This design comes from an exercise in tuning for small area, a short achievable clock period and few clock cycles on the open sky130 flow, not from production work.
RTL that was checked went through simulation tests only; none was proved equivalent to the original.
The series may have gaps, and a smaller design here may also do less where the tests do not look.
For runs 2 and 3, only the layout was checked, not whether the RTL still works.
Power figures rest on the tool's default switching activity, not on a simulated workload.

File: flow/design.v
`default_nettype none
module processor( input         clk, reset,
                  output [31:0] PC,
                  input  [31:0] instruction,
                  output        WE,
                  output [31:0] address_to_mem,
                  output [31:0] data_to_mem,
                  input  [31:0] data_from_mem
                );
    wire branchBlt,branchBeq,branchJal,branchJalr,regWrite,memToReg, ALUSrc;
    wire [2:0] ALUControl;
    wire [2:0] ImmControl;
    wire [31:0] res;  
    wire [31:0] rs1; 
    wire [31:0] immOp;
    wire zero;
    wire aSmaller;
    wire [31:0] srcB;
    wire [31:0] constFour = 4;
    wire [31:0] PCn;
    wire [31:0] PCPlus4;
    wire [31:0] sum2Out;
    wire [31:0] branchTarget;
    wire [31:0] mux5Out;
    wire branchJalx;
    wire branchOutcome;
    controlUnit cUnit (instruction,branchBlt,branchBeq,branchJal,branchJalr,regWrite,memToReg,WE,ALUControl,ALUSrc, ImmControl);
    soubor3Port reg3(instruction [19:15],instruction [24:20], instruction [11:7], 
                   clk, regWrite, 
                   res, 
                   rs1,data_to_mem);
    immDecode iDecode (instruction[31:7], ImmControl, immOp);
    alu32Bit alu(rs1, srcB, 
                ALUControl, 
                address_to_mem, 
                zero,
                aSmaller
               );
    branchJalxCirc branchJalxC (branchJal, branchJalr, branchJalx);
    branchOutcomeCirc branchOutcomeC (branchBlt, zero, aSmaller, branchBeq, branchJalx, branchOutcome);           
    multiplexor mux1 (PCPlus4,branchTarget,branchOutcome,PCn);          
    pcRegistr pcReg (clk,reset, PCn,  PC);
    multiplexor mux2 (data_to_mem,immOp,ALUSrc, srcB);
    multiplexor mux3 (sum2Out, address_to_mem, branchJalr, branchTarget);
    multiplexor mux4 (mux5Out,data_from_mem,memToReg, res);
    multiplexor mux5 (address_to_mem,PCPlus4, branchJalx, mux5Out);
    adder sum1 (constFour,PC,PCPlus4);
    adder sum2 (immOp, PC, sum2Out);
endmodule
module alu32Bit(  input [31:0] SrcA , SrcB, 
                  input [2:0] ALUControl, 
                  output reg [31:0] ALUResult, 
                  output reg Zero,
                  output reg aSmaller
               );
    always@(*) begin 
        ALUResult = 0;
        if (ALUControl == 0) ALUResult = SrcA + SrcB;
        if (ALUControl== 1) ALUResult = SrcA - SrcB;
        if (ALUControl== 2) ALUResult = SrcA & SrcB;
        if (ALUControl== 3) ALUResult = $unsigned(SrcA) >> SrcB;
        if (ALUControl== 4) begin
            ALUResult[31:24] = SrcA[31:24] + SrcB[31:24];
            ALUResult[23:16] = SrcA[23:16] + SrcB[23:16];
            ALUResult[15:8] = SrcA[15:8] + SrcB[15:8];
            ALUResult[7:0] = SrcA[7:0] + SrcB[7:0];
        end
        if (ALUControl== 5) begin
            ALUResult[31:24] = (SrcA[31:24] + SrcB[31:24])/2;
            ALUResult[23:16] = (SrcA[23:16] + SrcB[23:16])/2;
            ALUResult[15:8] = (SrcA[15:8] + SrcB[15:8])/2;
            ALUResult[7:0] = (SrcA[7:0] + SrcB[7:0])/2;
        end
        if (ALUResult == 0) Zero =1;
        else Zero = 0;
        if ($signed(SrcA) < $signed(SrcB)) aSmaller = 1;
        else aSmaller = 0;
    end
endmodule
module soubor3Port(input [4:0] A1 , A2, A3, 
                   input clk, WE3,
                   input [31:0] WD3, 
                   output reg [31:0] rd1,rd2
                  );
    reg [31:0] rf[31:1];
    always@(*) begin 
        if (A1 != 0 ) rd1 = rf[A1] ;
        else rd1 = 0;
        if (A2 != 0 ) rd2 = rf[A2];
        else rd2 = 0;
    end
    always@(posedge clk) begin 
        if (WE3 == 1 && A3 != 0) rf[A3] = WD3;
    end
endmodule
module pcRegistr (input clk, reset,
                  input [31:0] PCn, 
                  output reg [31:0] PC
                 );
    always@(posedge clk or posedge reset) begin 
        if (reset) PC <= 0;
        else PC <= PCn;
    end
endmodule
module controlUnit(input [31:0] instruction,
                   output reg branchBlt,
                   output reg branchBeq,
                   output reg branchJal,
                   output reg branchJalr,
                   output reg regWrite,
                   output reg memToReg,
                   output reg memWrite,
                   output reg [2:0] ALUControl,
                   output reg ALUSrc,
                   output reg [2:0] ImmControl  
                  );
    always@(*) begin 
        branchBeq <= 0;
        branchBlt <= 0;
        branchJal <= 0;
        branchJalr <= 0;
        regWrite <= 0;
        memToReg <= 0;
        memWrite <= 0;
        ALUControl <= 0;
        ALUSrc <= 0;
        ImmControl <= 0;
        if (instruction[6:0] == 7'b0110011) begin  
            branchBeq <= 0;
            branchBlt <= 0;
            branchJal <= 0;
            branchJalr <= 0;
            regWrite <= 1;
            memToReg <= 0;
            memWrite <= 0;
            ALUSrc <= 0;
            ImmControl <= 0;  
            if (instruction[31:25] == 7'b0000000 && instruction[14:12] == 3'b000) ALUControl <= 0;
            if (instruction[31:25] == 7'b0000000 && instruction[14:12] == 3'b111) ALUControl <= 2;
            if (instruction[31:25] == 7'b0100000 && instruction[14:12] == 3'b000) ALUControl <= 1;
            if (instruction[31:25] == 7'b0000000 && instruction[14:12] == 3'b101) ALUControl <= 3;
        end
        if (instruction[6:0] == 7'b0010011) begin  
            branchBeq <= 0;
            branchBlt <= 0;
            branchJal <= 0;
            branchJalr <= 0;
            regWrite <= 1;
            memToReg <= 0;
            memWrite <= 0;
            ALUControl <= 0;
            ALUSrc <= 1;
            ImmControl <= 1;
        end
        if (instruction[6:0] == 7'b1100011) begin  
            branchJal <= 0;
            branchJalr <= 0;
            regWrite <= 0;
            memToReg <= 0; 
            memWrite <= 0;
            ALUControl <= 1;
            ALUSrc <= 0;
            ImmControl <=3;
            if (instruction[14:12] == 3'b000) begin
                branchBeq <= 1;
                branchBlt <= 0;
            end
            if (instruction[14:12] == 3'b100) begin
                branchBeq <= 0;
                branchBlt <= 1;
            end
        end
        if (instruction[6:0] == 7'b0000011) begin  
             branchBeq <= 0;
            branchBlt <= 0;
            branchJal <= 0;
            branchJalr <= 0;
            regWrite <= 1;
            memToReg <= 1;
            memWrite <= 0;
            ALUControl <= 0;
            ALUSrc <= 1;
            ImmControl <= 1;
        end
        if (instruction[6:0] == 7'b0100011) begin  
            branchBeq <= 0;
            branchBlt <= 0;
            branchJal <= 0;
            branchJalr <= 0;
            regWrite <= 0;
            memToReg <= 1;
            memWrite <= 1;
            ALUControl <= 0;
            ALUSrc <= 1;
            ImmControl <= 2; 
        end
        if (instruction[6:0] == 7'b1101111) begin  
            branchBeq <= 0;
            branchBlt <= 0;
            branchJal <= 1;
            branchJalr <= 0;
            regWrite <= 1;
            memToReg <= 0;
            memWrite <= 0;
            ALUControl <= 0; 
            ALUSrc <= 0; 
            ImmControl <= 5; 
        end
        if (instruction[6:0] == 7'b1100111) begin  
            branchBeq <= 0;
            branchBlt <= 0;
            branchJal <= 0;
            branchJalr <= 1;
            regWrite <= 1;
            memToReg <= 0;
            memWrite <= 0;
            ALUControl <= 0;
            ALUSrc <= 1;
            ImmControl <= 1; 
        end
        if (instruction[6:0] == 7'b0001011) begin  
            branchBeq <= 0;
            branchBlt <= 0;
            branchJal <= 0;
            branchJalr <= 0;
            regWrite <= 1;
            memToReg <= 0;
            memWrite <= 0;
            ALUSrc <= 0;
            ImmControl <= 0; 
            if (instruction[31:25] == 7'b0000000 && instruction[14:12] == 3'b000) ALUControl <= 4;
            if (instruction[31:25] == 7'b0000000 && instruction[14:12] == 3'b001) ALUControl <= 5;
        end
    end
endmodule
module immDecode (input [24:0] immInstruction, 
                  input [2:0] immControl,
                  output reg[31:0] immOp);
    always@(*) begin 
        immOp = 0;
        if (immControl == 0) begin
            immOp = 0;
        end
        if (immControl == 1) begin
            immOp = 0;
            immOp[11:0] = immInstruction[24:13];
        end
        if (immControl == 2) begin
            immOp = 0;
            immOp[11:5] = immInstruction[24:18];
            immOp[4:0] = immInstruction[4:0];
        end
        if (immControl == 3) begin
            immOp = 0;
            immOp[12] = immInstruction[24];
            immOp[10:5] = immInstruction[23:18];
            immOp[4:1] = immInstruction[4:1];
            immOp[11] = immInstruction[0];
        end
        if (immControl == 4) begin
            immOp = 0;
            immOp[19:0] = immInstruction[24:5];
        end
        if (immControl == 5) begin
            immOp = 0;
            immOp[20] = immInstruction[24];
            immOp[10:1] = immInstruction[23:14];
            immOp[11] = immInstruction[13];
            immOp[19:12] = immInstruction[12:5];
        end
    end
endmodule
module multiplexor (input [31:0] in0, in1, 
             input select,
             output reg [31:0] out
            );
    always@(*) begin
        if (select == 1) out = in1;
        else out = in0;
    end
endmodule
module adder (input [31:0] in0, in1,
              output [31:0] out);
    assign out = in0 + in1;
endmodule
module branchJalxCirc (input branchJal, branchJalr,
              output branchJalx);
    assign branchJalx = branchJal | branchJalr;
endmodule
module branchOutcomeCirc (input branchBlt, ALUzero, ALUaSmaller, branchBeq, branchJalx,
                          output branchOutcome);
    assign branchOutcome = (branchBlt & ALUaSmaller) | ((branchBeq & ALUzero)| branchJalx);
endmodule
`default_nettype wire
File: flow/run.sh
#!/bin/bash
# synth_recipe.tcl (not shown) runs the flow's synth.tcl, then flattens the netlist and writes it again
# the make line also repeats each setting of config.mk as NAME=value (left out here)
make -C /OpenROAD-flow-scripts/flow DESIGN_CONFIG=/design/flow/config.mk WORK_HOME=/design/flow/orfs CLKGATE_MAP_FILE= SYNTH_SCRIPT=/design/flow/synth_recipe.tcl finish
File: flow/constraint.sdc
create_clock -name core_clock -period 11.0 [get_ports {clk}]
set_input_delay 2.2000 -clock core_clock [delete_from_list [all_inputs] [get_ports {clk}]]
set_output_delay 2.2000 -clock core_clock [all_outputs]
set_load 0.01 [all_outputs]
File: flow/config.mk
export PLATFORM = sky130hd
export DESIGN_NAME = processor
export DESIGN_NICKNAME = processor
export VERILOG_FILES = /design/flow/design.v
export SDC_FILE = /design/flow/constraint.sdc
export NUM_CORES = 4
export LEC_CHECK = 0
export CAP_MARGIN = 20
export CORE_MARGIN = 2
export CORE_UTILIZATION = 40
export SETUP_SLACK_MARGIN = 0.2
export SLEW_MARGIN = 20
run_1/registers.png
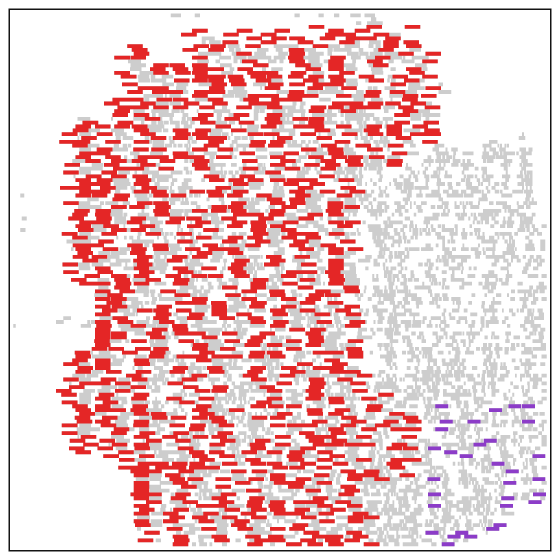
Key: red = reg3.rf [flops 992]; purple = pcReg.PC [flops 32, where bottom right]
final core occ: 46.89%
sequential cell area share: 45.58%

run_1/met4.png
Supply wires on this layer in gray.
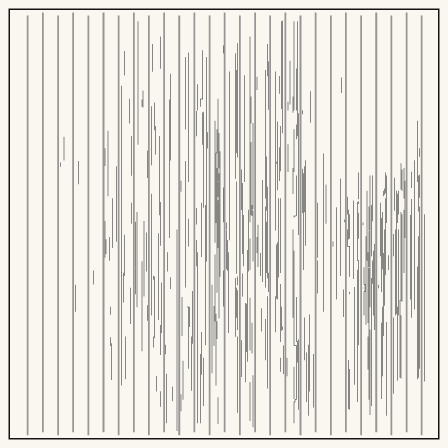
The layer carries 14,800 um of wire. The longest straight run is 183 um. The layer holds 6.4% of the routed length.
final WL: 232,600 um
via count: 43,580

run_1/port_nets.png
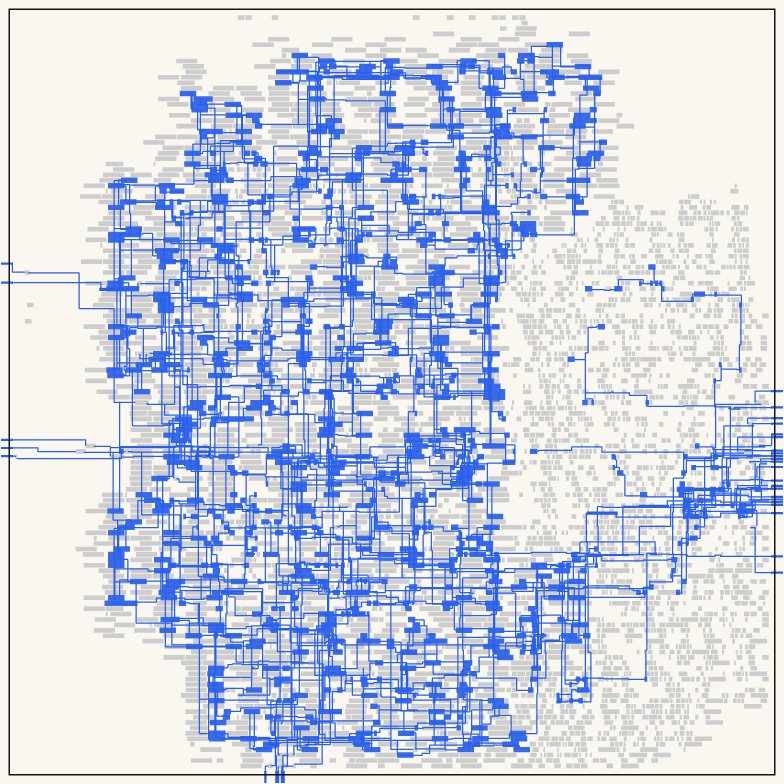
Key: blue = instruction [bits 32, direction input, end cells 1,003, wire 29.3 mm]
IO buf count: 162
I/O pins: 163

==> reports/qor.csv, run 1 <==
stage,metric,value,unit
run_status,status,timing/DRC/antenna clean,
worst_setup_path,CP endpoint,address_to_mem[25],
floorplan,Well Taps,1903,
routing,drt initial violations,6440,
finish,post-route cell area,67110,um^2
finish,register area,30590,um^2
worst_setup_path,worst-path cell chain,buf_6 -> buf_4 -> buf_4 -> nand3b_1 -> o221a_2 -> a22oi_1 -> o211ai_1 -> nor2_1 -> inv_1 -> ha_1 -> buf_4 -> nor2b_1 -> a21oi_1 -> a21oi_1 -> nor4_1 -> o21ai_0 -> buf_4 -> nand3_1 -> a21oi_1 -> a2111oi_0 -> buf_4 -> xnor2_1 -> o21ai_1 -> clkdlybuf4s50_1,
sta,Slew @ Worst Pin,1.362,ns
clock_network,clk slew on worst S/H paths,0.07,ns
sta,"Slew Viols, Final",0,
sta,clk_skew,0.05445,ns
worst_setup_path,Critical Path AT,8.42,ns
pwr,Clock power frac,29.8,%
logic_synthesis,cells after synthesis,4160,
logic_synthesis,post-synth top area share,51.77,%
logic_synthesis,Synth Area in XOR/XNOR,1.416,%
finish,Multi-input gate area,25390,um^2
finish,"commonest cells after routing, fill and taps aside","edfxtp_1 (992), mux4_2 (372), buf_4 (364)",
logic_synthesis,"count leader, synth",edfxtp_1,
worst_setup_path,Register-to-Register Path Depth,32,
logic_synthesis,largest family of logic cells by synthesized area,multiplexers,
pwr,Power Density,181.9,nW/um^2
floorplan,Initial Util,40.20,%
worst_setup_path,CP required,8.80,ns
finish,invs w/o clock,98,
worst_hold_path,hold path start,pcReg.PC[0]$_DFFE_PP0P_,
worst_setup_path,Critical Path Source Type,input port,
global_route,initial antenna violation count,5,
logic_synthesis,syn nets,4318,
worst_setup_path,crit path kind,in2out,
pwr,total sequential power,4.99,mW
worst_hold_path,Worst Hold Depth,2,
Testbench counts for the RTL of run 1, summed over its fixed seeds: cycles 44,715.
--- run 2 (changed files replaced; the others as in run 1) ---
==> flow/design.v <==
`default_nettype none
module processor( input         clk, reset,
                  output [31:0] PC,
                  input  [31:0] instruction,
                  output        WE,
                  output [31:0] address_to_mem,
                  output [31:0] data_to_mem,
                  input  [31:0] data_from_mem
                );
    reg  [31:0] pc_q;
    reg  [31:0] rf [1:31];
    reg  [31:0] a_e, b_e, pc_e;
    reg  [20:0] imm_e;
    reg  [4:0]  rd_e;
    reg         wen_e, load_e, store_e, beq_e, blt_e, jal_e, jalr_e;
    reg         sel_sum_e, sub_e, kill_e, sel_avg_e, sel_and_e, sel_srl_e, sel_addr_e;
    reg  [31:0] res_m, data_m;
    reg  [4:0]  rd_m;
    reg         wen_m, load_m, we_m;
    assign PC             = pc_q;
    assign WE             = we_m;
    assign address_to_mem = res_m;
    assign data_to_mem    = data_m;
    wire [6:0] op  = instruction[6:0];
    wire [2:0] f3  = instruction[14:12];
    wire [4:0] rs1 = instruction[19:15];
    wire [4:0] rs2 = instruction[24:20];
    wire [4:0] rd  = instruction[11:7];
    wire       f7z = instruction[31:25] == 7'b0000000;
    wire       f7s = instruction[31:25] == 7'b0100000;
    wire d_r    = op == 7'b0110011;
    wire d_v    = op == 7'b0001011;
    wire d_i    = op == 7'b0010011;
    wire d_l    = op == 7'b0000011;
    wire d_s    = op == 7'b0100011;
    wire d_b    = op == 7'b1100011;
    wire d_jal  = op == 7'b1101111;
    wire d_jalr = op == 7'b1100111;
    wire d_add  = d_r & f7z & (f3 == 3'b000);
    wire d_sub  = d_r & f7s & (f3 == 3'b000);
    wire d_and  = d_r & f7z & (f3 == 3'b111);
    wire d_srl  = d_r & f7z & (f3 == 3'b101);
    wire d_addv = d_v & f7z & (f3 == 3'b000);
    wire d_avgv = d_v & f7z & (f3 == 3'b001);
    wire d_beq  = d_b & (f3 == 3'b000);
    wire d_blt  = d_b & (f3 == 3'b100);
    wire d_use1 = d_r | d_v | d_i | d_l | d_s | d_b | d_jalr;
    wire d_use2 = d_r | d_v | d_s | d_b;
    wire d_wen  = (d_add | d_sub | d_and | d_srl | d_addv | d_avgv | d_i | d_l | d_jal | d_jalr)
                  & (rd != 5'd0);
    reg [20:0] d_imm;
    always @(*) begin
        if (d_s)        d_imm = {9'd0, instruction[31:25], instruction[11:7]};
        else if (d_b)   d_imm = {8'd0, instruction[31], instruction[7], instruction[30:25],
                                 instruction[11:8], 1'b0};
        else if (d_jal) d_imm = {instruction[31], instruction[19:12], instruction[20],
                                 instruction[30:21], 1'b0};
        else            d_imm = {9'd0, instruction[31:20]};
    end
    wire [31:0] bi = sub_e ? ~b_e : b_e;
    wire        pk = ~kill_e;
    wire [35:0] sx = {1'b0, a_e[31:24], pk, a_e[23:16], pk, a_e[15:8], pk, a_e[7:0]}
                   + {1'b0, bi[31:24], 1'b0, bi[23:16], 1'b0, bi[15:8], 1'b0, bi[7:0]}
                   + {35'd0, sub_e};
    wire [31:0] sum_r = {sx[34:27], sx[25:18], sx[16:9], sx[7:0]};
    wire [31:0] avg_r = {sx[35:28], sx[26:19], sx[17:10], sx[8:1]};
    wire [31:0] and_r = a_e & b_e;
    wire [31:0] srl_r = (|b_e[31:5]) ? 32'd0 : (a_e >> b_e[4:0]);
    wire [31:0] addr  = a_e + {20'd0, imm_e[11:0]};
    wire [31:0] link  = pc_e + 32'd4;
    wire [31:0] tgt   = pc_e + {11'd0, imm_e};
    wire [31:0] res_e = ({32{sel_sum_e}}  & sum_r)
                      | ({32{sel_avg_e}}  & avg_r)
                      | ({32{sel_and_e}}  & and_r)
                      | ({32{sel_srl_e}}  & srl_r)
                      | ({32{sel_addr_e}} & addr)
                      | ({32{jal_e | jalr_e}} & link);
    wire eq = a_e == b_e;
    wire lt = (a_e[31] ^ b_e[31]) ? a_e[31] : sx[34];
    wire redirect = (beq_e & eq) | (blt_e & lt) | jal_e | jalr_e;
    wire [31:0] target = jalr_e ? addr : tgt;
    wire [31:0] wb = load_m ? data_from_mem : res_m;
    always @(posedge clk) begin
        if (wen_m) rf[rd_m] <= wb;
    end
    wire [31:0] rf1 = (rs1 == 5'd0) ? 32'd0 : rf[rs1];
    wire [31:0] rf2 = (rs2 == 5'd0) ? 32'd0 : rf[rs2];
    wire hit1e = wen_e & (rd_e == rs1);
    wire hit2e = wen_e & (rd_e == rs2);
    wire hit1m = wen_m & (rd_m == rs1);
    wire hit2m = wen_m & (rd_m == rs2);
    wire [31:0] fwd1 = hit1e ? res_e : hit1m ? wb : rf1;
    wire [31:0] fwd2 = hit2e ? res_e : hit2m ? wb : rf2;
    wire stall = load_e & ((d_use1 & hit1e) | (d_use2 & hit2e));
    wire bubble = redirect | stall;
    always @(posedge clk or posedge reset) begin
        if (reset) begin
            pc_q <= 32'd0;
            wen_e <= 1'b0; load_e <= 1'b0; store_e <= 1'b0;
            beq_e <= 1'b0; blt_e <= 1'b0; jal_e <= 1'b0; jalr_e <= 1'b0;
            wen_m <= 1'b0; load_m <= 1'b0; we_m <= 1'b0;
        end else begin
            pc_q <= redirect ? target : stall ? pc_q : pc_q + 32'd4;
            wen_e   <= ~bubble & d_wen;
            load_e  <= ~bubble & d_l;
            store_e <= ~bubble & d_s;
            beq_e   <= ~bubble & d_beq;
            blt_e   <= ~bubble & d_blt;
            jal_e   <= ~bubble & d_jal;
            jalr_e  <= ~bubble & d_jalr;
            wen_m   <= wen_e;
            load_m  <= load_e;
            we_m    <= store_e;
        end
    end
    always @(posedge clk) begin
        a_e <= fwd1;
        b_e <= fwd2;
        pc_e <= pc_q;
        imm_e <= d_imm;
        rd_e <= rd;
        sel_sum_e  <= d_add | d_sub | d_addv | d_b;
        sub_e      <= d_sub | d_b;
        kill_e     <= d_addv | d_avgv;
        sel_avg_e  <= d_avgv;
        sel_and_e  <= d_and;
        sel_srl_e  <= d_srl;
        sel_addr_e <= d_i | d_l | d_s;
        res_m  <= res_e;
        data_m <= b_e;
        rd_m   <= rd_e;
    end
endmodule
`default_nettype wire
run_2/final_worst_path.png
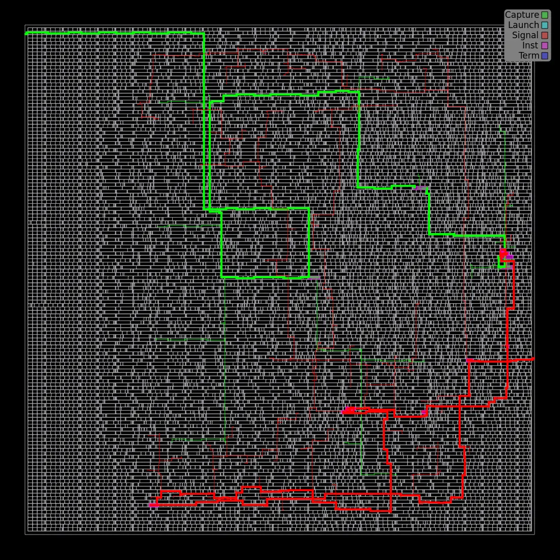
Final Non-Filler Cells: 6,536
Setup Total Neg Slack: 0 ns
final worst slack: 5.455 ns

==> run 2 against run 1 <==
Critical path depth decreased by 13. Die area up 10%. Clock power up 24%. Global-route usage shrank 3.3 points. Largest cell class unchanged. Non-clock buffer count down 290.
==> reports/qor.csv, run 2 <==
stage,metric,value,unit,change
finish,invs w/o clock,52,,was 98
routing,drt initial violations,5605,,"was 6,440"
finish,post-route cell area,71720,um^2,"was 67,110 um^2"
placed_design,placed instance area,67320,um^2,"was 63,530 um^2"
pwr,Clock power frac,38.4,%,was 29.8%
logic_synthesis,syn nets,4425,,"was 4,318"
floorplan,Well Taps,2072,,"was 1,903"
finish,sequential cell area share,48.54,%,was 45.58%
logic_synthesis,post-synth top area share,47.02,%,was 51.77%
finish,register area,34810,um^2,"was 30,590 um^2"
pwr,top power group,registers,,unchanged
clock_network,later-pin clock latency in the skew report,0.81,ns,was 0.76 ns
finish,multi-input combinational area share,38.07,%,was 37.84%
pwr,total sequential power,5.37,mW,was 4.99 mW
worst_hold_path,WHS Endpoint,we_m$_DFF_PP0_,,was pcReg.PC[0]$_DFFE_PP0P_
logic_synthesis,Synth Register Bits,1232,,"was 1,024"
worst_setup_path,Register-to-Register Path Depth,11,,was 32
worst_setup_path,CP endpoint,pc_q[13]$_DFFE_PP0P_,,was address_to_mem[25]
routing,DR vias/cell,6.509,,was 6.692
worst_setup_path,crit path kind,in2reg,,was in2out
pwr,Power Density,164.6,nW/um^2,was 181.9 nW/um^2
worst_setup_path,Crit path max-delay family,buffers and inverters,,was compound AO/OA/AOI/OAI gates
worst_hold_path,Worst Hold Depth,0,,was 2
worst_setup_path,CP required,11.68,ns,was 8.80 ns
worst_setup_path,Critical Path Source Type,input port,,unchanged
global_route,initial antenna violation count,9,,was 5
clock_network,CTS buffer count,130,,was 108
finish,Data buffer area share,3.414,%,was 7.275%
worst_setup_path,worst reg2reg setup slack,6.40,ns,was 3.68 ns
floorplan,die height,402.0,um,was 383.3 um
worst_hold_path,HP Class,reg2reg,,unchanged
floorplan,Initial Util,40.14,%,was 40.20%
finish,final core occ,45.44,%,was 46.89%
logic_synthesis,Synth Area in XOR/XNOR,2.516,%,was 1.416%
finish,fillers,13880,,"was 12,540"
logic_synthesis,largest family of logic cells by synthesized area,multiplexers,,unchanged
placed_design,IO buf count,162,,unchanged
worst_setup_path,worst-path cell chain,buf_8 -> buf_12 -> xor2_1 -> nor4_1 -> and3_2 -> buf_4 -> a32o_1 -> nor2_1 -> nand4_1 -> xnor2_1 -> mux2_1,,was buf_6 -> buf_4 -> buf_4 -> nand3b_1 -> o221a_2 -> a22oi_1 -> o211ai_1 -> nor2_1 -> inv_1 -> ha_1 -> buf_4 -> nor2b_1 -> a21oi_1 -> a21oi_1 -> nor4_1 -> o21ai_0 -> buf_4 -> nand3_1 -> a21oi_1 -> a2111oi_0 -> buf_4 -> xnor2_1 -> o21ai_1 -> clkdlybuf4s50_1
floorplan,die width,402.0,um,was 383.3 um
run_status,status,timing/DRC/antenna clean,,unchanged
logic_synthesis,"count leader, synth",edfxtp_1,,unchanged
worst_hold_path,hold path start,store_e$_DFF_PP0_,,was pcReg.PC[0]$_DFFE_PP0P_
logic_synthesis,warnings from Yosys,1,,was 6
clock_network,clk slew on worst S/H paths,0.06,ns,was 0.07 ns
finish,"commonest cells after routing, fill and taps aside","edfxtp_1 (992), mux4_2 (517), mux2i_1 (252)",,"was edfxtp_1 (992), mux4_2 (372), buf_4 (364)"
sta,"Slew Viols, Final",0,,unchanged
sta,clk_skew,0.03602,ns,was 0.05445 ns
finish,Max-area cell class,flip-flops and latches,,unchanged
worst_setup_path,Critical Path AT,6.23,ns,was 8.42 ns
logic_synthesis,Yosys cell types,93,,was 107
sta,Slew @ Worst Pin,1.165,ns,was 1.362 ns
run_2/met4.png
Supply wires on this layer in gray.
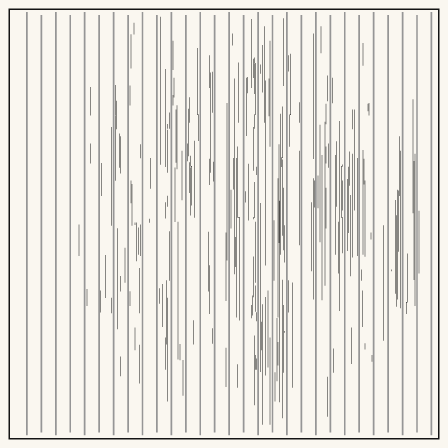
The wires run mostly vertical. The longest straight run is 189 um. The layer holds 4.5% of the routed length. The layer carries 10,300 um of wire. 129 nets have wire on it.
via count: 42,540
final WL: 228,200 um

## Run 3: what changed since run 2
--- a/flow/config.mk
+++ b/flow/config.mk
@@ -8,5 +8,5 @@
 export CAP_MARGIN = 20
 export CORE_MARGIN = 2
 export CORE_UTILIZATION = 40
-export SETUP_SLACK_MARGIN = 0.2
+export SETUP_SLACK_MARGIN = 5
 export SLEW_MARGIN = 20
run_3/port_nets.png
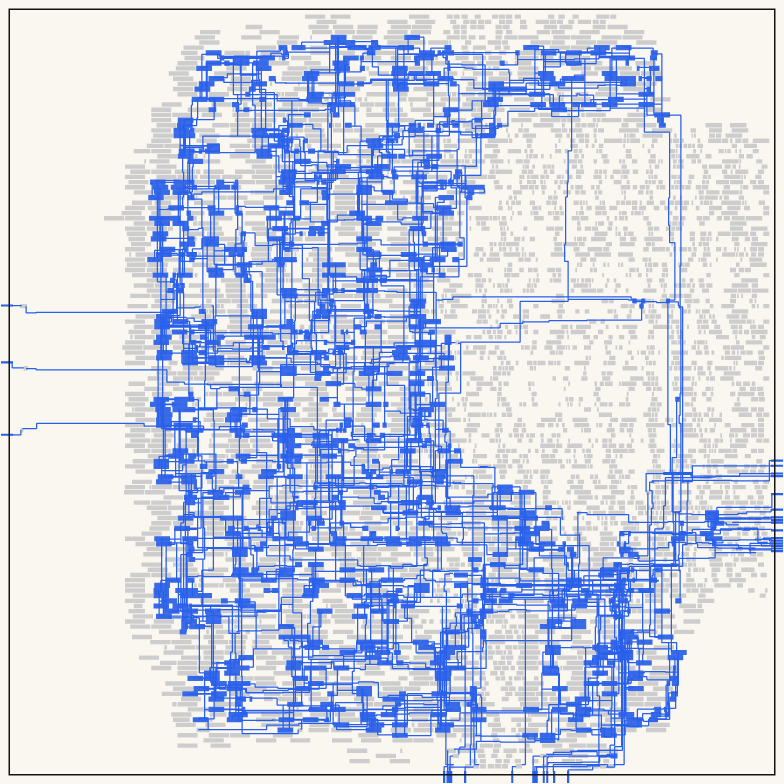
Key: blue = instruction [bits 32, direction input, end cells 1,040, wire 34.1 mm]

==> run 3 against run 2 <==
Highest routed layer unchanged. Critical path type unchanged. Critical endpoint unchanged. Still clean. Die area is the same. Critical path depth unchanged. Via count stayed put.
==> reports/qor.csv, run 3 <==
stage,metric,value,unit,change
run_status,status,timing/DRC/antenna clean,,unchanged
worst_hold_path,WHS Endpoint,we_m$_DFF_PP0_,,unchanged
sta,clk_skew,0.03602,ns,unchanged
finish,Data buffer area share,3.414,%,unchanged
worst_setup_path,worst-path cell chain,buf_8 -> buf_12 -> xor2_1 -> nor4_1 -> and3_2 -> buf_4 -> a32o_1 -> nor2_1 -> nand4_1 -> xnor2_1 -> mux2_1,,unchanged
sta,final worst slack,5.455,ns,unchanged
routing,DR vias/cell,6.509,,unchanged
finish,Max-area cell class,flip-flops and latches,,unchanged
sta,Slew @ Worst Pin,1.165,ns,unchanged
logic_synthesis,syn nets,4425,,unchanged
finish,register area,34810,um^2,unchanged
clock_network,clk slew on worst S/H paths,0.06,ns,about the same
floorplan,Well Taps,2072,,unchanged
finish,sequential cell area share,48.54,%,unchanged
routing,final WL,228200,um,unchanged
worst_setup_path,crit path kind,in2reg,,unchanged
finish,multi-input combinational area share,38.07,%,unchanged
placed_design,placed instance area,67320,um^2,unchanged
worst_setup_path,CP endpoint,pc_q[13]$_DFFE_PP0P_,,unchanged
floorplan,die width,402.0,um,unchanged
pwr,top power group,registers,,unchanged
finish,"commonest cells after routing, fill and taps aside","edfxtp_1 (992), mux4_2 (517), mux2i_1 (252)",,unchanged
logic_synthesis,Synth Area in XOR/XNOR,2.516,%,unchanged
logic_synthesis,post-synth top area share,47.02,%,unchanged
routing,drt initial violations,5605,,unchanged
floorplan,die height,402.0,um,unchanged
worst_setup_path,Register-to-Register Path Depth,11,,unchanged
logic_synthesis,Synth Register Bits,1232,,unchanged
worst_setup_path,Crit path max-delay family,buffers and inverters,,unchanged
finish,Multi-input gate area,27300,um^2,unchanged
worst_setup_path,worst reg2reg setup slack,6.40,ns,about the same
finish,Final Non-Filler Cells,6536,,unchanged
worst_hold_path,Worst Hold Depth,0,,unchanged
worst_setup_path,Critical Path Source Type,input port,,unchanged
worst_setup_path,Critical Path AT,6.23,ns,about the same
finish,fillers,13880,,unchanged
clock_network,later-pin clock latency in the skew report,0.81,ns,about the same
worst_setup_path,CP required,11.68,ns,about the same
pwr,Clock power frac,38.4,%,about the same
sta,"Slew Viols, Final",0,,unchanged
floorplan,Initial Util,40.14,%,unchanged
logic_synthesis,cells after synthesis,4256,,unchanged
run_3/metal_stack.png
Two of the layers only.
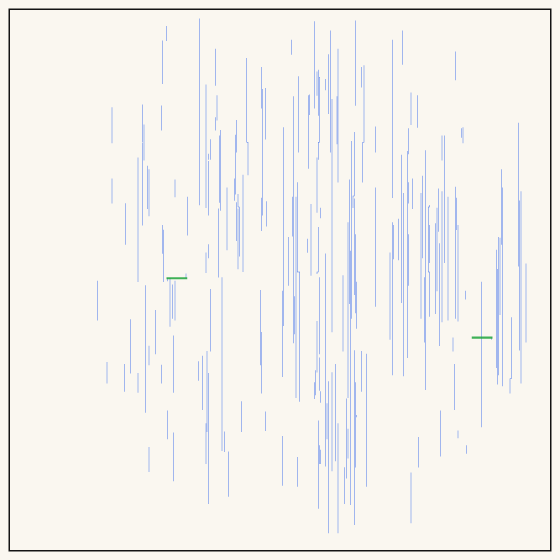
Key: blue = met4 [wire length 10,300 um]; green = met5 [wire length 27.6 um]
GRT Overall Usage: 27.76%
WL per Instance: 34.92 um

--- run 4 (changed files replaced; the others as in run 3) ---
removed: flow/run.sh
==> flow/design.v <==
`default_nettype none
module processor( input         clk, reset,
                  output [31:0] PC,
                  input  [31:0] instruction,
                  output        WE,
                  output [31:0] address_to_mem,
                  output [31:0] data_to_mem,
                  input  [31:0] data_from_mem
                );
    reg  [31:0] pc_q;
    reg  [31:0] rf [1:31];
    reg  [31:0] a_e, b_e, alt_e;
    reg  [11:0] imm_e;
    reg  [4:0]  rd_e;
    reg         wen_e, load_e, store_e, br_e, beq_e, blt_e, jal_e, jalr_e, pred_e;
    reg         sel_sum_e, sub_e, kill_e, sel_avg_e, sel_and_e, sel_srl_e, sel_addr_e;
    reg  [31:0] res_m, data_m;
    reg  [4:0]  rd_m;
    reg         wen_m, load_m, we_m;
    assign PC             = pc_q;
    assign WE             = we_m;
    assign address_to_mem = res_m;
    assign data_to_mem    = data_m;
    wire [6:0] op  = instruction[6:0];
    wire [2:0] f3  = instruction[14:12];
    wire [4:0] rs1 = instruction[19:15];
    wire [4:0] rs2 = instruction[24:20];
    wire [4:0] rd  = instruction[11:7];
    wire       f7z = instruction[31:25] == 7'b0000000;
    wire       f7s = instruction[31:25] == 7'b0100000;
    wire d_r    = op == 7'b0110011;
    wire d_v    = op == 7'b0001011;
    wire d_i    = op == 7'b0010011;
    wire d_l    = op == 7'b0000011;
    wire d_s    = op == 7'b0100011;
    wire d_b    = op == 7'b1100011;
    wire d_jal  = op == 7'b1101111;
    wire d_jalr = op == 7'b1100111;
    wire d_add  = d_r & f7z & (f3 == 3'b000);
    wire d_sub  = d_r & f7s & (f3 == 3'b000);
    wire d_and  = d_r & f7z & (f3 == 3'b111);
    wire d_srl  = d_r & f7z & (f3 == 3'b101);
    wire d_addv = d_v & f7z & (f3 == 3'b000);
    wire d_avgv = d_v & f7z & (f3 == 3'b001);
    wire d_beq  = d_b & (f3 == 3'b000);
    wire d_blt  = d_b & (f3 == 3'b100);
    wire d_use1 = d_r | d_v | d_i | d_l | d_s | d_b | d_jalr;
    wire d_use2 = d_r | d_v | d_s | d_b;
    wire d_wen  = (d_add | d_sub | d_and | d_srl | d_addv | d_avgv | d_i | d_l | d_jal | d_jalr)
                  & (rd != 5'd0);
    wire [11:0] d_imm = d_s ? {instruction[31:25], instruction[11:7]} : instruction[31:20];
    wire [20:0] f_off = instruction[3]
                      ? {instruction[31], instruction[19:12], instruction[20], instruction[30:21], 1'b0}
                      : {8'd0, instruction[31], instruction[7], instruction[30:25], instruction[11:8], 1'b0};
    wire [31:0] f_tgt, f_pc4;
    pfx_add #(32) u_tgt (.a(pc_q), .b({11'd0, f_off}), .cin(1'b0), .s(f_tgt), .cout());
    pfx_add #(30) u_pc4 (.a(pc_q[31:2]), .b(30'd1), .cin(1'b0), .s(f_pc4[31:2]), .cout());
    assign f_pc4[1:0] = pc_q[1:0];
    wire        d_pred = d_jal | (d_b & instruction[31]);
    wire [31:0] d_alt  = (d_b & ~d_pred) ? f_tgt : f_pc4;
    wire [31:0] bi = sub_e ? ~b_e : b_e;
    wire        pk = ~kill_e;
    wire [35:0] sx;
    pfx_add #(35) u_sum (
        .a({a_e[31:24], pk, a_e[23:16], pk, a_e[15:8], pk, a_e[7:0]}),
        .b({bi[31:24], 1'b0, bi[23:16], 1'b0, bi[15:8], 1'b0, bi[7:0]}),
        .cin(sub_e), .s(sx[34:0]), .cout(sx[35]));
    wire [31:0] sum_r = {sx[34:27], sx[25:18], sx[16:9], sx[7:0]};
    wire [31:0] avg_r = {sx[35:28], sx[26:19], sx[17:10], sx[8:1]};
    wire [31:0] and_r = a_e & b_e;
    wire [31:0] srl_r = (|b_e[31:5]) ? 32'd0 : (a_e >> b_e[4:0]);
    wire [31:0] addr;
    pfx_add #(32) u_addr (.a(a_e), .b({20'd0, imm_e}), .cin(1'b0), .s(addr), .cout());
    wire [31:0] link  = alt_e;
    wire [31:0] res_e = ({32{sel_sum_e}}  & sum_r)
                      | ({32{sel_avg_e}}  & avg_r)
                      | ({32{sel_and_e}}  & and_r)
                      | ({32{sel_srl_e}}  & srl_r)
                      | ({32{sel_addr_e}} & addr)
                      | ({32{jal_e | jalr_e}} & link);
    wire eq = a_e == b_e;
    wire lt = (a_e[31] ^ b_e[31]) ? a_e[31] : sx[34];
    wire taken    = (beq_e & eq) | (blt_e & lt);
    wire redirect = (br_e & (taken ^ pred_e)) | jalr_e;
    wire [31:0] target = jalr_e ? addr : alt_e;
    wire [31:0] wb = load_m ? data_from_mem : res_m;
    always @(posedge clk) begin
        if (wen_m) rf[rd_m] <= wb;
    end
    reg  [31:0] rf1, rf2;
    integer k;
    always @(*) begin
        rf1 = 32'd0;
        rf2 = 32'd0;
        for (k = 1; k < 32; k = k + 1) begin
            rf1 = rf1 | ({32{rs1 == k}} & rf[k]);
            rf2 = rf2 | ({32{rs2 == k}} & rf[k]);
        end
    end
    wire hit1e = wen_e & (rd_e == rs1);
    wire hit2e = wen_e & (rd_e == rs2);
    wire hit1m = wen_m & (rd_m == rs1);
    wire hit2m = wen_m & (rd_m == rs2);
    wire [31:0] fwd1 = hit1e ? res_e : hit1m ? wb : rf1;
    wire [31:0] fwd2 = hit2e ? res_e : hit2m ? wb : rf2;
    wire stall = load_e & ((d_use1 & hit1e) | (d_use2 & hit2e));
    wire bubble = redirect | stall;
    always @(posedge clk or posedge reset) begin
        if (reset) begin
            pc_q <= 32'd0;
            wen_e <= 1'b0; load_e <= 1'b0; store_e <= 1'b0; br_e <= 1'b0;
            beq_e <= 1'b0; blt_e <= 1'b0; jal_e <= 1'b0; jalr_e <= 1'b0; pred_e <= 1'b0;
            wen_m <= 1'b0; load_m <= 1'b0; we_m <= 1'b0;
        end else begin
            pc_q <= redirect ? target : stall ? pc_q : d_pred ? f_tgt : f_pc4;
            wen_e   <= ~bubble & d_wen;
            load_e  <= ~bubble & d_l;
            store_e <= ~bubble & d_s;
            br_e    <= ~bubble & d_b;
            beq_e   <= ~bubble & d_beq;
            blt_e   <= ~bubble & d_blt;
            jal_e   <= ~bubble & d_jal;
            jalr_e  <= ~bubble & d_jalr;
            pred_e  <= ~bubble & d_pred;
            wen_m   <= wen_e;
            load_m  <= load_e;
            we_m    <= store_e;
        end
    end
    always @(posedge clk) begin
        a_e <= fwd1;
        b_e <= fwd2;
        alt_e <= d_alt;
        imm_e <= d_imm;
        rd_e <= rd;
        sel_sum_e  <= d_add | d_sub | d_addv | d_b;
        sub_e      <= d_sub | d_b;
        kill_e     <= d_addv | d_avgv;
        sel_avg_e  <= d_avgv;
        sel_and_e  <= d_and;
        sel_srl_e  <= d_srl;
        sel_addr_e <= d_i | d_l | d_s;
        res_m  <= res_e;
        data_m <= b_e;
        rd_m   <= rd_e;
    end
endmodule
module pfx_add #(parameter N = 32) (
    input  [N-1:0] a, b,
    input          cin,
    output [N-1:0] s,
    output         cout
);
    localparam L = (N > 32) ? 6 : (N > 16) ? 5 : (N > 8) ? 4 : (N > 4) ? 3 : 2;
    wire [(L+1)*N-1:0] gg, pp;
    wire [N-1:0] p0 = a ^ b;
    wire [N-1:0] g0 = a & b;
    assign gg[N-1:0] = {g0[N-1:1], g0[0] | (p0[0] & cin)};
    assign pp[N-1:0] = p0;
    genvar l, i;
    generate
        for (l = 0; l < L; l = l + 1) begin : lv
            for (i = 0; i < N; i = i + 1) begin : bt
                if ((i >> l) & 1) begin : cmb
                    assign gg[(l+1)*N+i] = gg[l*N+i] | (pp[l*N+i] & gg[l*N+((i>>l)<<l)-1]);
                    assign pp[(l+1)*N+i] = pp[l*N+i] & pp[l*N+((i>>l)<<l)-1];
                end else begin : pass
                    assign gg[(l+1)*N+i] = gg[l*N+i];
                    assign pp[(l+1)*N+i] = pp[l*N+i];
                end
            end
        end
    endgenerate
    wire [N-1:0] c = gg[L*N +: N];
    assign s    = p0 ^ {c[N-2:0], cin};
    assign cout = c[N-1];
endmodule
`default_nettype wire
==> flow/flow/run.sh <==
#!/bin/bash
# Layout flow: the standard synthesis, unchanged; then the standard ORFS
# place-and-route with these changes:
#  - timing repair aims below the clock period (setup margin), so the layout
#    is sized for speed; the clock, I/O delays and loads stay as given;
#  - resizing may change a cell's footprint, so port buffers can be sized;
#  - port buffers are plain buffers rather than the default delay-cell buffer.
set -euo pipefail
MARGIN=${MARGIN:-7.4}
bash standard.sh synth > synth.log 2>&1
bash standard.sh \
  SETUP_SLACK_MARGIN=$MARGIN \
  MATCH_CELL_FOOTPRINT=0 \
  "BUFFER_PORTS_ARGS=-buffer_cell sky130_fd_sc_hd__buf_2" \
  TNS_END_PERCENT=${TNS:-20} \
  finish > pnr.log 2>&1
==> flow/standard.sh <==
#!/bin/bash
# synth_recipe.tcl (not shown) runs the flow's synth.tcl, then flattens the netlist and writes it again
# the make line also repeats each setting of config.mk as NAME=value (left out here)
make -C /OpenROAD-flow-scripts/flow DESIGN_CONFIG=/design/flow/config.mk WORK_HOME=/design/flow/orfs CLKGATE_MAP_FILE= SYNTH_SCRIPT=/design/flow/synth_recipe.tcl "${@:-finish}"
==> flow/config.mk <==
export PLATFORM = sky130hd
export DESIGN_NAME = processor
export DESIGN_NICKNAME = processor
export VERILOG_FILES = /design/flow/design.v
export SDC_FILE = /design/flow/constraint.sdc
export NUM_CORES = 4
export LEC_CHECK = 0
export CAP_MARGIN = 20
export CORE_MARGIN = 2
export CORE_UTILIZATION = 40
export SETUP_SLACK_MARGIN = 0.2
export SLEW_MARGIN = 20
run_4/registers.png
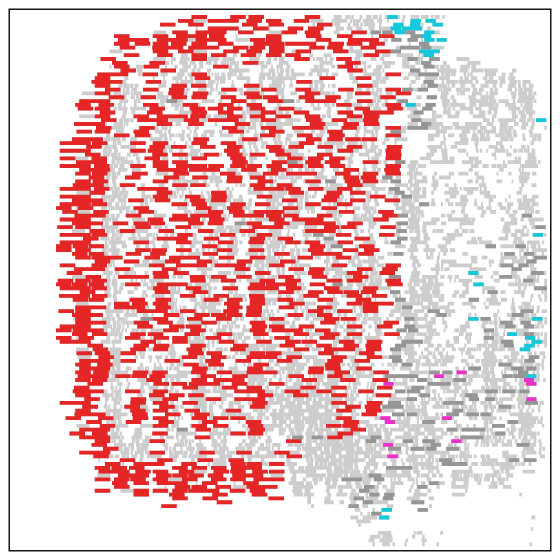
Key: cyan = data_m [flops 32]; magenta = imm_e [flops 12, where bottom right]; red = rf [flops 992]
total sequential power: 5.51 mW
register area: 34,720 um^2
final core occ: 49.76%

==> run 4 against run 3 <==
Still clean. Combinational power is 17% higher. Global-route usage increased by 12 points. Final cell count up 11%. Synthesized cell count increased by 13%. Clock skew shrank 0.00054 ns. Design area decreased by 0.33%. Routed wire length is 36% higher. Sequential share of layout area barely moved.
==> reports/qor.csv, run 4 <==
stage,metric,value,unit,change
run_status,status,timing/DRC/antenna clean,,unchanged
finish,Final Non-Filler Cells,7224,,"was 6,536"
worst_setup_path,Critical Path AT,4.97,ns,was 6.23 ns
worst_setup_path,Crit path max-delay family,compound AO/OA/AOI/OAI gates,,was buffers and inverters
worst_setup_path,worst reg2reg setup slack,6.70,ns,was 6.40 ns
worst_setup_path,worst-path cell chain,buf_12 -> xor2_1 -> ha_1 -> o211ai_1 -> o21ai_4 -> buf_4 -> o2111a_2 -> nor2_4 -> fa_1 -> inv_2 -> a222oi_1 -> o211ai_1 -> a221o_2 -> mux2_4,,was buf_8 -> buf_12 -> xor2_1 -> nor4_1 -> and3_2 -> buf_4 -> a32o_1 -> nor2_1 -> nand4_1 -> xnor2_1 -> mux2_1
routing,drt initial violations,12640,,"was 5,605"
global_route,initial antenna violation count,19,,was 9
floorplan,die width,384.4,um,was 402.0 um
logic_synthesis,post-synth top area share,51.46,%,was 47.02%
worst_hold_path,HP Class,reg2reg,,unchanged
worst_hold_path,WHS Endpoint,we_m$_DFF_PP0_,,unchanged
worst_hold_path,Worst Hold Depth,0,,unchanged
worst_setup_path,CP required,11.67,ns,was 11.68 ns
finish,sequential cell area share,48.57,%,was 48.54%
floorplan,Initial Util,40.30,%,was 40.14%
logic_synthesis,Yosys cell types,90,,was 93
pwr,Clock power frac,36.3,%,was 38.4%
finish,fillers,12450,,"was 13,880"
routing,WL per Instance,43.11,um,was 34.92 um
sta,Setup Total Neg Slack,0,ns,unchanged
clock_network,later-pin clock latency in the skew report,0.79,ns,was 0.81 ns
finish,invs w/o clock,99,,was 52
sta,final worst slack,6.702,ns,was 5.455 ns
finish,post-route cell area,71480,um^2,"was 71,720 um^2"
finish,Max-area cell class,flip-flops and latches,,unchanged
placed_design,IO buf count,162,,unchanged
floorplan,I/O pins,163,,unchanged
placed_design,placed instance area,61750,um^2,"was 67,320 um^2"
pwr,top power group,registers,,unchanged
logic_synthesis,largest family of logic cells by synthesized area,compound AO/OA/AOI/OAI gates,,was multiplexers
routing,DR vias/cell,7.392,,was 6.509
logic_synthesis,syn nets,4983,,"was 4,425"
worst_setup_path,Register-to-Register Path Depth,14,,was 11
finish,"commonest cells after routing, fill and taps aside","edfxtp_1 (992), a22oi_1 (848), nand2_1 (564)",,"was edfxtp_1 (992), mux4_2 (517), mux2i_1 (252)"
finish,multi-input combinational area share,33.49,%,was 38.07%
logic_synthesis,cells after synthesis,4804,,"was 4,256"
worst_setup_path,Critical Path Source Type,flop,,was input port
worst_setup_path,CP endpoint,b_e[14]$_DFF_P_,,was pc_q[13]$_DFFE_PP0P_
worst_hold_path,hold path start,store_e$_DFF_PP0_,,unchanged
sta,"Slew Viols, Final",0,,unchanged
sta,Slew @ Worst Pin,1.203,ns,was 1.165 ns
logic_synthesis,Synth Area in XOR/XNOR,2.012,%,was 2.516%
floorplan,die height,384.4,um,was 402.0 um
sta,clk_skew,0.03548,ns,was 0.03602 ns
Testbench counts for the RTL of run 4, summed over its fixed seeds: cycles 47,396.
run_4/met4.png
Supply wires on this layer in gray.
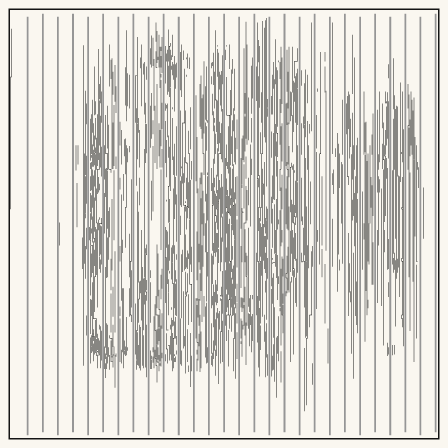
The layer holds 11% of the routed length. The longest straight run is 288 um. 389 nets have wire on it. The layer carries 33.2 mm of wire.
via count: 53,400
final WL: 311,400 um

==> run 5: a larger rewrite; changed files in full <==
==> flow/design.v <==
`default_nettype none
module processor( input         clk, reset,
                  output [31:0] PC,
                  input  [31:0] instruction,
                  output        WE,
                  output [31:0] address_to_mem,
                  output [31:0] data_to_mem,
                  input  [31:0] data_from_mem
                );
    reg  [12:0] pc_lo;
    reg  [31:13] pc_hb;
    reg  [7:0]  pc_dh;
    reg         pc_c;
    reg  [31:0] rf [1:31];
    reg  [31:0] a_e, b_e, pc_e;
    reg         fa_e, fb_e, fwa_e, fwb_e;
    reg  [31:0] wb_w;
    reg  [12:0] imm_e;
    reg  [4:0]  rd_e;
    reg         sq_e;      
    reg         wen_q, load_q, store_q, br_q, beq_q, blt_q, jal_q, jalr_q, pred_e;
    wire        wen_e = wen_q & ~sq_e, load_e = load_q & ~sq_e, store_e = store_q & ~sq_e;
    wire        br_e = br_q & ~sq_e, beq_e = beq_q & ~sq_e, blt_e = blt_q & ~sq_e;
    wire        jal_e = jal_q & ~sq_e, jalr_e = jalr_q & ~sq_e;
    reg         sel_sum_e, sub_e, kill_e, sel_avg_e, sel_and_e, sel_srl_e, sel_addr_e;
    reg  [31:0] res_m, data_m;
    reg  [4:0]  rd_m;
    reg         wen_m, load_m, we_m;
    assign PC             = {pc_hb, pc_lo};
    assign WE             = we_m;
    assign address_to_mem = res_m;
    assign data_to_mem    = data_m;
    wire [6:0] op  = instruction[6:0];
    wire [2:0] f3  = instruction[14:12];
    wire [4:0] rs1 = instruction[19:15];
    wire [4:0] rs2 = instruction[24:20];
    wire [4:0] rd  = instruction[11:7];
    wire       f7z = instruction[31:25] == 7'b0000000;
    wire       f7s = instruction[31:25] == 7'b0100000;
    wire d_r    = op == 7'b0110011;
    wire d_v    = op == 7'b0001011;
    wire d_i    = op == 7'b0010011;
    wire d_l    = op == 7'b0000011;
    wire d_s    = op == 7'b0100011;
    wire d_b    = op == 7'b1100011;
    wire d_jal  = op == 7'b1101111;
    wire d_jalr = op == 7'b1100111;
    wire d_add  = d_r & f7z & (f3 == 3'b000);
    wire d_sub  = d_r & f7s & (f3 == 3'b000);
    wire d_and  = d_r & f7z & (f3 == 3'b111);
    wire d_srl  = d_r & f7z & (f3 == 3'b101);
    wire d_addv = d_v & f7z & (f3 == 3'b000);
    wire d_avgv = d_v & f7z & (f3 == 3'b001);
    wire d_beq  = d_b & (f3 == 3'b000);
    wire d_blt  = d_b & (f3 == 3'b100);
    wire d_use1 = d_r | d_v | d_i | d_l | d_s | d_b | d_jalr;
    wire d_use2 = d_r | d_v | d_s | d_b;
    wire d_wen  = (d_add | d_sub | d_and | d_srl | d_addv | d_avgv | d_i | d_l | d_jal | d_jalr)
                  & (rd != 5'd0);
    wire [12:0] d_imm = d_s ? {1'b0, instruction[31:25], instruction[11:7]}
                      : d_b ? {instruction[31], instruction[7], instruction[30:25], instruction[11:8], 1'b0}
                      : {1'b0, instruction[31:20]};
    wire [20:0] f_offj = {instruction[31], instruction[19:12], instruction[20], instruction[30:21], 1'b0};
    wire [12:0] f_offb = {instruction[31], instruction[7], instruction[30:25], instruction[11:8], 1'b0};
    wire [31:13] pc_hi  = pc_hb + {11'd0, pc_dh} + {18'd0, pc_c};
    wire [13:0] lo_j = {1'b0, pc_lo} + {1'b0, f_offj[12:0]};
    wire [13:0] lo_b = {1'b0, pc_lo} + {1'b0, f_offb};
    wire [13:0] lo_4 = {1'b0, pc_lo} + 14'd4;
    wire        d_predb = d_b & instruction[31];
    wire        d_pred  = d_jal | d_predb;
    wire [31:0] opa = fa_e ? res_m : fwa_e ? wb_w : a_e;
    wire [31:0] opb = fb_e ? res_m : fwb_e ? wb_w : b_e;
    wire [31:0] bi = sub_e ? ~opb : opb;
    wire        pk = ~kill_e;
    wire [35:0] sx = {1'b0, opa[31:24], pk, opa[23:16], pk, opa[15:8], pk, opa[7:0]}
                   + {1'b0, bi[31:24], 1'b0, bi[23:16], 1'b0, bi[15:8], 1'b0, bi[7:0]}
                   + {35'd0, sub_e};
    wire [31:0] sum_r = {sx[34:27], sx[25:18], sx[16:9], sx[7:0]};
    wire [31:0] avg_r = {sx[35:28], sx[26:19], sx[17:10], sx[8:1]};
    wire [31:0] and_r = opa & opb;
    wire [31:0] srl_r = (|opb[31:5]) ? 32'd0 : (opa >> opb[4:0]);
    wire [31:0] addr  = opa + {19'd0, imm_e};
    wire [31:0] link  = pc_e + 32'd4;
    wire [31:0] btgt  = pc_e + {19'd0, imm_e};
    wire [31:0] res_e = ({32{sel_sum_e}}  & sum_r)
                      | ({32{sel_avg_e}}  & avg_r)
                      | ({32{sel_and_e}}  & and_r)
                      | ({32{sel_srl_e}}  & srl_r)
                      | ({32{sel_addr_e}} & addr)
                      | ({32{jal_e | jalr_e}} & link);
    wire eq = opa == opb;
    wire lt = (opa[31] ^ opb[31]) ? opa[31] : sx[34];
    wire taken    = (beq_e & eq) | (blt_e & lt);
    wire redirect = (br_e & (taken ^ pred_e)) | jalr_e;
    wire [31:0] target = jalr_e ? addr : pred_e ? link : btgt;
    wire [31:0] wb = load_m ? data_from_mem : res_m;
    always @(posedge clk) begin
        if (wen_m) rf[rd_m] <= wb;
    end
    reg  [31:0] rf1, rf2;
    integer k;
    always @(*) begin
        rf1 = 32'd0;
        rf2 = 32'd0;
        for (k = 1; k < 32; k = k + 1) begin
            rf1 = rf1 | ({32{rs1 == k}} & rf[k]);
            rf2 = rf2 | ({32{rs2 == k}} & rf[k]);
        end
    end
    wire hit1e = wen_e & (rd_e == rs1);
    wire hit2e = wen_e & (rd_e == rs2);
    wire hit1m = wen_m & (rd_m == rs1);
    wire hit2m = wen_m & (rd_m == rs2);
    wire stall = load_e & (hit1e | hit2e);
    always @(posedge clk or posedge reset) begin
        if (reset) begin
            pc_lo <= 13'd0;
            pc_hb <= 19'd0;
            pc_dh <= 8'd0;
            pc_c  <= 1'b0;
            sq_e <= 1'b0;
            wen_q <= 1'b0; load_q <= 1'b0; store_q <= 1'b0; br_q <= 1'b0;
            beq_q <= 1'b0; blt_q <= 1'b0; jal_q <= 1'b0; jalr_q <= 1'b0; pred_e <= 1'b0;
            wen_m <= 1'b0; load_m <= 1'b0; we_m <= 1'b0;
        end else begin
            if (redirect) begin
                pc_lo <= target[12:0];
                pc_hb <= target[31:13];
                pc_dh <= 8'd0;
                pc_c  <= 1'b0;
            end else if (!stall) begin
                pc_lo <= d_jal ? lo_j[12:0] : d_predb ? lo_b[12:0] : lo_4[12:0];
                pc_hb <= pc_hi;
                pc_dh <= d_jal ? f_offj[20:13] : 8'd0;
                pc_c  <= d_jal ? lo_j[13] : d_predb ? lo_b[13] : lo_4[13];
            end
            sq_e    <= redirect;
            wen_q   <= ~stall & d_wen;
            load_q  <= ~stall & d_l;
            store_q <= ~stall & d_s;
            br_q    <= ~stall & d_b;
            beq_q   <= ~stall & d_beq;
            blt_q   <= ~stall & d_blt;
            jal_q   <= ~stall & d_jal;
            jalr_q  <= ~stall & d_jalr;
            pred_e  <= ~stall & d_pred;
            wen_m   <= wen_e;
            load_m  <= load_e;
            we_m    <= store_e;
        end
    end
    always @(posedge clk) begin
        a_e <= rf1;
        b_e <= rf2;
        fa_e <= hit1e;
        fb_e <= hit2e;
        fwa_e <= hit1m;
        fwb_e <= hit2m;
        wb_w <= wb;
        pc_e <= {pc_hi, pc_lo};
        imm_e <= d_imm;
        rd_e <= rd;
        sel_sum_e  <= d_add | d_sub | d_addv | d_b;
        sub_e      <= d_sub | d_b;
        kill_e     <= d_addv | d_avgv;
        sel_avg_e  <= d_avgv;
        sel_and_e  <= d_and;
        sel_srl_e  <= d_srl;
        sel_addr_e <= d_i | d_l | d_s;
        res_m  <= res_e;
        data_m <= opb;
        rd_m   <= rd_e;
    end
endmodule
`default_nettype wire
==> flow/flow/run.sh <==
#!/bin/bash
# Layout flow: the standard synthesis, unchanged; then the standard ORFS
# place-and-route with these changes:
#  - timing repair aims below the clock period (setup margin), so the layout
#    is sized for speed; the clock, I/O delays and loads stay as given;
#  - resizing may change a cell's footprint, so port buffers can be sized;
#  - port buffers are plain buffers rather than the default delay-cell buffer;
#  - larger clock-tree sink clusters (fewer clock buffers).
# Each step's full log is in synth.log / pnr.log here and orfs/logs/.
set -euo pipefail
MARGIN=7.4
TNS=100
bash standard.sh synth > synth.log 2>&1
bash standard.sh \
  SETUP_SLACK_MARGIN=$MARGIN \
  MATCH_CELL_FOOTPRINT=0 \
  "BUFFER_PORTS_ARGS=-buffer_cell sky130_fd_sc_hd__buf_2" \
  TNS_END_PERCENT=$TNS \
  CTS_CLUSTER_SIZE=20 \
  CTS_CLUSTER_DIAMETER=80 \
  finish > pnr.log 2>&1
run_5/final_worst_path.png
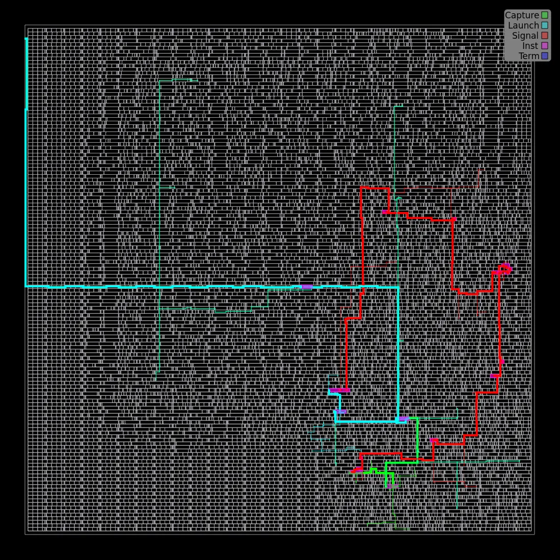
fin crit period: 4.280 ns
final worst slack: 6.720 ns

==> run 5 against run 4 <==
Area after synthesis is 2.3% higher. Highest routed layer unchanged. Critical path type unchanged. Clock power is 29% lower. Utilization is 2.0 points lower. Largest power group unchanged. Non-clock buffer count is 106 lower.
==> reports/qor.csv, run 5 <==
stage,metric,value,unit,change
clock_network,CTS buffer count,78,,was 130
finish,post-route cell area,70380,um^2,"was 71,480 um^2"
clock_network,clk slew on worst S/H paths,0.08,ns,was 0.06 ns
routing,WL per Instance,42.18,um,was 43.11 um
worst_setup_path,crit path kind,reg2reg,,unchanged
worst_setup_path,Register-to-Register Path Depth,13,,was 14
finish,sequential cell area share,50.80,%,was 48.57%
run_status,status,timing/DRC/antenna clean,,unchanged
logic_synthesis,post-synth top area share,50.29,%,was 51.46%
worst_hold_path,WHS Endpoint,rd_m[4]$_DFF_P_,,was we_m$_DFF_PP0_
logic_synthesis,largest family of logic cells by synthesized area,compound AO/OA/AOI/OAI gates,,unchanged
floorplan,Well Taps,1930,,"was 1,903"
floorplan,Initial Util,40.21,%,was 40.30%
worst_setup_path,worst-path cell chain,buf_12 -> mux2i_1 -> o21ai_1 -> ha_1 -> a21o_1 -> a221o_1 -> a21o_1 -> a21oi_4 -> or2_4 -> mux2_4 -> mux2_4 -> or3_1 -> o211ai_2,,was buf_12 -> xor2_1 -> ha_1 -> o211ai_1 -> o21ai_4 -> buf_4 -> o2111a_2 -> nor2_4 -> fa_1 -> inv_2 -> a222oi_1 -> o211ai_1 -> a221o_2 -> mux2_4
floorplan,I/O pins,163,,unchanged
sta,Slew @ Worst Pin,1.152,ns,was 1.203 ns
clock_network,later-pin clock latency in the skew report,0.76,ns,was 0.79 ns
pwr,top power group,registers,,unchanged
pwr,Clock power frac,27.4,%,was 36.3%
pwr,Power Density,162.8,nW/um^2,was 170.0 nW/um^2
finish,Max-area cell class,flip-flops and latches,,unchanged
worst_setup_path,worst reg2reg setup slack,6.72,ns,was 6.70 ns
finish,register area,35750,um^2,"was 34,720 um^2"
routing,drt initial violations,11340,,"was 12,640"
logic_synthesis,syn nets,4990,,"was 4,983"
sta,Setup Total Neg Slack,0,ns,unchanged
worst_setup_path,Critical Path AT,4.93,ns,was 4.97 ns
worst_hold_path,hold path start,rd_e[4]$_DFF_P_,,was store_e$_DFF_PP0_
routing,DR vias/cell,7.375,,was 7.392
finish,"commonest cells after routing, fill and taps aside","edfxtp_1 (992), a22oi_1 (566), nand2_1 (256)",,"was edfxtp_1 (992), a22oi_1 (848), nand2_1 (564)"
logic_synthesis,Yosys cell types,77,,was 90
logic_synthesis,Synth Register Bits,1272,,"was 1,225"
finish,Multi-input gate area,24950,um^2,"was 23,940 um^2"
Testbench counts for the RTL of run 5, summed over its fixed seeds: cycles 47,429.
run_5/metal_stack.png
Two of the layers only.
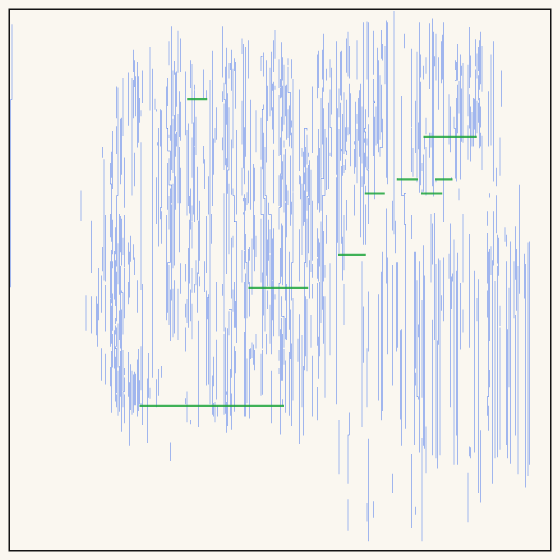
Key: green = met5 [wire length 263 um]; blue = met4 [wire length 27.8 mm]
GRT Overall Usage: 37.67%
via count: 52,020

## Run 6: what changed since run 5
--- a/flow/design.v
+++ b/flow/design.v
@@ -13,8 +13,7 @@
     reg         pc_c;
     reg  [31:0] rf [1:31];
     reg  [31:0] a_e, b_e, pc_e;
-    reg         fa_e, fb_e, fwa_e, fwb_e;
-    reg  [31:0] wb_w;
+    reg         fa_e, fb_e;
     reg  [12:0] imm_e;
     reg  [4:0]  rd_e;
     reg         sq_e;      
@@ -68,8 +67,8 @@
     wire [13:0] lo_4 = {1'b0, pc_lo} + 14'd4;
     wire        d_predb = d_b & instruction[31];
     wire        d_pred  = d_jal | d_predb;
-    wire [31:0] opa = fa_e ? res_m : fwa_e ? wb_w : a_e;
-    wire [31:0] opb = fb_e ? res_m : fwb_e ? wb_w : b_e;
+    wire [31:0] opa = fa_e ? res_m : a_e;
+    wire [31:0] opb = fb_e ? res_m : b_e;
     wire [31:0] bi = sub_e ? ~opb : opb;
     wire        pk = ~kill_e;
     wire [35:0] sx = {1'b0, opa[31:24], pk, opa[23:16], pk, opa[15:8], pk, opa[7:0]}
@@ -150,13 +149,10 @@
         end
     end
     always @(posedge clk) begin
-        a_e <= rf1;
-        b_e <= rf2;
+        a_e <= hit1m ? wb : rf1;
+        b_e <= hit2m ? wb : rf2;
         fa_e <= hit1e;
         fb_e <= hit2e;
-        fwa_e <= hit1m;
-        fwb_e <= hit2m;
-        wb_w <= wb;
         pc_e <= {pc_hi, pc_lo};
         imm_e <= d_imm;
         rd_e <= rd;
--- a/flow/flow/run.sh
+++ b/flow/flow/run.sh
@@ -8,8 +8,8 @@
 #  - larger clock-tree sink clusters (fewer clock buffers).
 # Each step's full log is in synth.log / pnr.log here and orfs/logs/.
 set -euo pipefail
-MARGIN=7.4
-TNS=100
+MARGIN=6.7
+TNS=5
 bash standard.sh synth > synth.log 2>&1
 bash standard.sh \
   SETUP_SLACK_MARGIN=$MARGIN \
run_6/port_nets.png
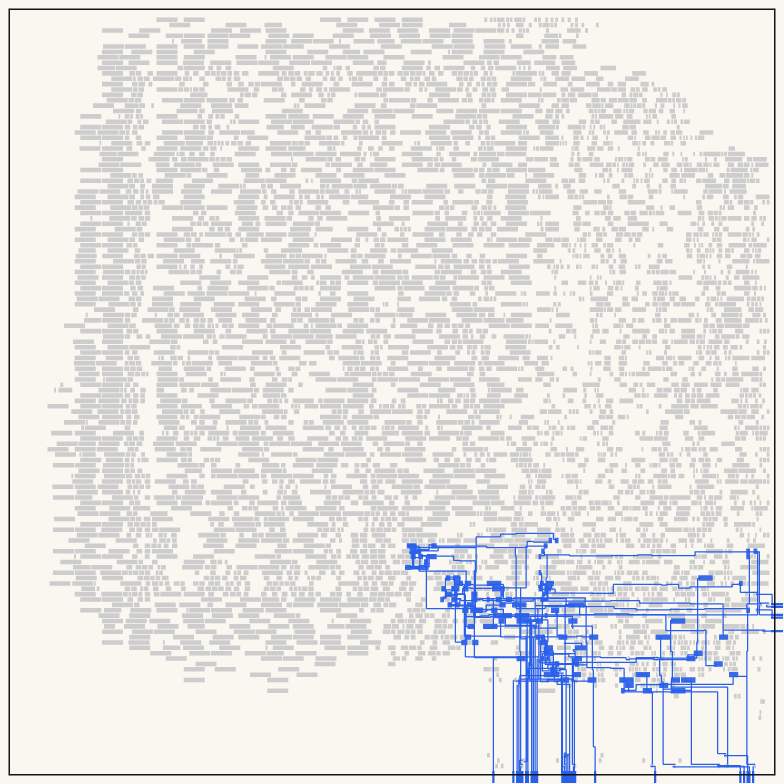
Key: blue = instruction [bits 32, direction input, end cells 122, wire 5,000 um]

==> run 6 against run 5 <==
Still clean. Synthesized cell count shrank 2.4%. Routed wire length shrank 1.2%. Count of clock-buffer cells in the layout shrank 2. Clock power grew 1%. Utilization shrank 2.4 points. Critical path depth shrank 4. Sequential cell count shrank 34. Setup slack lost 0.29 ns. Fmax shrank 6.3%. Sequential power shrank 1%. Design area shrank 6.0%. Critical endpoint is now a_e[13]$_DFF_P_. Largest cell class unchanged. Highest routed layer unchanged.
==> reports/qor.csv, run 6 <==
stage,metric,value,unit,change
pwr,Clock power frac,28.2,%,was 27.4%
logic_synthesis,largest family of logic cells by synthesized area,compound AO/OA/AOI/OAI gates,,unchanged
finish,Data buffer area share,3.961,%,was 6.457%
pwr,Power Density,170.5,nW/um^2,was 162.8 nW/um^2
finish,register area,34990,um^2,"was 35,750 um^2"
run_status,status,timing/DRC/antenna clean,,unchanged
finish,post-route cell area,66150,um^2,"was 70,380 um^2"
logic_synthesis,cells after synthesis,4686,,"was 4,801"
worst_hold_path,hold path start,rd_e[4]$_DFF_P_,,unchanged
logic_synthesis,Synth Area in XOR/XNOR,3.044,%,was 3.061%
logic_synthesis,Synth Register Bits,1238,,"was 1,272"
finish,final core occ,45.39,%,was 47.78%
worst_setup_path,Critical Path Source Type,input port,,was flop
pwr,top power group,registers,,unchanged
worst_hold_path,WHS Endpoint,rd_m[4]$_DFF_P_,,unchanged
finish,fillers,13120,,"was 12,970"
floorplan,die width,387.1,um,was 388.8 um
floorplan,I/O pins,163,,unchanged
sta,Setup Total Neg Slack,0,ns,unchanged
clock_network,clk slew on worst S/H paths,0.09,ns,was 0.08 ns
worst_setup_path,Crit path max-delay family,simple AND/OR/NAND/NOR gates,,was compound AO/OA/AOI/OAI gates
finish,Max-area cell class,flip-flops and latches,,unchanged
finish,invs w/o clock,94,,was 78
worst_setup_path,worst-path cell chain,buf_2 -> nand2b_2 -> nor2_4 -> buf_4 -> a22o_1 -> a221oi_1 -> nand4_1 -> nor3_1 -> a21oi_1,,was buf_12 -> mux2i_1 -> o21ai_1 -> ha_1 -> a21o_1 -> a221o_1 -> a21o_1 -> a21oi_4 -> or2_4 -> mux2_4 -> mux2_4 -> or3_1 -> o211ai_2
finish,Multi-input gate area,23250,um^2,"was 24,950 um^2"
floorplan,Initial Util,40.28,%,was 40.21%
floorplan,Well Taps,1917,,"was 1,930"
sta,fin crit period,4.570,ns,was 4.280 ns
logic_synthesis,warnings from Yosys,1,,unchanged
Testbench counts for the RTL of run 6, summed over its fixed seeds: cycles 47,429.
run_6/metal_stack.png
Two of the layers only.
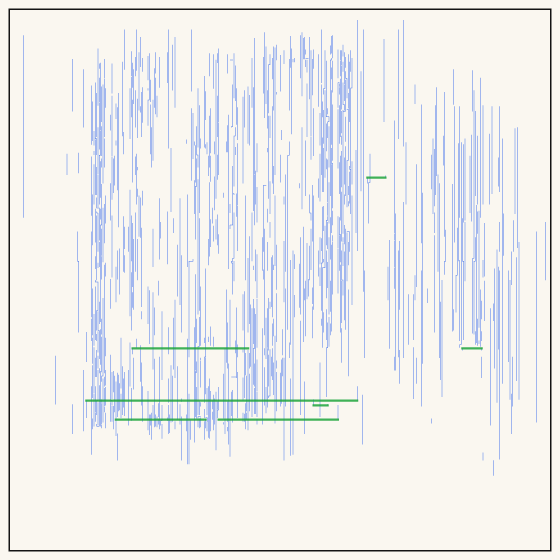
Key: green = met5 [wire length 464 um]; blue = met4 [wire length 24.6 mm]
via count: 51,410
GRT Overall Usage: 37.58%
WL per Instance: 43.13 um

## Run 7: what changed since run 6
--- a/flow/flow/run.sh
+++ b/flow/flow/run.sh
@@ -8,7 +8,7 @@
 #  - larger clock-tree sink clusters (fewer clock buffers).
 # Each step's full log is in synth.log / pnr.log here and orfs/logs/.
 set -euo pipefail
-MARGIN=6.7
+MARGIN=7.0
 TNS=5
 bash standard.sh synth > synth.log 2>&1
 bash standard.sh \
run_7/final_worst_path.png
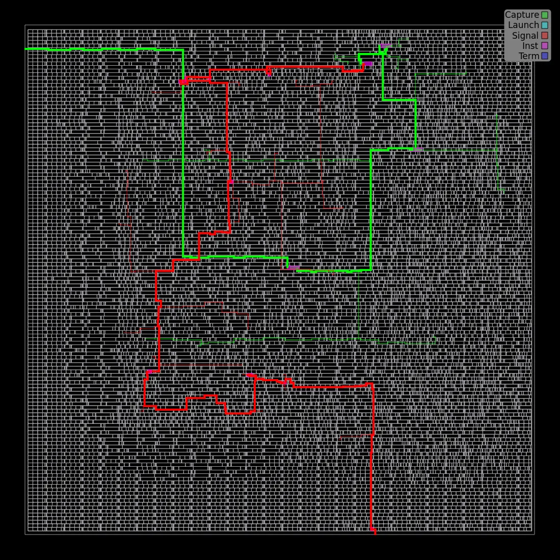
final worst slack: 6.313 ns
final core occ: 45.77%

==> run 7 against run 6 <==
Area after synthesis is the same. Clock power is essentially flat. Via count grew 0.50%. Critical path depth grew 1. Combinational power grew 3%. Synthesized cell count is the same. Final cell count grew 0.23%. First-iteration DRC count shrank 6.5%. Total power grew 0.86%. Still clean on timing, DRC and antenna. Die area is the same. Largest cell class unchanged.
==> reports/qor.csv, run 7 <==
stage,metric,value,unit,change
logic_synthesis,"count leader, synth",edfxtp_1,,unchanged
worst_setup_path,Critical Path AT,5.22,ns,was 5.15 ns
worst_hold_path,HP Class,reg2reg,,unchanged
worst_setup_path,worst-path cell chain,buf_2 -> nand3_1 -> nor2_4 -> buf_4 -> buf_4 -> a22o_1 -> a221oi_1 -> nand3_1 -> nor3_1 -> a21oi_1,,was buf_2 -> nand2b_2 -> nor2_4 -> buf_4 -> a22o_1 -> a221oi_1 -> nand4_1 -> nor3_1 -> a21oi_1
finish,post-route cell area,66700,um^2,"was 66,150 um^2"
finish,register area,34990,um^2,about the same
sta,fin crit period,4.687,ns,was 4.570 ns
finish,"commonest cells after routing, fill and taps aside","edfxtp_1 (992), a221oi_1 (339), a22o_1 (321)",,"was edfxtp_1 (992), a221oi_1 (338), a22o_1 (321)"
logic_synthesis,simple-gate share of the synthesized area,8.517,%,unchanged
pwr,top power group,registers,,unchanged
sta,clk_skew,0.05963,ns,was 0.07775 ns
finish,Final Non-Filler Cells,6832,,"was 6,816"
finish,fillers,13050,,"was 13,120"
routing,DR vias/cell,7.562,,was 7.542
run_status,status,timing/DRC/antenna clean,,unchanged
clock_network,later-pin clock latency in the skew report,0.74,ns,was 0.78 ns
sta,"Slew Viols, Final",0,,unchanged
global_route,GRT Overall Usage,38.05,%,was 37.58%
worst_setup_path,crit path launch,instruction[16],,was instruction[18]
routing,drt initial violations,12080,,"was 12,910"
placed_design,IO buf count,162,,unchanged
worst_setup_path,crit path kind,in2reg,,unchanged
finish,Data buffer area share,4.292,%,was 3.961%
pwr,total sequential power,5.52,mW,about the same
logic_synthesis,post-synth top area share,50.74,%,unchanged
pwr,Leak Pwr,23.11,nW,was 22.90 nW
logic_synthesis,warnings from Yosys,1,,unchanged
finish,invs w/o clock,94,,unchanged
worst_setup_path,Register-to-Register Path Depth,14,,was 12
worst_setup_path,Crit path max-delay family,buffers and inverters,,was simple AND/OR/NAND/NOR gates
routing,WL met1,97010,um,"was 98,060 um"
worst_setup_path,worst reg2reg setup slack,6.53,ns,was 6.57 ns
placed_design,placed instance area,62600,um^2,"was 62,530 um^2"
floorplan,Well Taps,1917,,unchanged
logic_synthesis,cells after synthesis,4686,,unchanged
finish,sequential cell area share,52.46,%,was 52.90%
global_route,initial antenna violation count,14,,was 8
pwr,Clock power frac,28.1,%,was 28.2%
logic_synthesis,largest family of logic cells by synthesized area,compound AO/OA/AOI/OAI gates,,unchanged
logic_synthesis,Synth Area in XOR/XNOR,3.044,%,unchanged
worst_hold_path,WHS Endpoint,rd_m[0]$_DFF_P_,,was rd_m[4]$_DFF_P_
finish,multi-input combinational area share,35.28,%,was 35.16%
floorplan,Initial Util,40.28,%,unchanged
worst_hold_path,Worst Hold Depth,0,,unchanged
routing,WL per Instance,43.25,um,was 43.13 um
sta,Slew @ Worst Pin,1.249,ns,was 1.195 ns
worst_hold_path,hold path start,rd_e[0]$_DFF_P_,,was rd_e[4]$_DFF_P_
worst_setup_path,Critical Path Source Type,input port,,unchanged
logic_synthesis,Synth Register Bits,1238,,unchanged
clock_network,clk slew on worst S/H paths,0.08,ns,was 0.09 ns
logic_synthesis,Yosys cell types,89,,unchanged
floorplan,die width,387.1,um,unchanged
worst_setup_path,CP required,11.54,ns,was 11.58 ns
run_7/met4.png
Supply wires on this layer in gray.
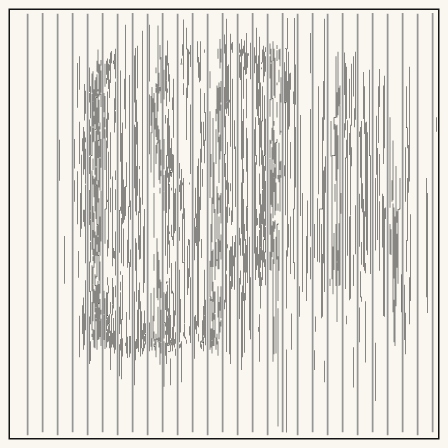
The longest straight run is 173 um. The layer carries 27.1 mm of wire. 364 nets have wire on it. The layer holds 9.2% of the routed length.
via count: 51,660
final WL: 295,500 um

## Run 8: what changed since run 7
--- a/flow/flow/run.sh
+++ b/flow/flow/run.sh
@@ -8,8 +8,8 @@
 #  - larger clock-tree sink clusters (fewer clock buffers).
 # Each step's full log is in synth.log / pnr.log here and orfs/logs/.
 set -euo pipefail
-MARGIN=7.0
-TNS=5
+MARGIN=7.4
+TNS=100
 bash standard.sh synth > synth.log 2>&1
 bash standard.sh \
   SETUP_SLACK_MARGIN=$MARGIN \
run_8/metal_stack.png
Two of the layers only.
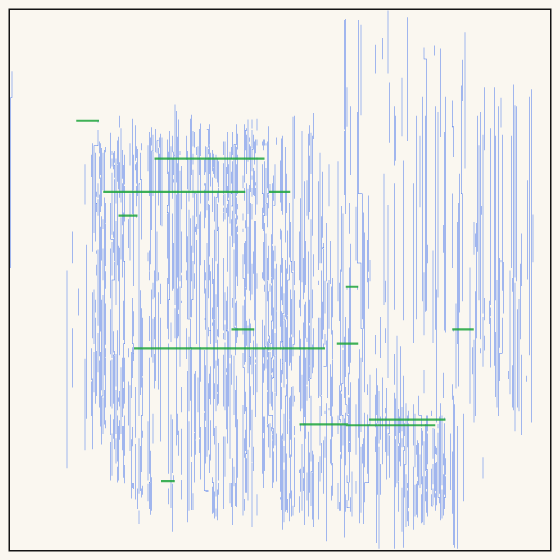
Key: green = met5 [wire length 561 um]; blue = met4 [wire length 35.8 mm]
WL per Instance: 46.00 um
final WL: 329,500 um
GRT Overall Usage: 40.90%

==> run 8 against run 7 <==
Routed wire length grew 12%. Die area is the same. First-iteration DRC count grew 8.5%. Global-route usage grew 2.9 points. Sequential share of layout area shrank 5.3 points. Clock skew grew 0.013 ns. Via count grew 6.8%.
==> reports/qor.csv, run 8 <==
stage,metric,value,unit,change
sta,Slew @ Worst Pin,1.221,ns,was 1.249 ns
finish,post-route cell area,74350,um^2,"was 66,700 um^2"
sta,final worst slack,6.852,ns,was 6.313 ns
finish,fillers,12290,,"was 13,050"
pwr,total sequential power,5.52,mW,about the same
worst_setup_path,Critical Path Source Type,flop,,was input port
worst_setup_path,crit path launch,fa_e$_DFF_P_,,was instruction[16]
run_status,status,timing/DRC/antenna clean,,unchanged
floorplan,die height,387.1,um,unchanged
sta,fin crit period,4.148,ns,was 4.687 ns
global_route,initial antenna violation count,24,,was 14
finish,Final Non-Filler Cells,7164,,"was 6,832"
worst_setup_path,Critical Path AT,4.73,ns,was 5.22 ns
logic_synthesis,Synth Area in XOR/XNOR,3.044,%,unchanged
routing,drt initial violations,13100,,"was 12,080"
finish,sequential cell area share,47.18,%,was 52.46%
finish,Max-area cell class,flip-flops and latches,,unchanged
pwr,Leak Pwr,26.21,nW,was 23.11 nW
pwr,Clock power frac,26.8,%,was 28.1%
routing,WL met1,107600,um,"was 97,010 um"
worst_setup_path,Crit path max-delay family,compound AO/OA/AOI/OAI gates,,was buffers and inverters
worst_setup_path,crit path kind,reg2reg,,was in2reg
worst_setup_path,Register-to-Register Path Depth,15,,was 14
sta,Setup Total Neg Slack,0,ns,unchanged
logic_synthesis,warnings from Yosys,1,,unchanged
clock_network,CTS buffer count,79,,unchanged
logic_synthesis,Synth Register Bits,1238,,unchanged
finish,Multi-input gate area,26460,um^2,"was 23,530 um^2"
run_8/port_nets.png
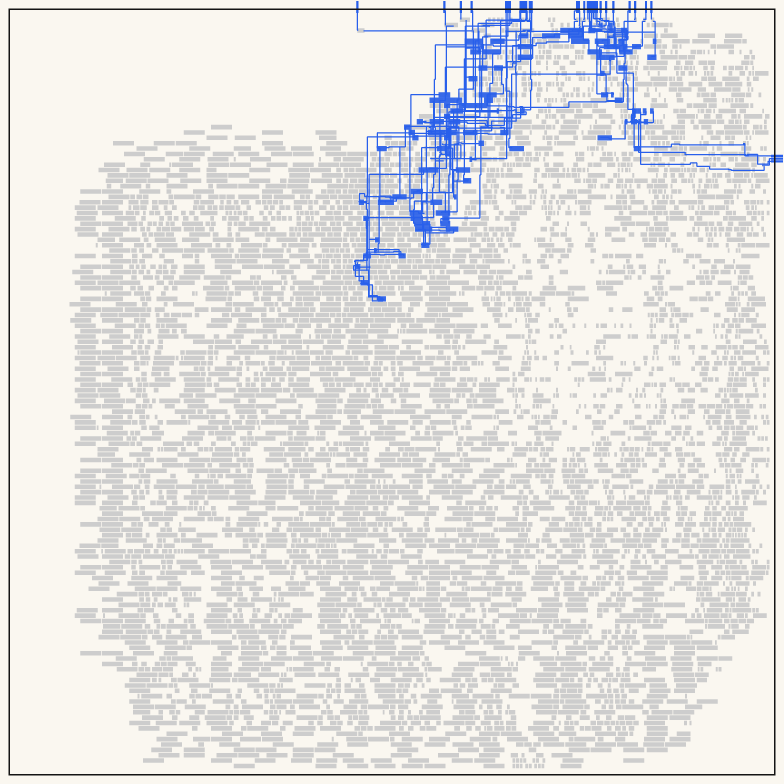
Key: blue = instruction [bits 32, direction input, end cells 122, wire 4,580 um]

## Run 9: what changed since run 8
--- a/flow/flow/run.sh
+++ b/flow/flow/run.sh
@@ -9,7 +9,7 @@
 # Each step's full log is in synth.log / pnr.log here and orfs/logs/.
 set -euo pipefail
 MARGIN=7.4
-TNS=100
+TNS=20
 bash standard.sh synth > synth.log 2>&1
 bash standard.sh \
   SETUP_SLACK_MARGIN=$MARGIN \
run_9/metal_stack.png
Two of the layers only.
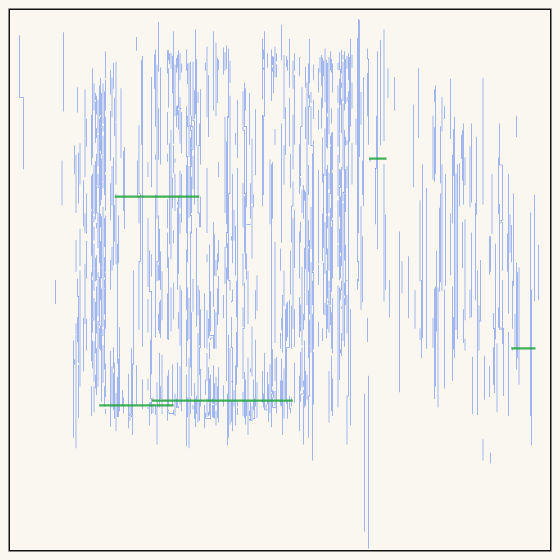
Key: blue = met4 [wire length 26.4 mm]; green = met5 [wire length 236 um]
GRT Overall Usage: 36.93%
final WL: 290,500 um
via count: 51,610
WL per Instance: 42.20 um

==> run 9 against run 8 <==
Setup slack got worse by 0.12 ns. Largest cell class unchanged. Utilization decreased by 4.4 points. Die area unchanged. Total power decreased by 4.8%. Global-route usage decreased by 4.0 points. Non-clock buffer count decreased by 255. Sequential cell count unchanged. Via count decreased by 6.4%. Final cell count decreased by 3.9%. Sequential power about the same. Critical endpoint is now b_e[8]$_DFF_P_. Count of clock-buffer cells in the layout decreased by 1. Register-to-register slack got worse by 0.08 ns.
==> reports/qor.csv, run 9 <==
stage,metric,value,unit,change
logic_synthesis,syn nets,4875,,unchanged
worst_setup_path,Critical Path AT,4.87,ns,was 4.73 ns
logic_synthesis,simple-gate share of the synthesized area,8.517,%,unchanged
logic_synthesis,Synth Area in XOR/XNOR,3.044,%,unchanged
worst_setup_path,CP endpoint,b_e[8]$_DFF_P_,,was res_m[28]$_DFF_P_
run_status,status,timing/DRC/antenna clean,,unchanged
logic_synthesis,warnings from Yosys,1,,unchanged
placed_design,placed instance area,62790,um^2,"was 63,890 um^2"
logic_synthesis,Yosys cell types,89,,unchanged
sta,Setup Total Neg Slack,0,ns,unchanged
clock_network,clk slew on worst S/H paths,0.09,ns,was 0.08 ns
pwr,top power group,registers,,unchanged
worst_hold_path,Worst Hold Depth,0,,unchanged
worst_setup_path,Critical Path Source Type,input port,,was flop
worst_hold_path,WHS Endpoint,rd_m[0]$_DFF_P_,,unchanged
floorplan,Well Taps,1917,,unchanged
finish,fillers,12960,,"was 12,290"
logic_synthesis,Synth Register Bits,1238,,unchanged
logic_synthesis,largest family of logic cells by synthesized area,compound AO/OA/AOI/OAI gates,,unchanged
clock_network,later-pin clock latency in the skew report,0.75,ns,was 0.76 ns
routing,WL met1,97010,um,"was 107,600 um"
floorplan,I/O pins,163,,unchanged
logic_synthesis,"count leader, synth",edfxtp_1,,unchanged
worst_setup_path,worst reg2reg setup slack,6.77,ns,was 6.85 ns
worst_hold_path,HP Class,reg2reg,,unchanged
logic_synthesis,post-synth top area share,50.74,%,unchanged
finish,Max-area cell class,flip-flops and latches,,unchanged
worst_setup_path,crit path kind,in2reg,,was reg2reg
floorplan,die width,387.1,um,unchanged
finish,"commonest cells after routing, fill and taps aside","edfxtp_1 (992), a221oi_1 (331), a22o_1 (321)",,"was edfxtp_1 (992), a22o_1 (320), buf_4 (309)"
routing,DR vias/cell,7.498,,was 7.700
worst_setup_path,Register-to-Register Path Depth,14,,was 15
worst_setup_path,worst-path cell chain,buf_2 -> inv_1 -> or3_1 -> nor2_4 -> clkbuf_8 -> a22o_1 -> a221oi_1 -> nand4_1 -> nor3_1 -> a21oi_2,,was clkbuf_16 -> mux2_2 -> ha_2 -> nand2_1 -> or3_4 -> a211oi_4 -> buf_6 -> buf_4 -> buf_6 -> o211ai_1 -> a21oi_2 -> o21ai_2 -> xnor2_2 -> a221o_1 -> a221o_1
sta,clk_skew,0.06339,ns,was 0.07284 ns
pwr,Clock power frac,27.1,%,was 26.8%
sta,Slew @ Worst Pin,1.161,ns,was 1.221 ns
finish,multi-input combinational area share,35.20,%,was 35.58%
finish,post-route cell area,67880,um^2,"was 74,350 um^2"
sta,"Slew Viols, Final",0,,unchanged
pwr,Power Density,167.9,nW/um^2,was 161.0 nW/um^2
finish,invs w/o clock,97,,was 96
floorplan,die height,387.1,um,unchanged
pwr,total sequential power,5.53,mW,was 5.52 mW
routing,drt initial violations,11490,,"was 13,100"
finish,Data buffer area share,5.577,%,was 9.996%
global_route,initial antenna violation count,7,,was 24
finish,Multi-input gate area,23900,um^2,"was 26,460 um^2"
placed_design,IO buf count,162,,unchanged
worst_setup_path,Crit path max-delay family,simple AND/OR/NAND/NOR gates,,was compound AO/OA/AOI/OAI gates
run_9/final_worst_path.png
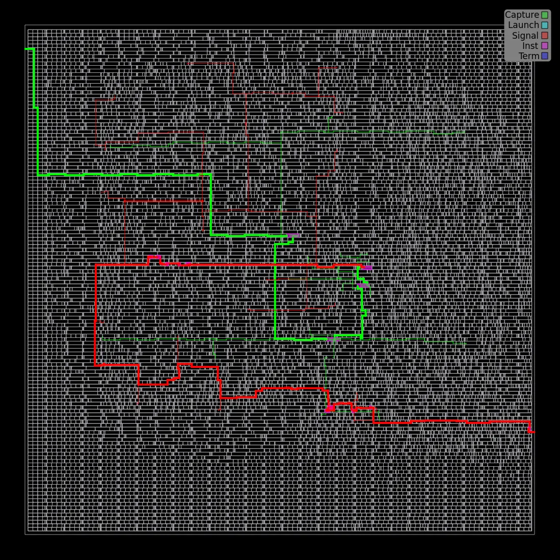
final worst slack: 6.731 ns
final core occ: 46.58%
Final Non-Filler Cells: 6,883
fin crit period: 4.269 ns

[afterwards: timing with drivers on the ports]
The results above use ideal ports. As a check the final layouts listed here were re-extracted and re-timed, cells and wires unchanged. Step 1 (the two cells are an assumption about what drives the block):
set clk [get_ports {clk}]
set_driving_cell -lib_cell sky130_fd_sc_hd__clkbuf_16 $clk
set_driving_cell -lib_cell sky130_fd_sc_hd__buf_2 [delete_from_list [all_inputs] $clk]
Step 2, shift: input delay + t, output delay - t, t = (earliest + latest rising clock arrival at the registers) / 2. This alone moves slack from input paths to output paths. a / b / c = ideal / step 1 / step 2; a / b = the first two.
run	t, ns	slack for setup (ns)	worst setup path after step 2	worst slew at a driven data input, ns
run 1	0.822	0.381 / 0.338 / 0.338	input to output	0.13
run 2	0.880	5.455 / 5.458 / 4.578	input to register	0.13
run 3	0.880	5.455 / 5.458 / 4.578	input to register	0.13
run 4	0.855	6.702 / 6.702 / 5.894	input to register	0.20
run 5	0.807	6.720 / 6.720 / 6.237	input to register	0.08
run 6	0.817	6.430 / 6.480 / 5.664	input to register	0.07
run 7	0.800	6.313 / 6.376 / 5.576	input to register	0.07
run 8	0.806	6.852 / 6.852 / 6.253	input to register	0.18
run 9	0.805	6.731 / 6.757 / 5.951	input to register	0.13
After both steps every run listed still meets setup and hold.
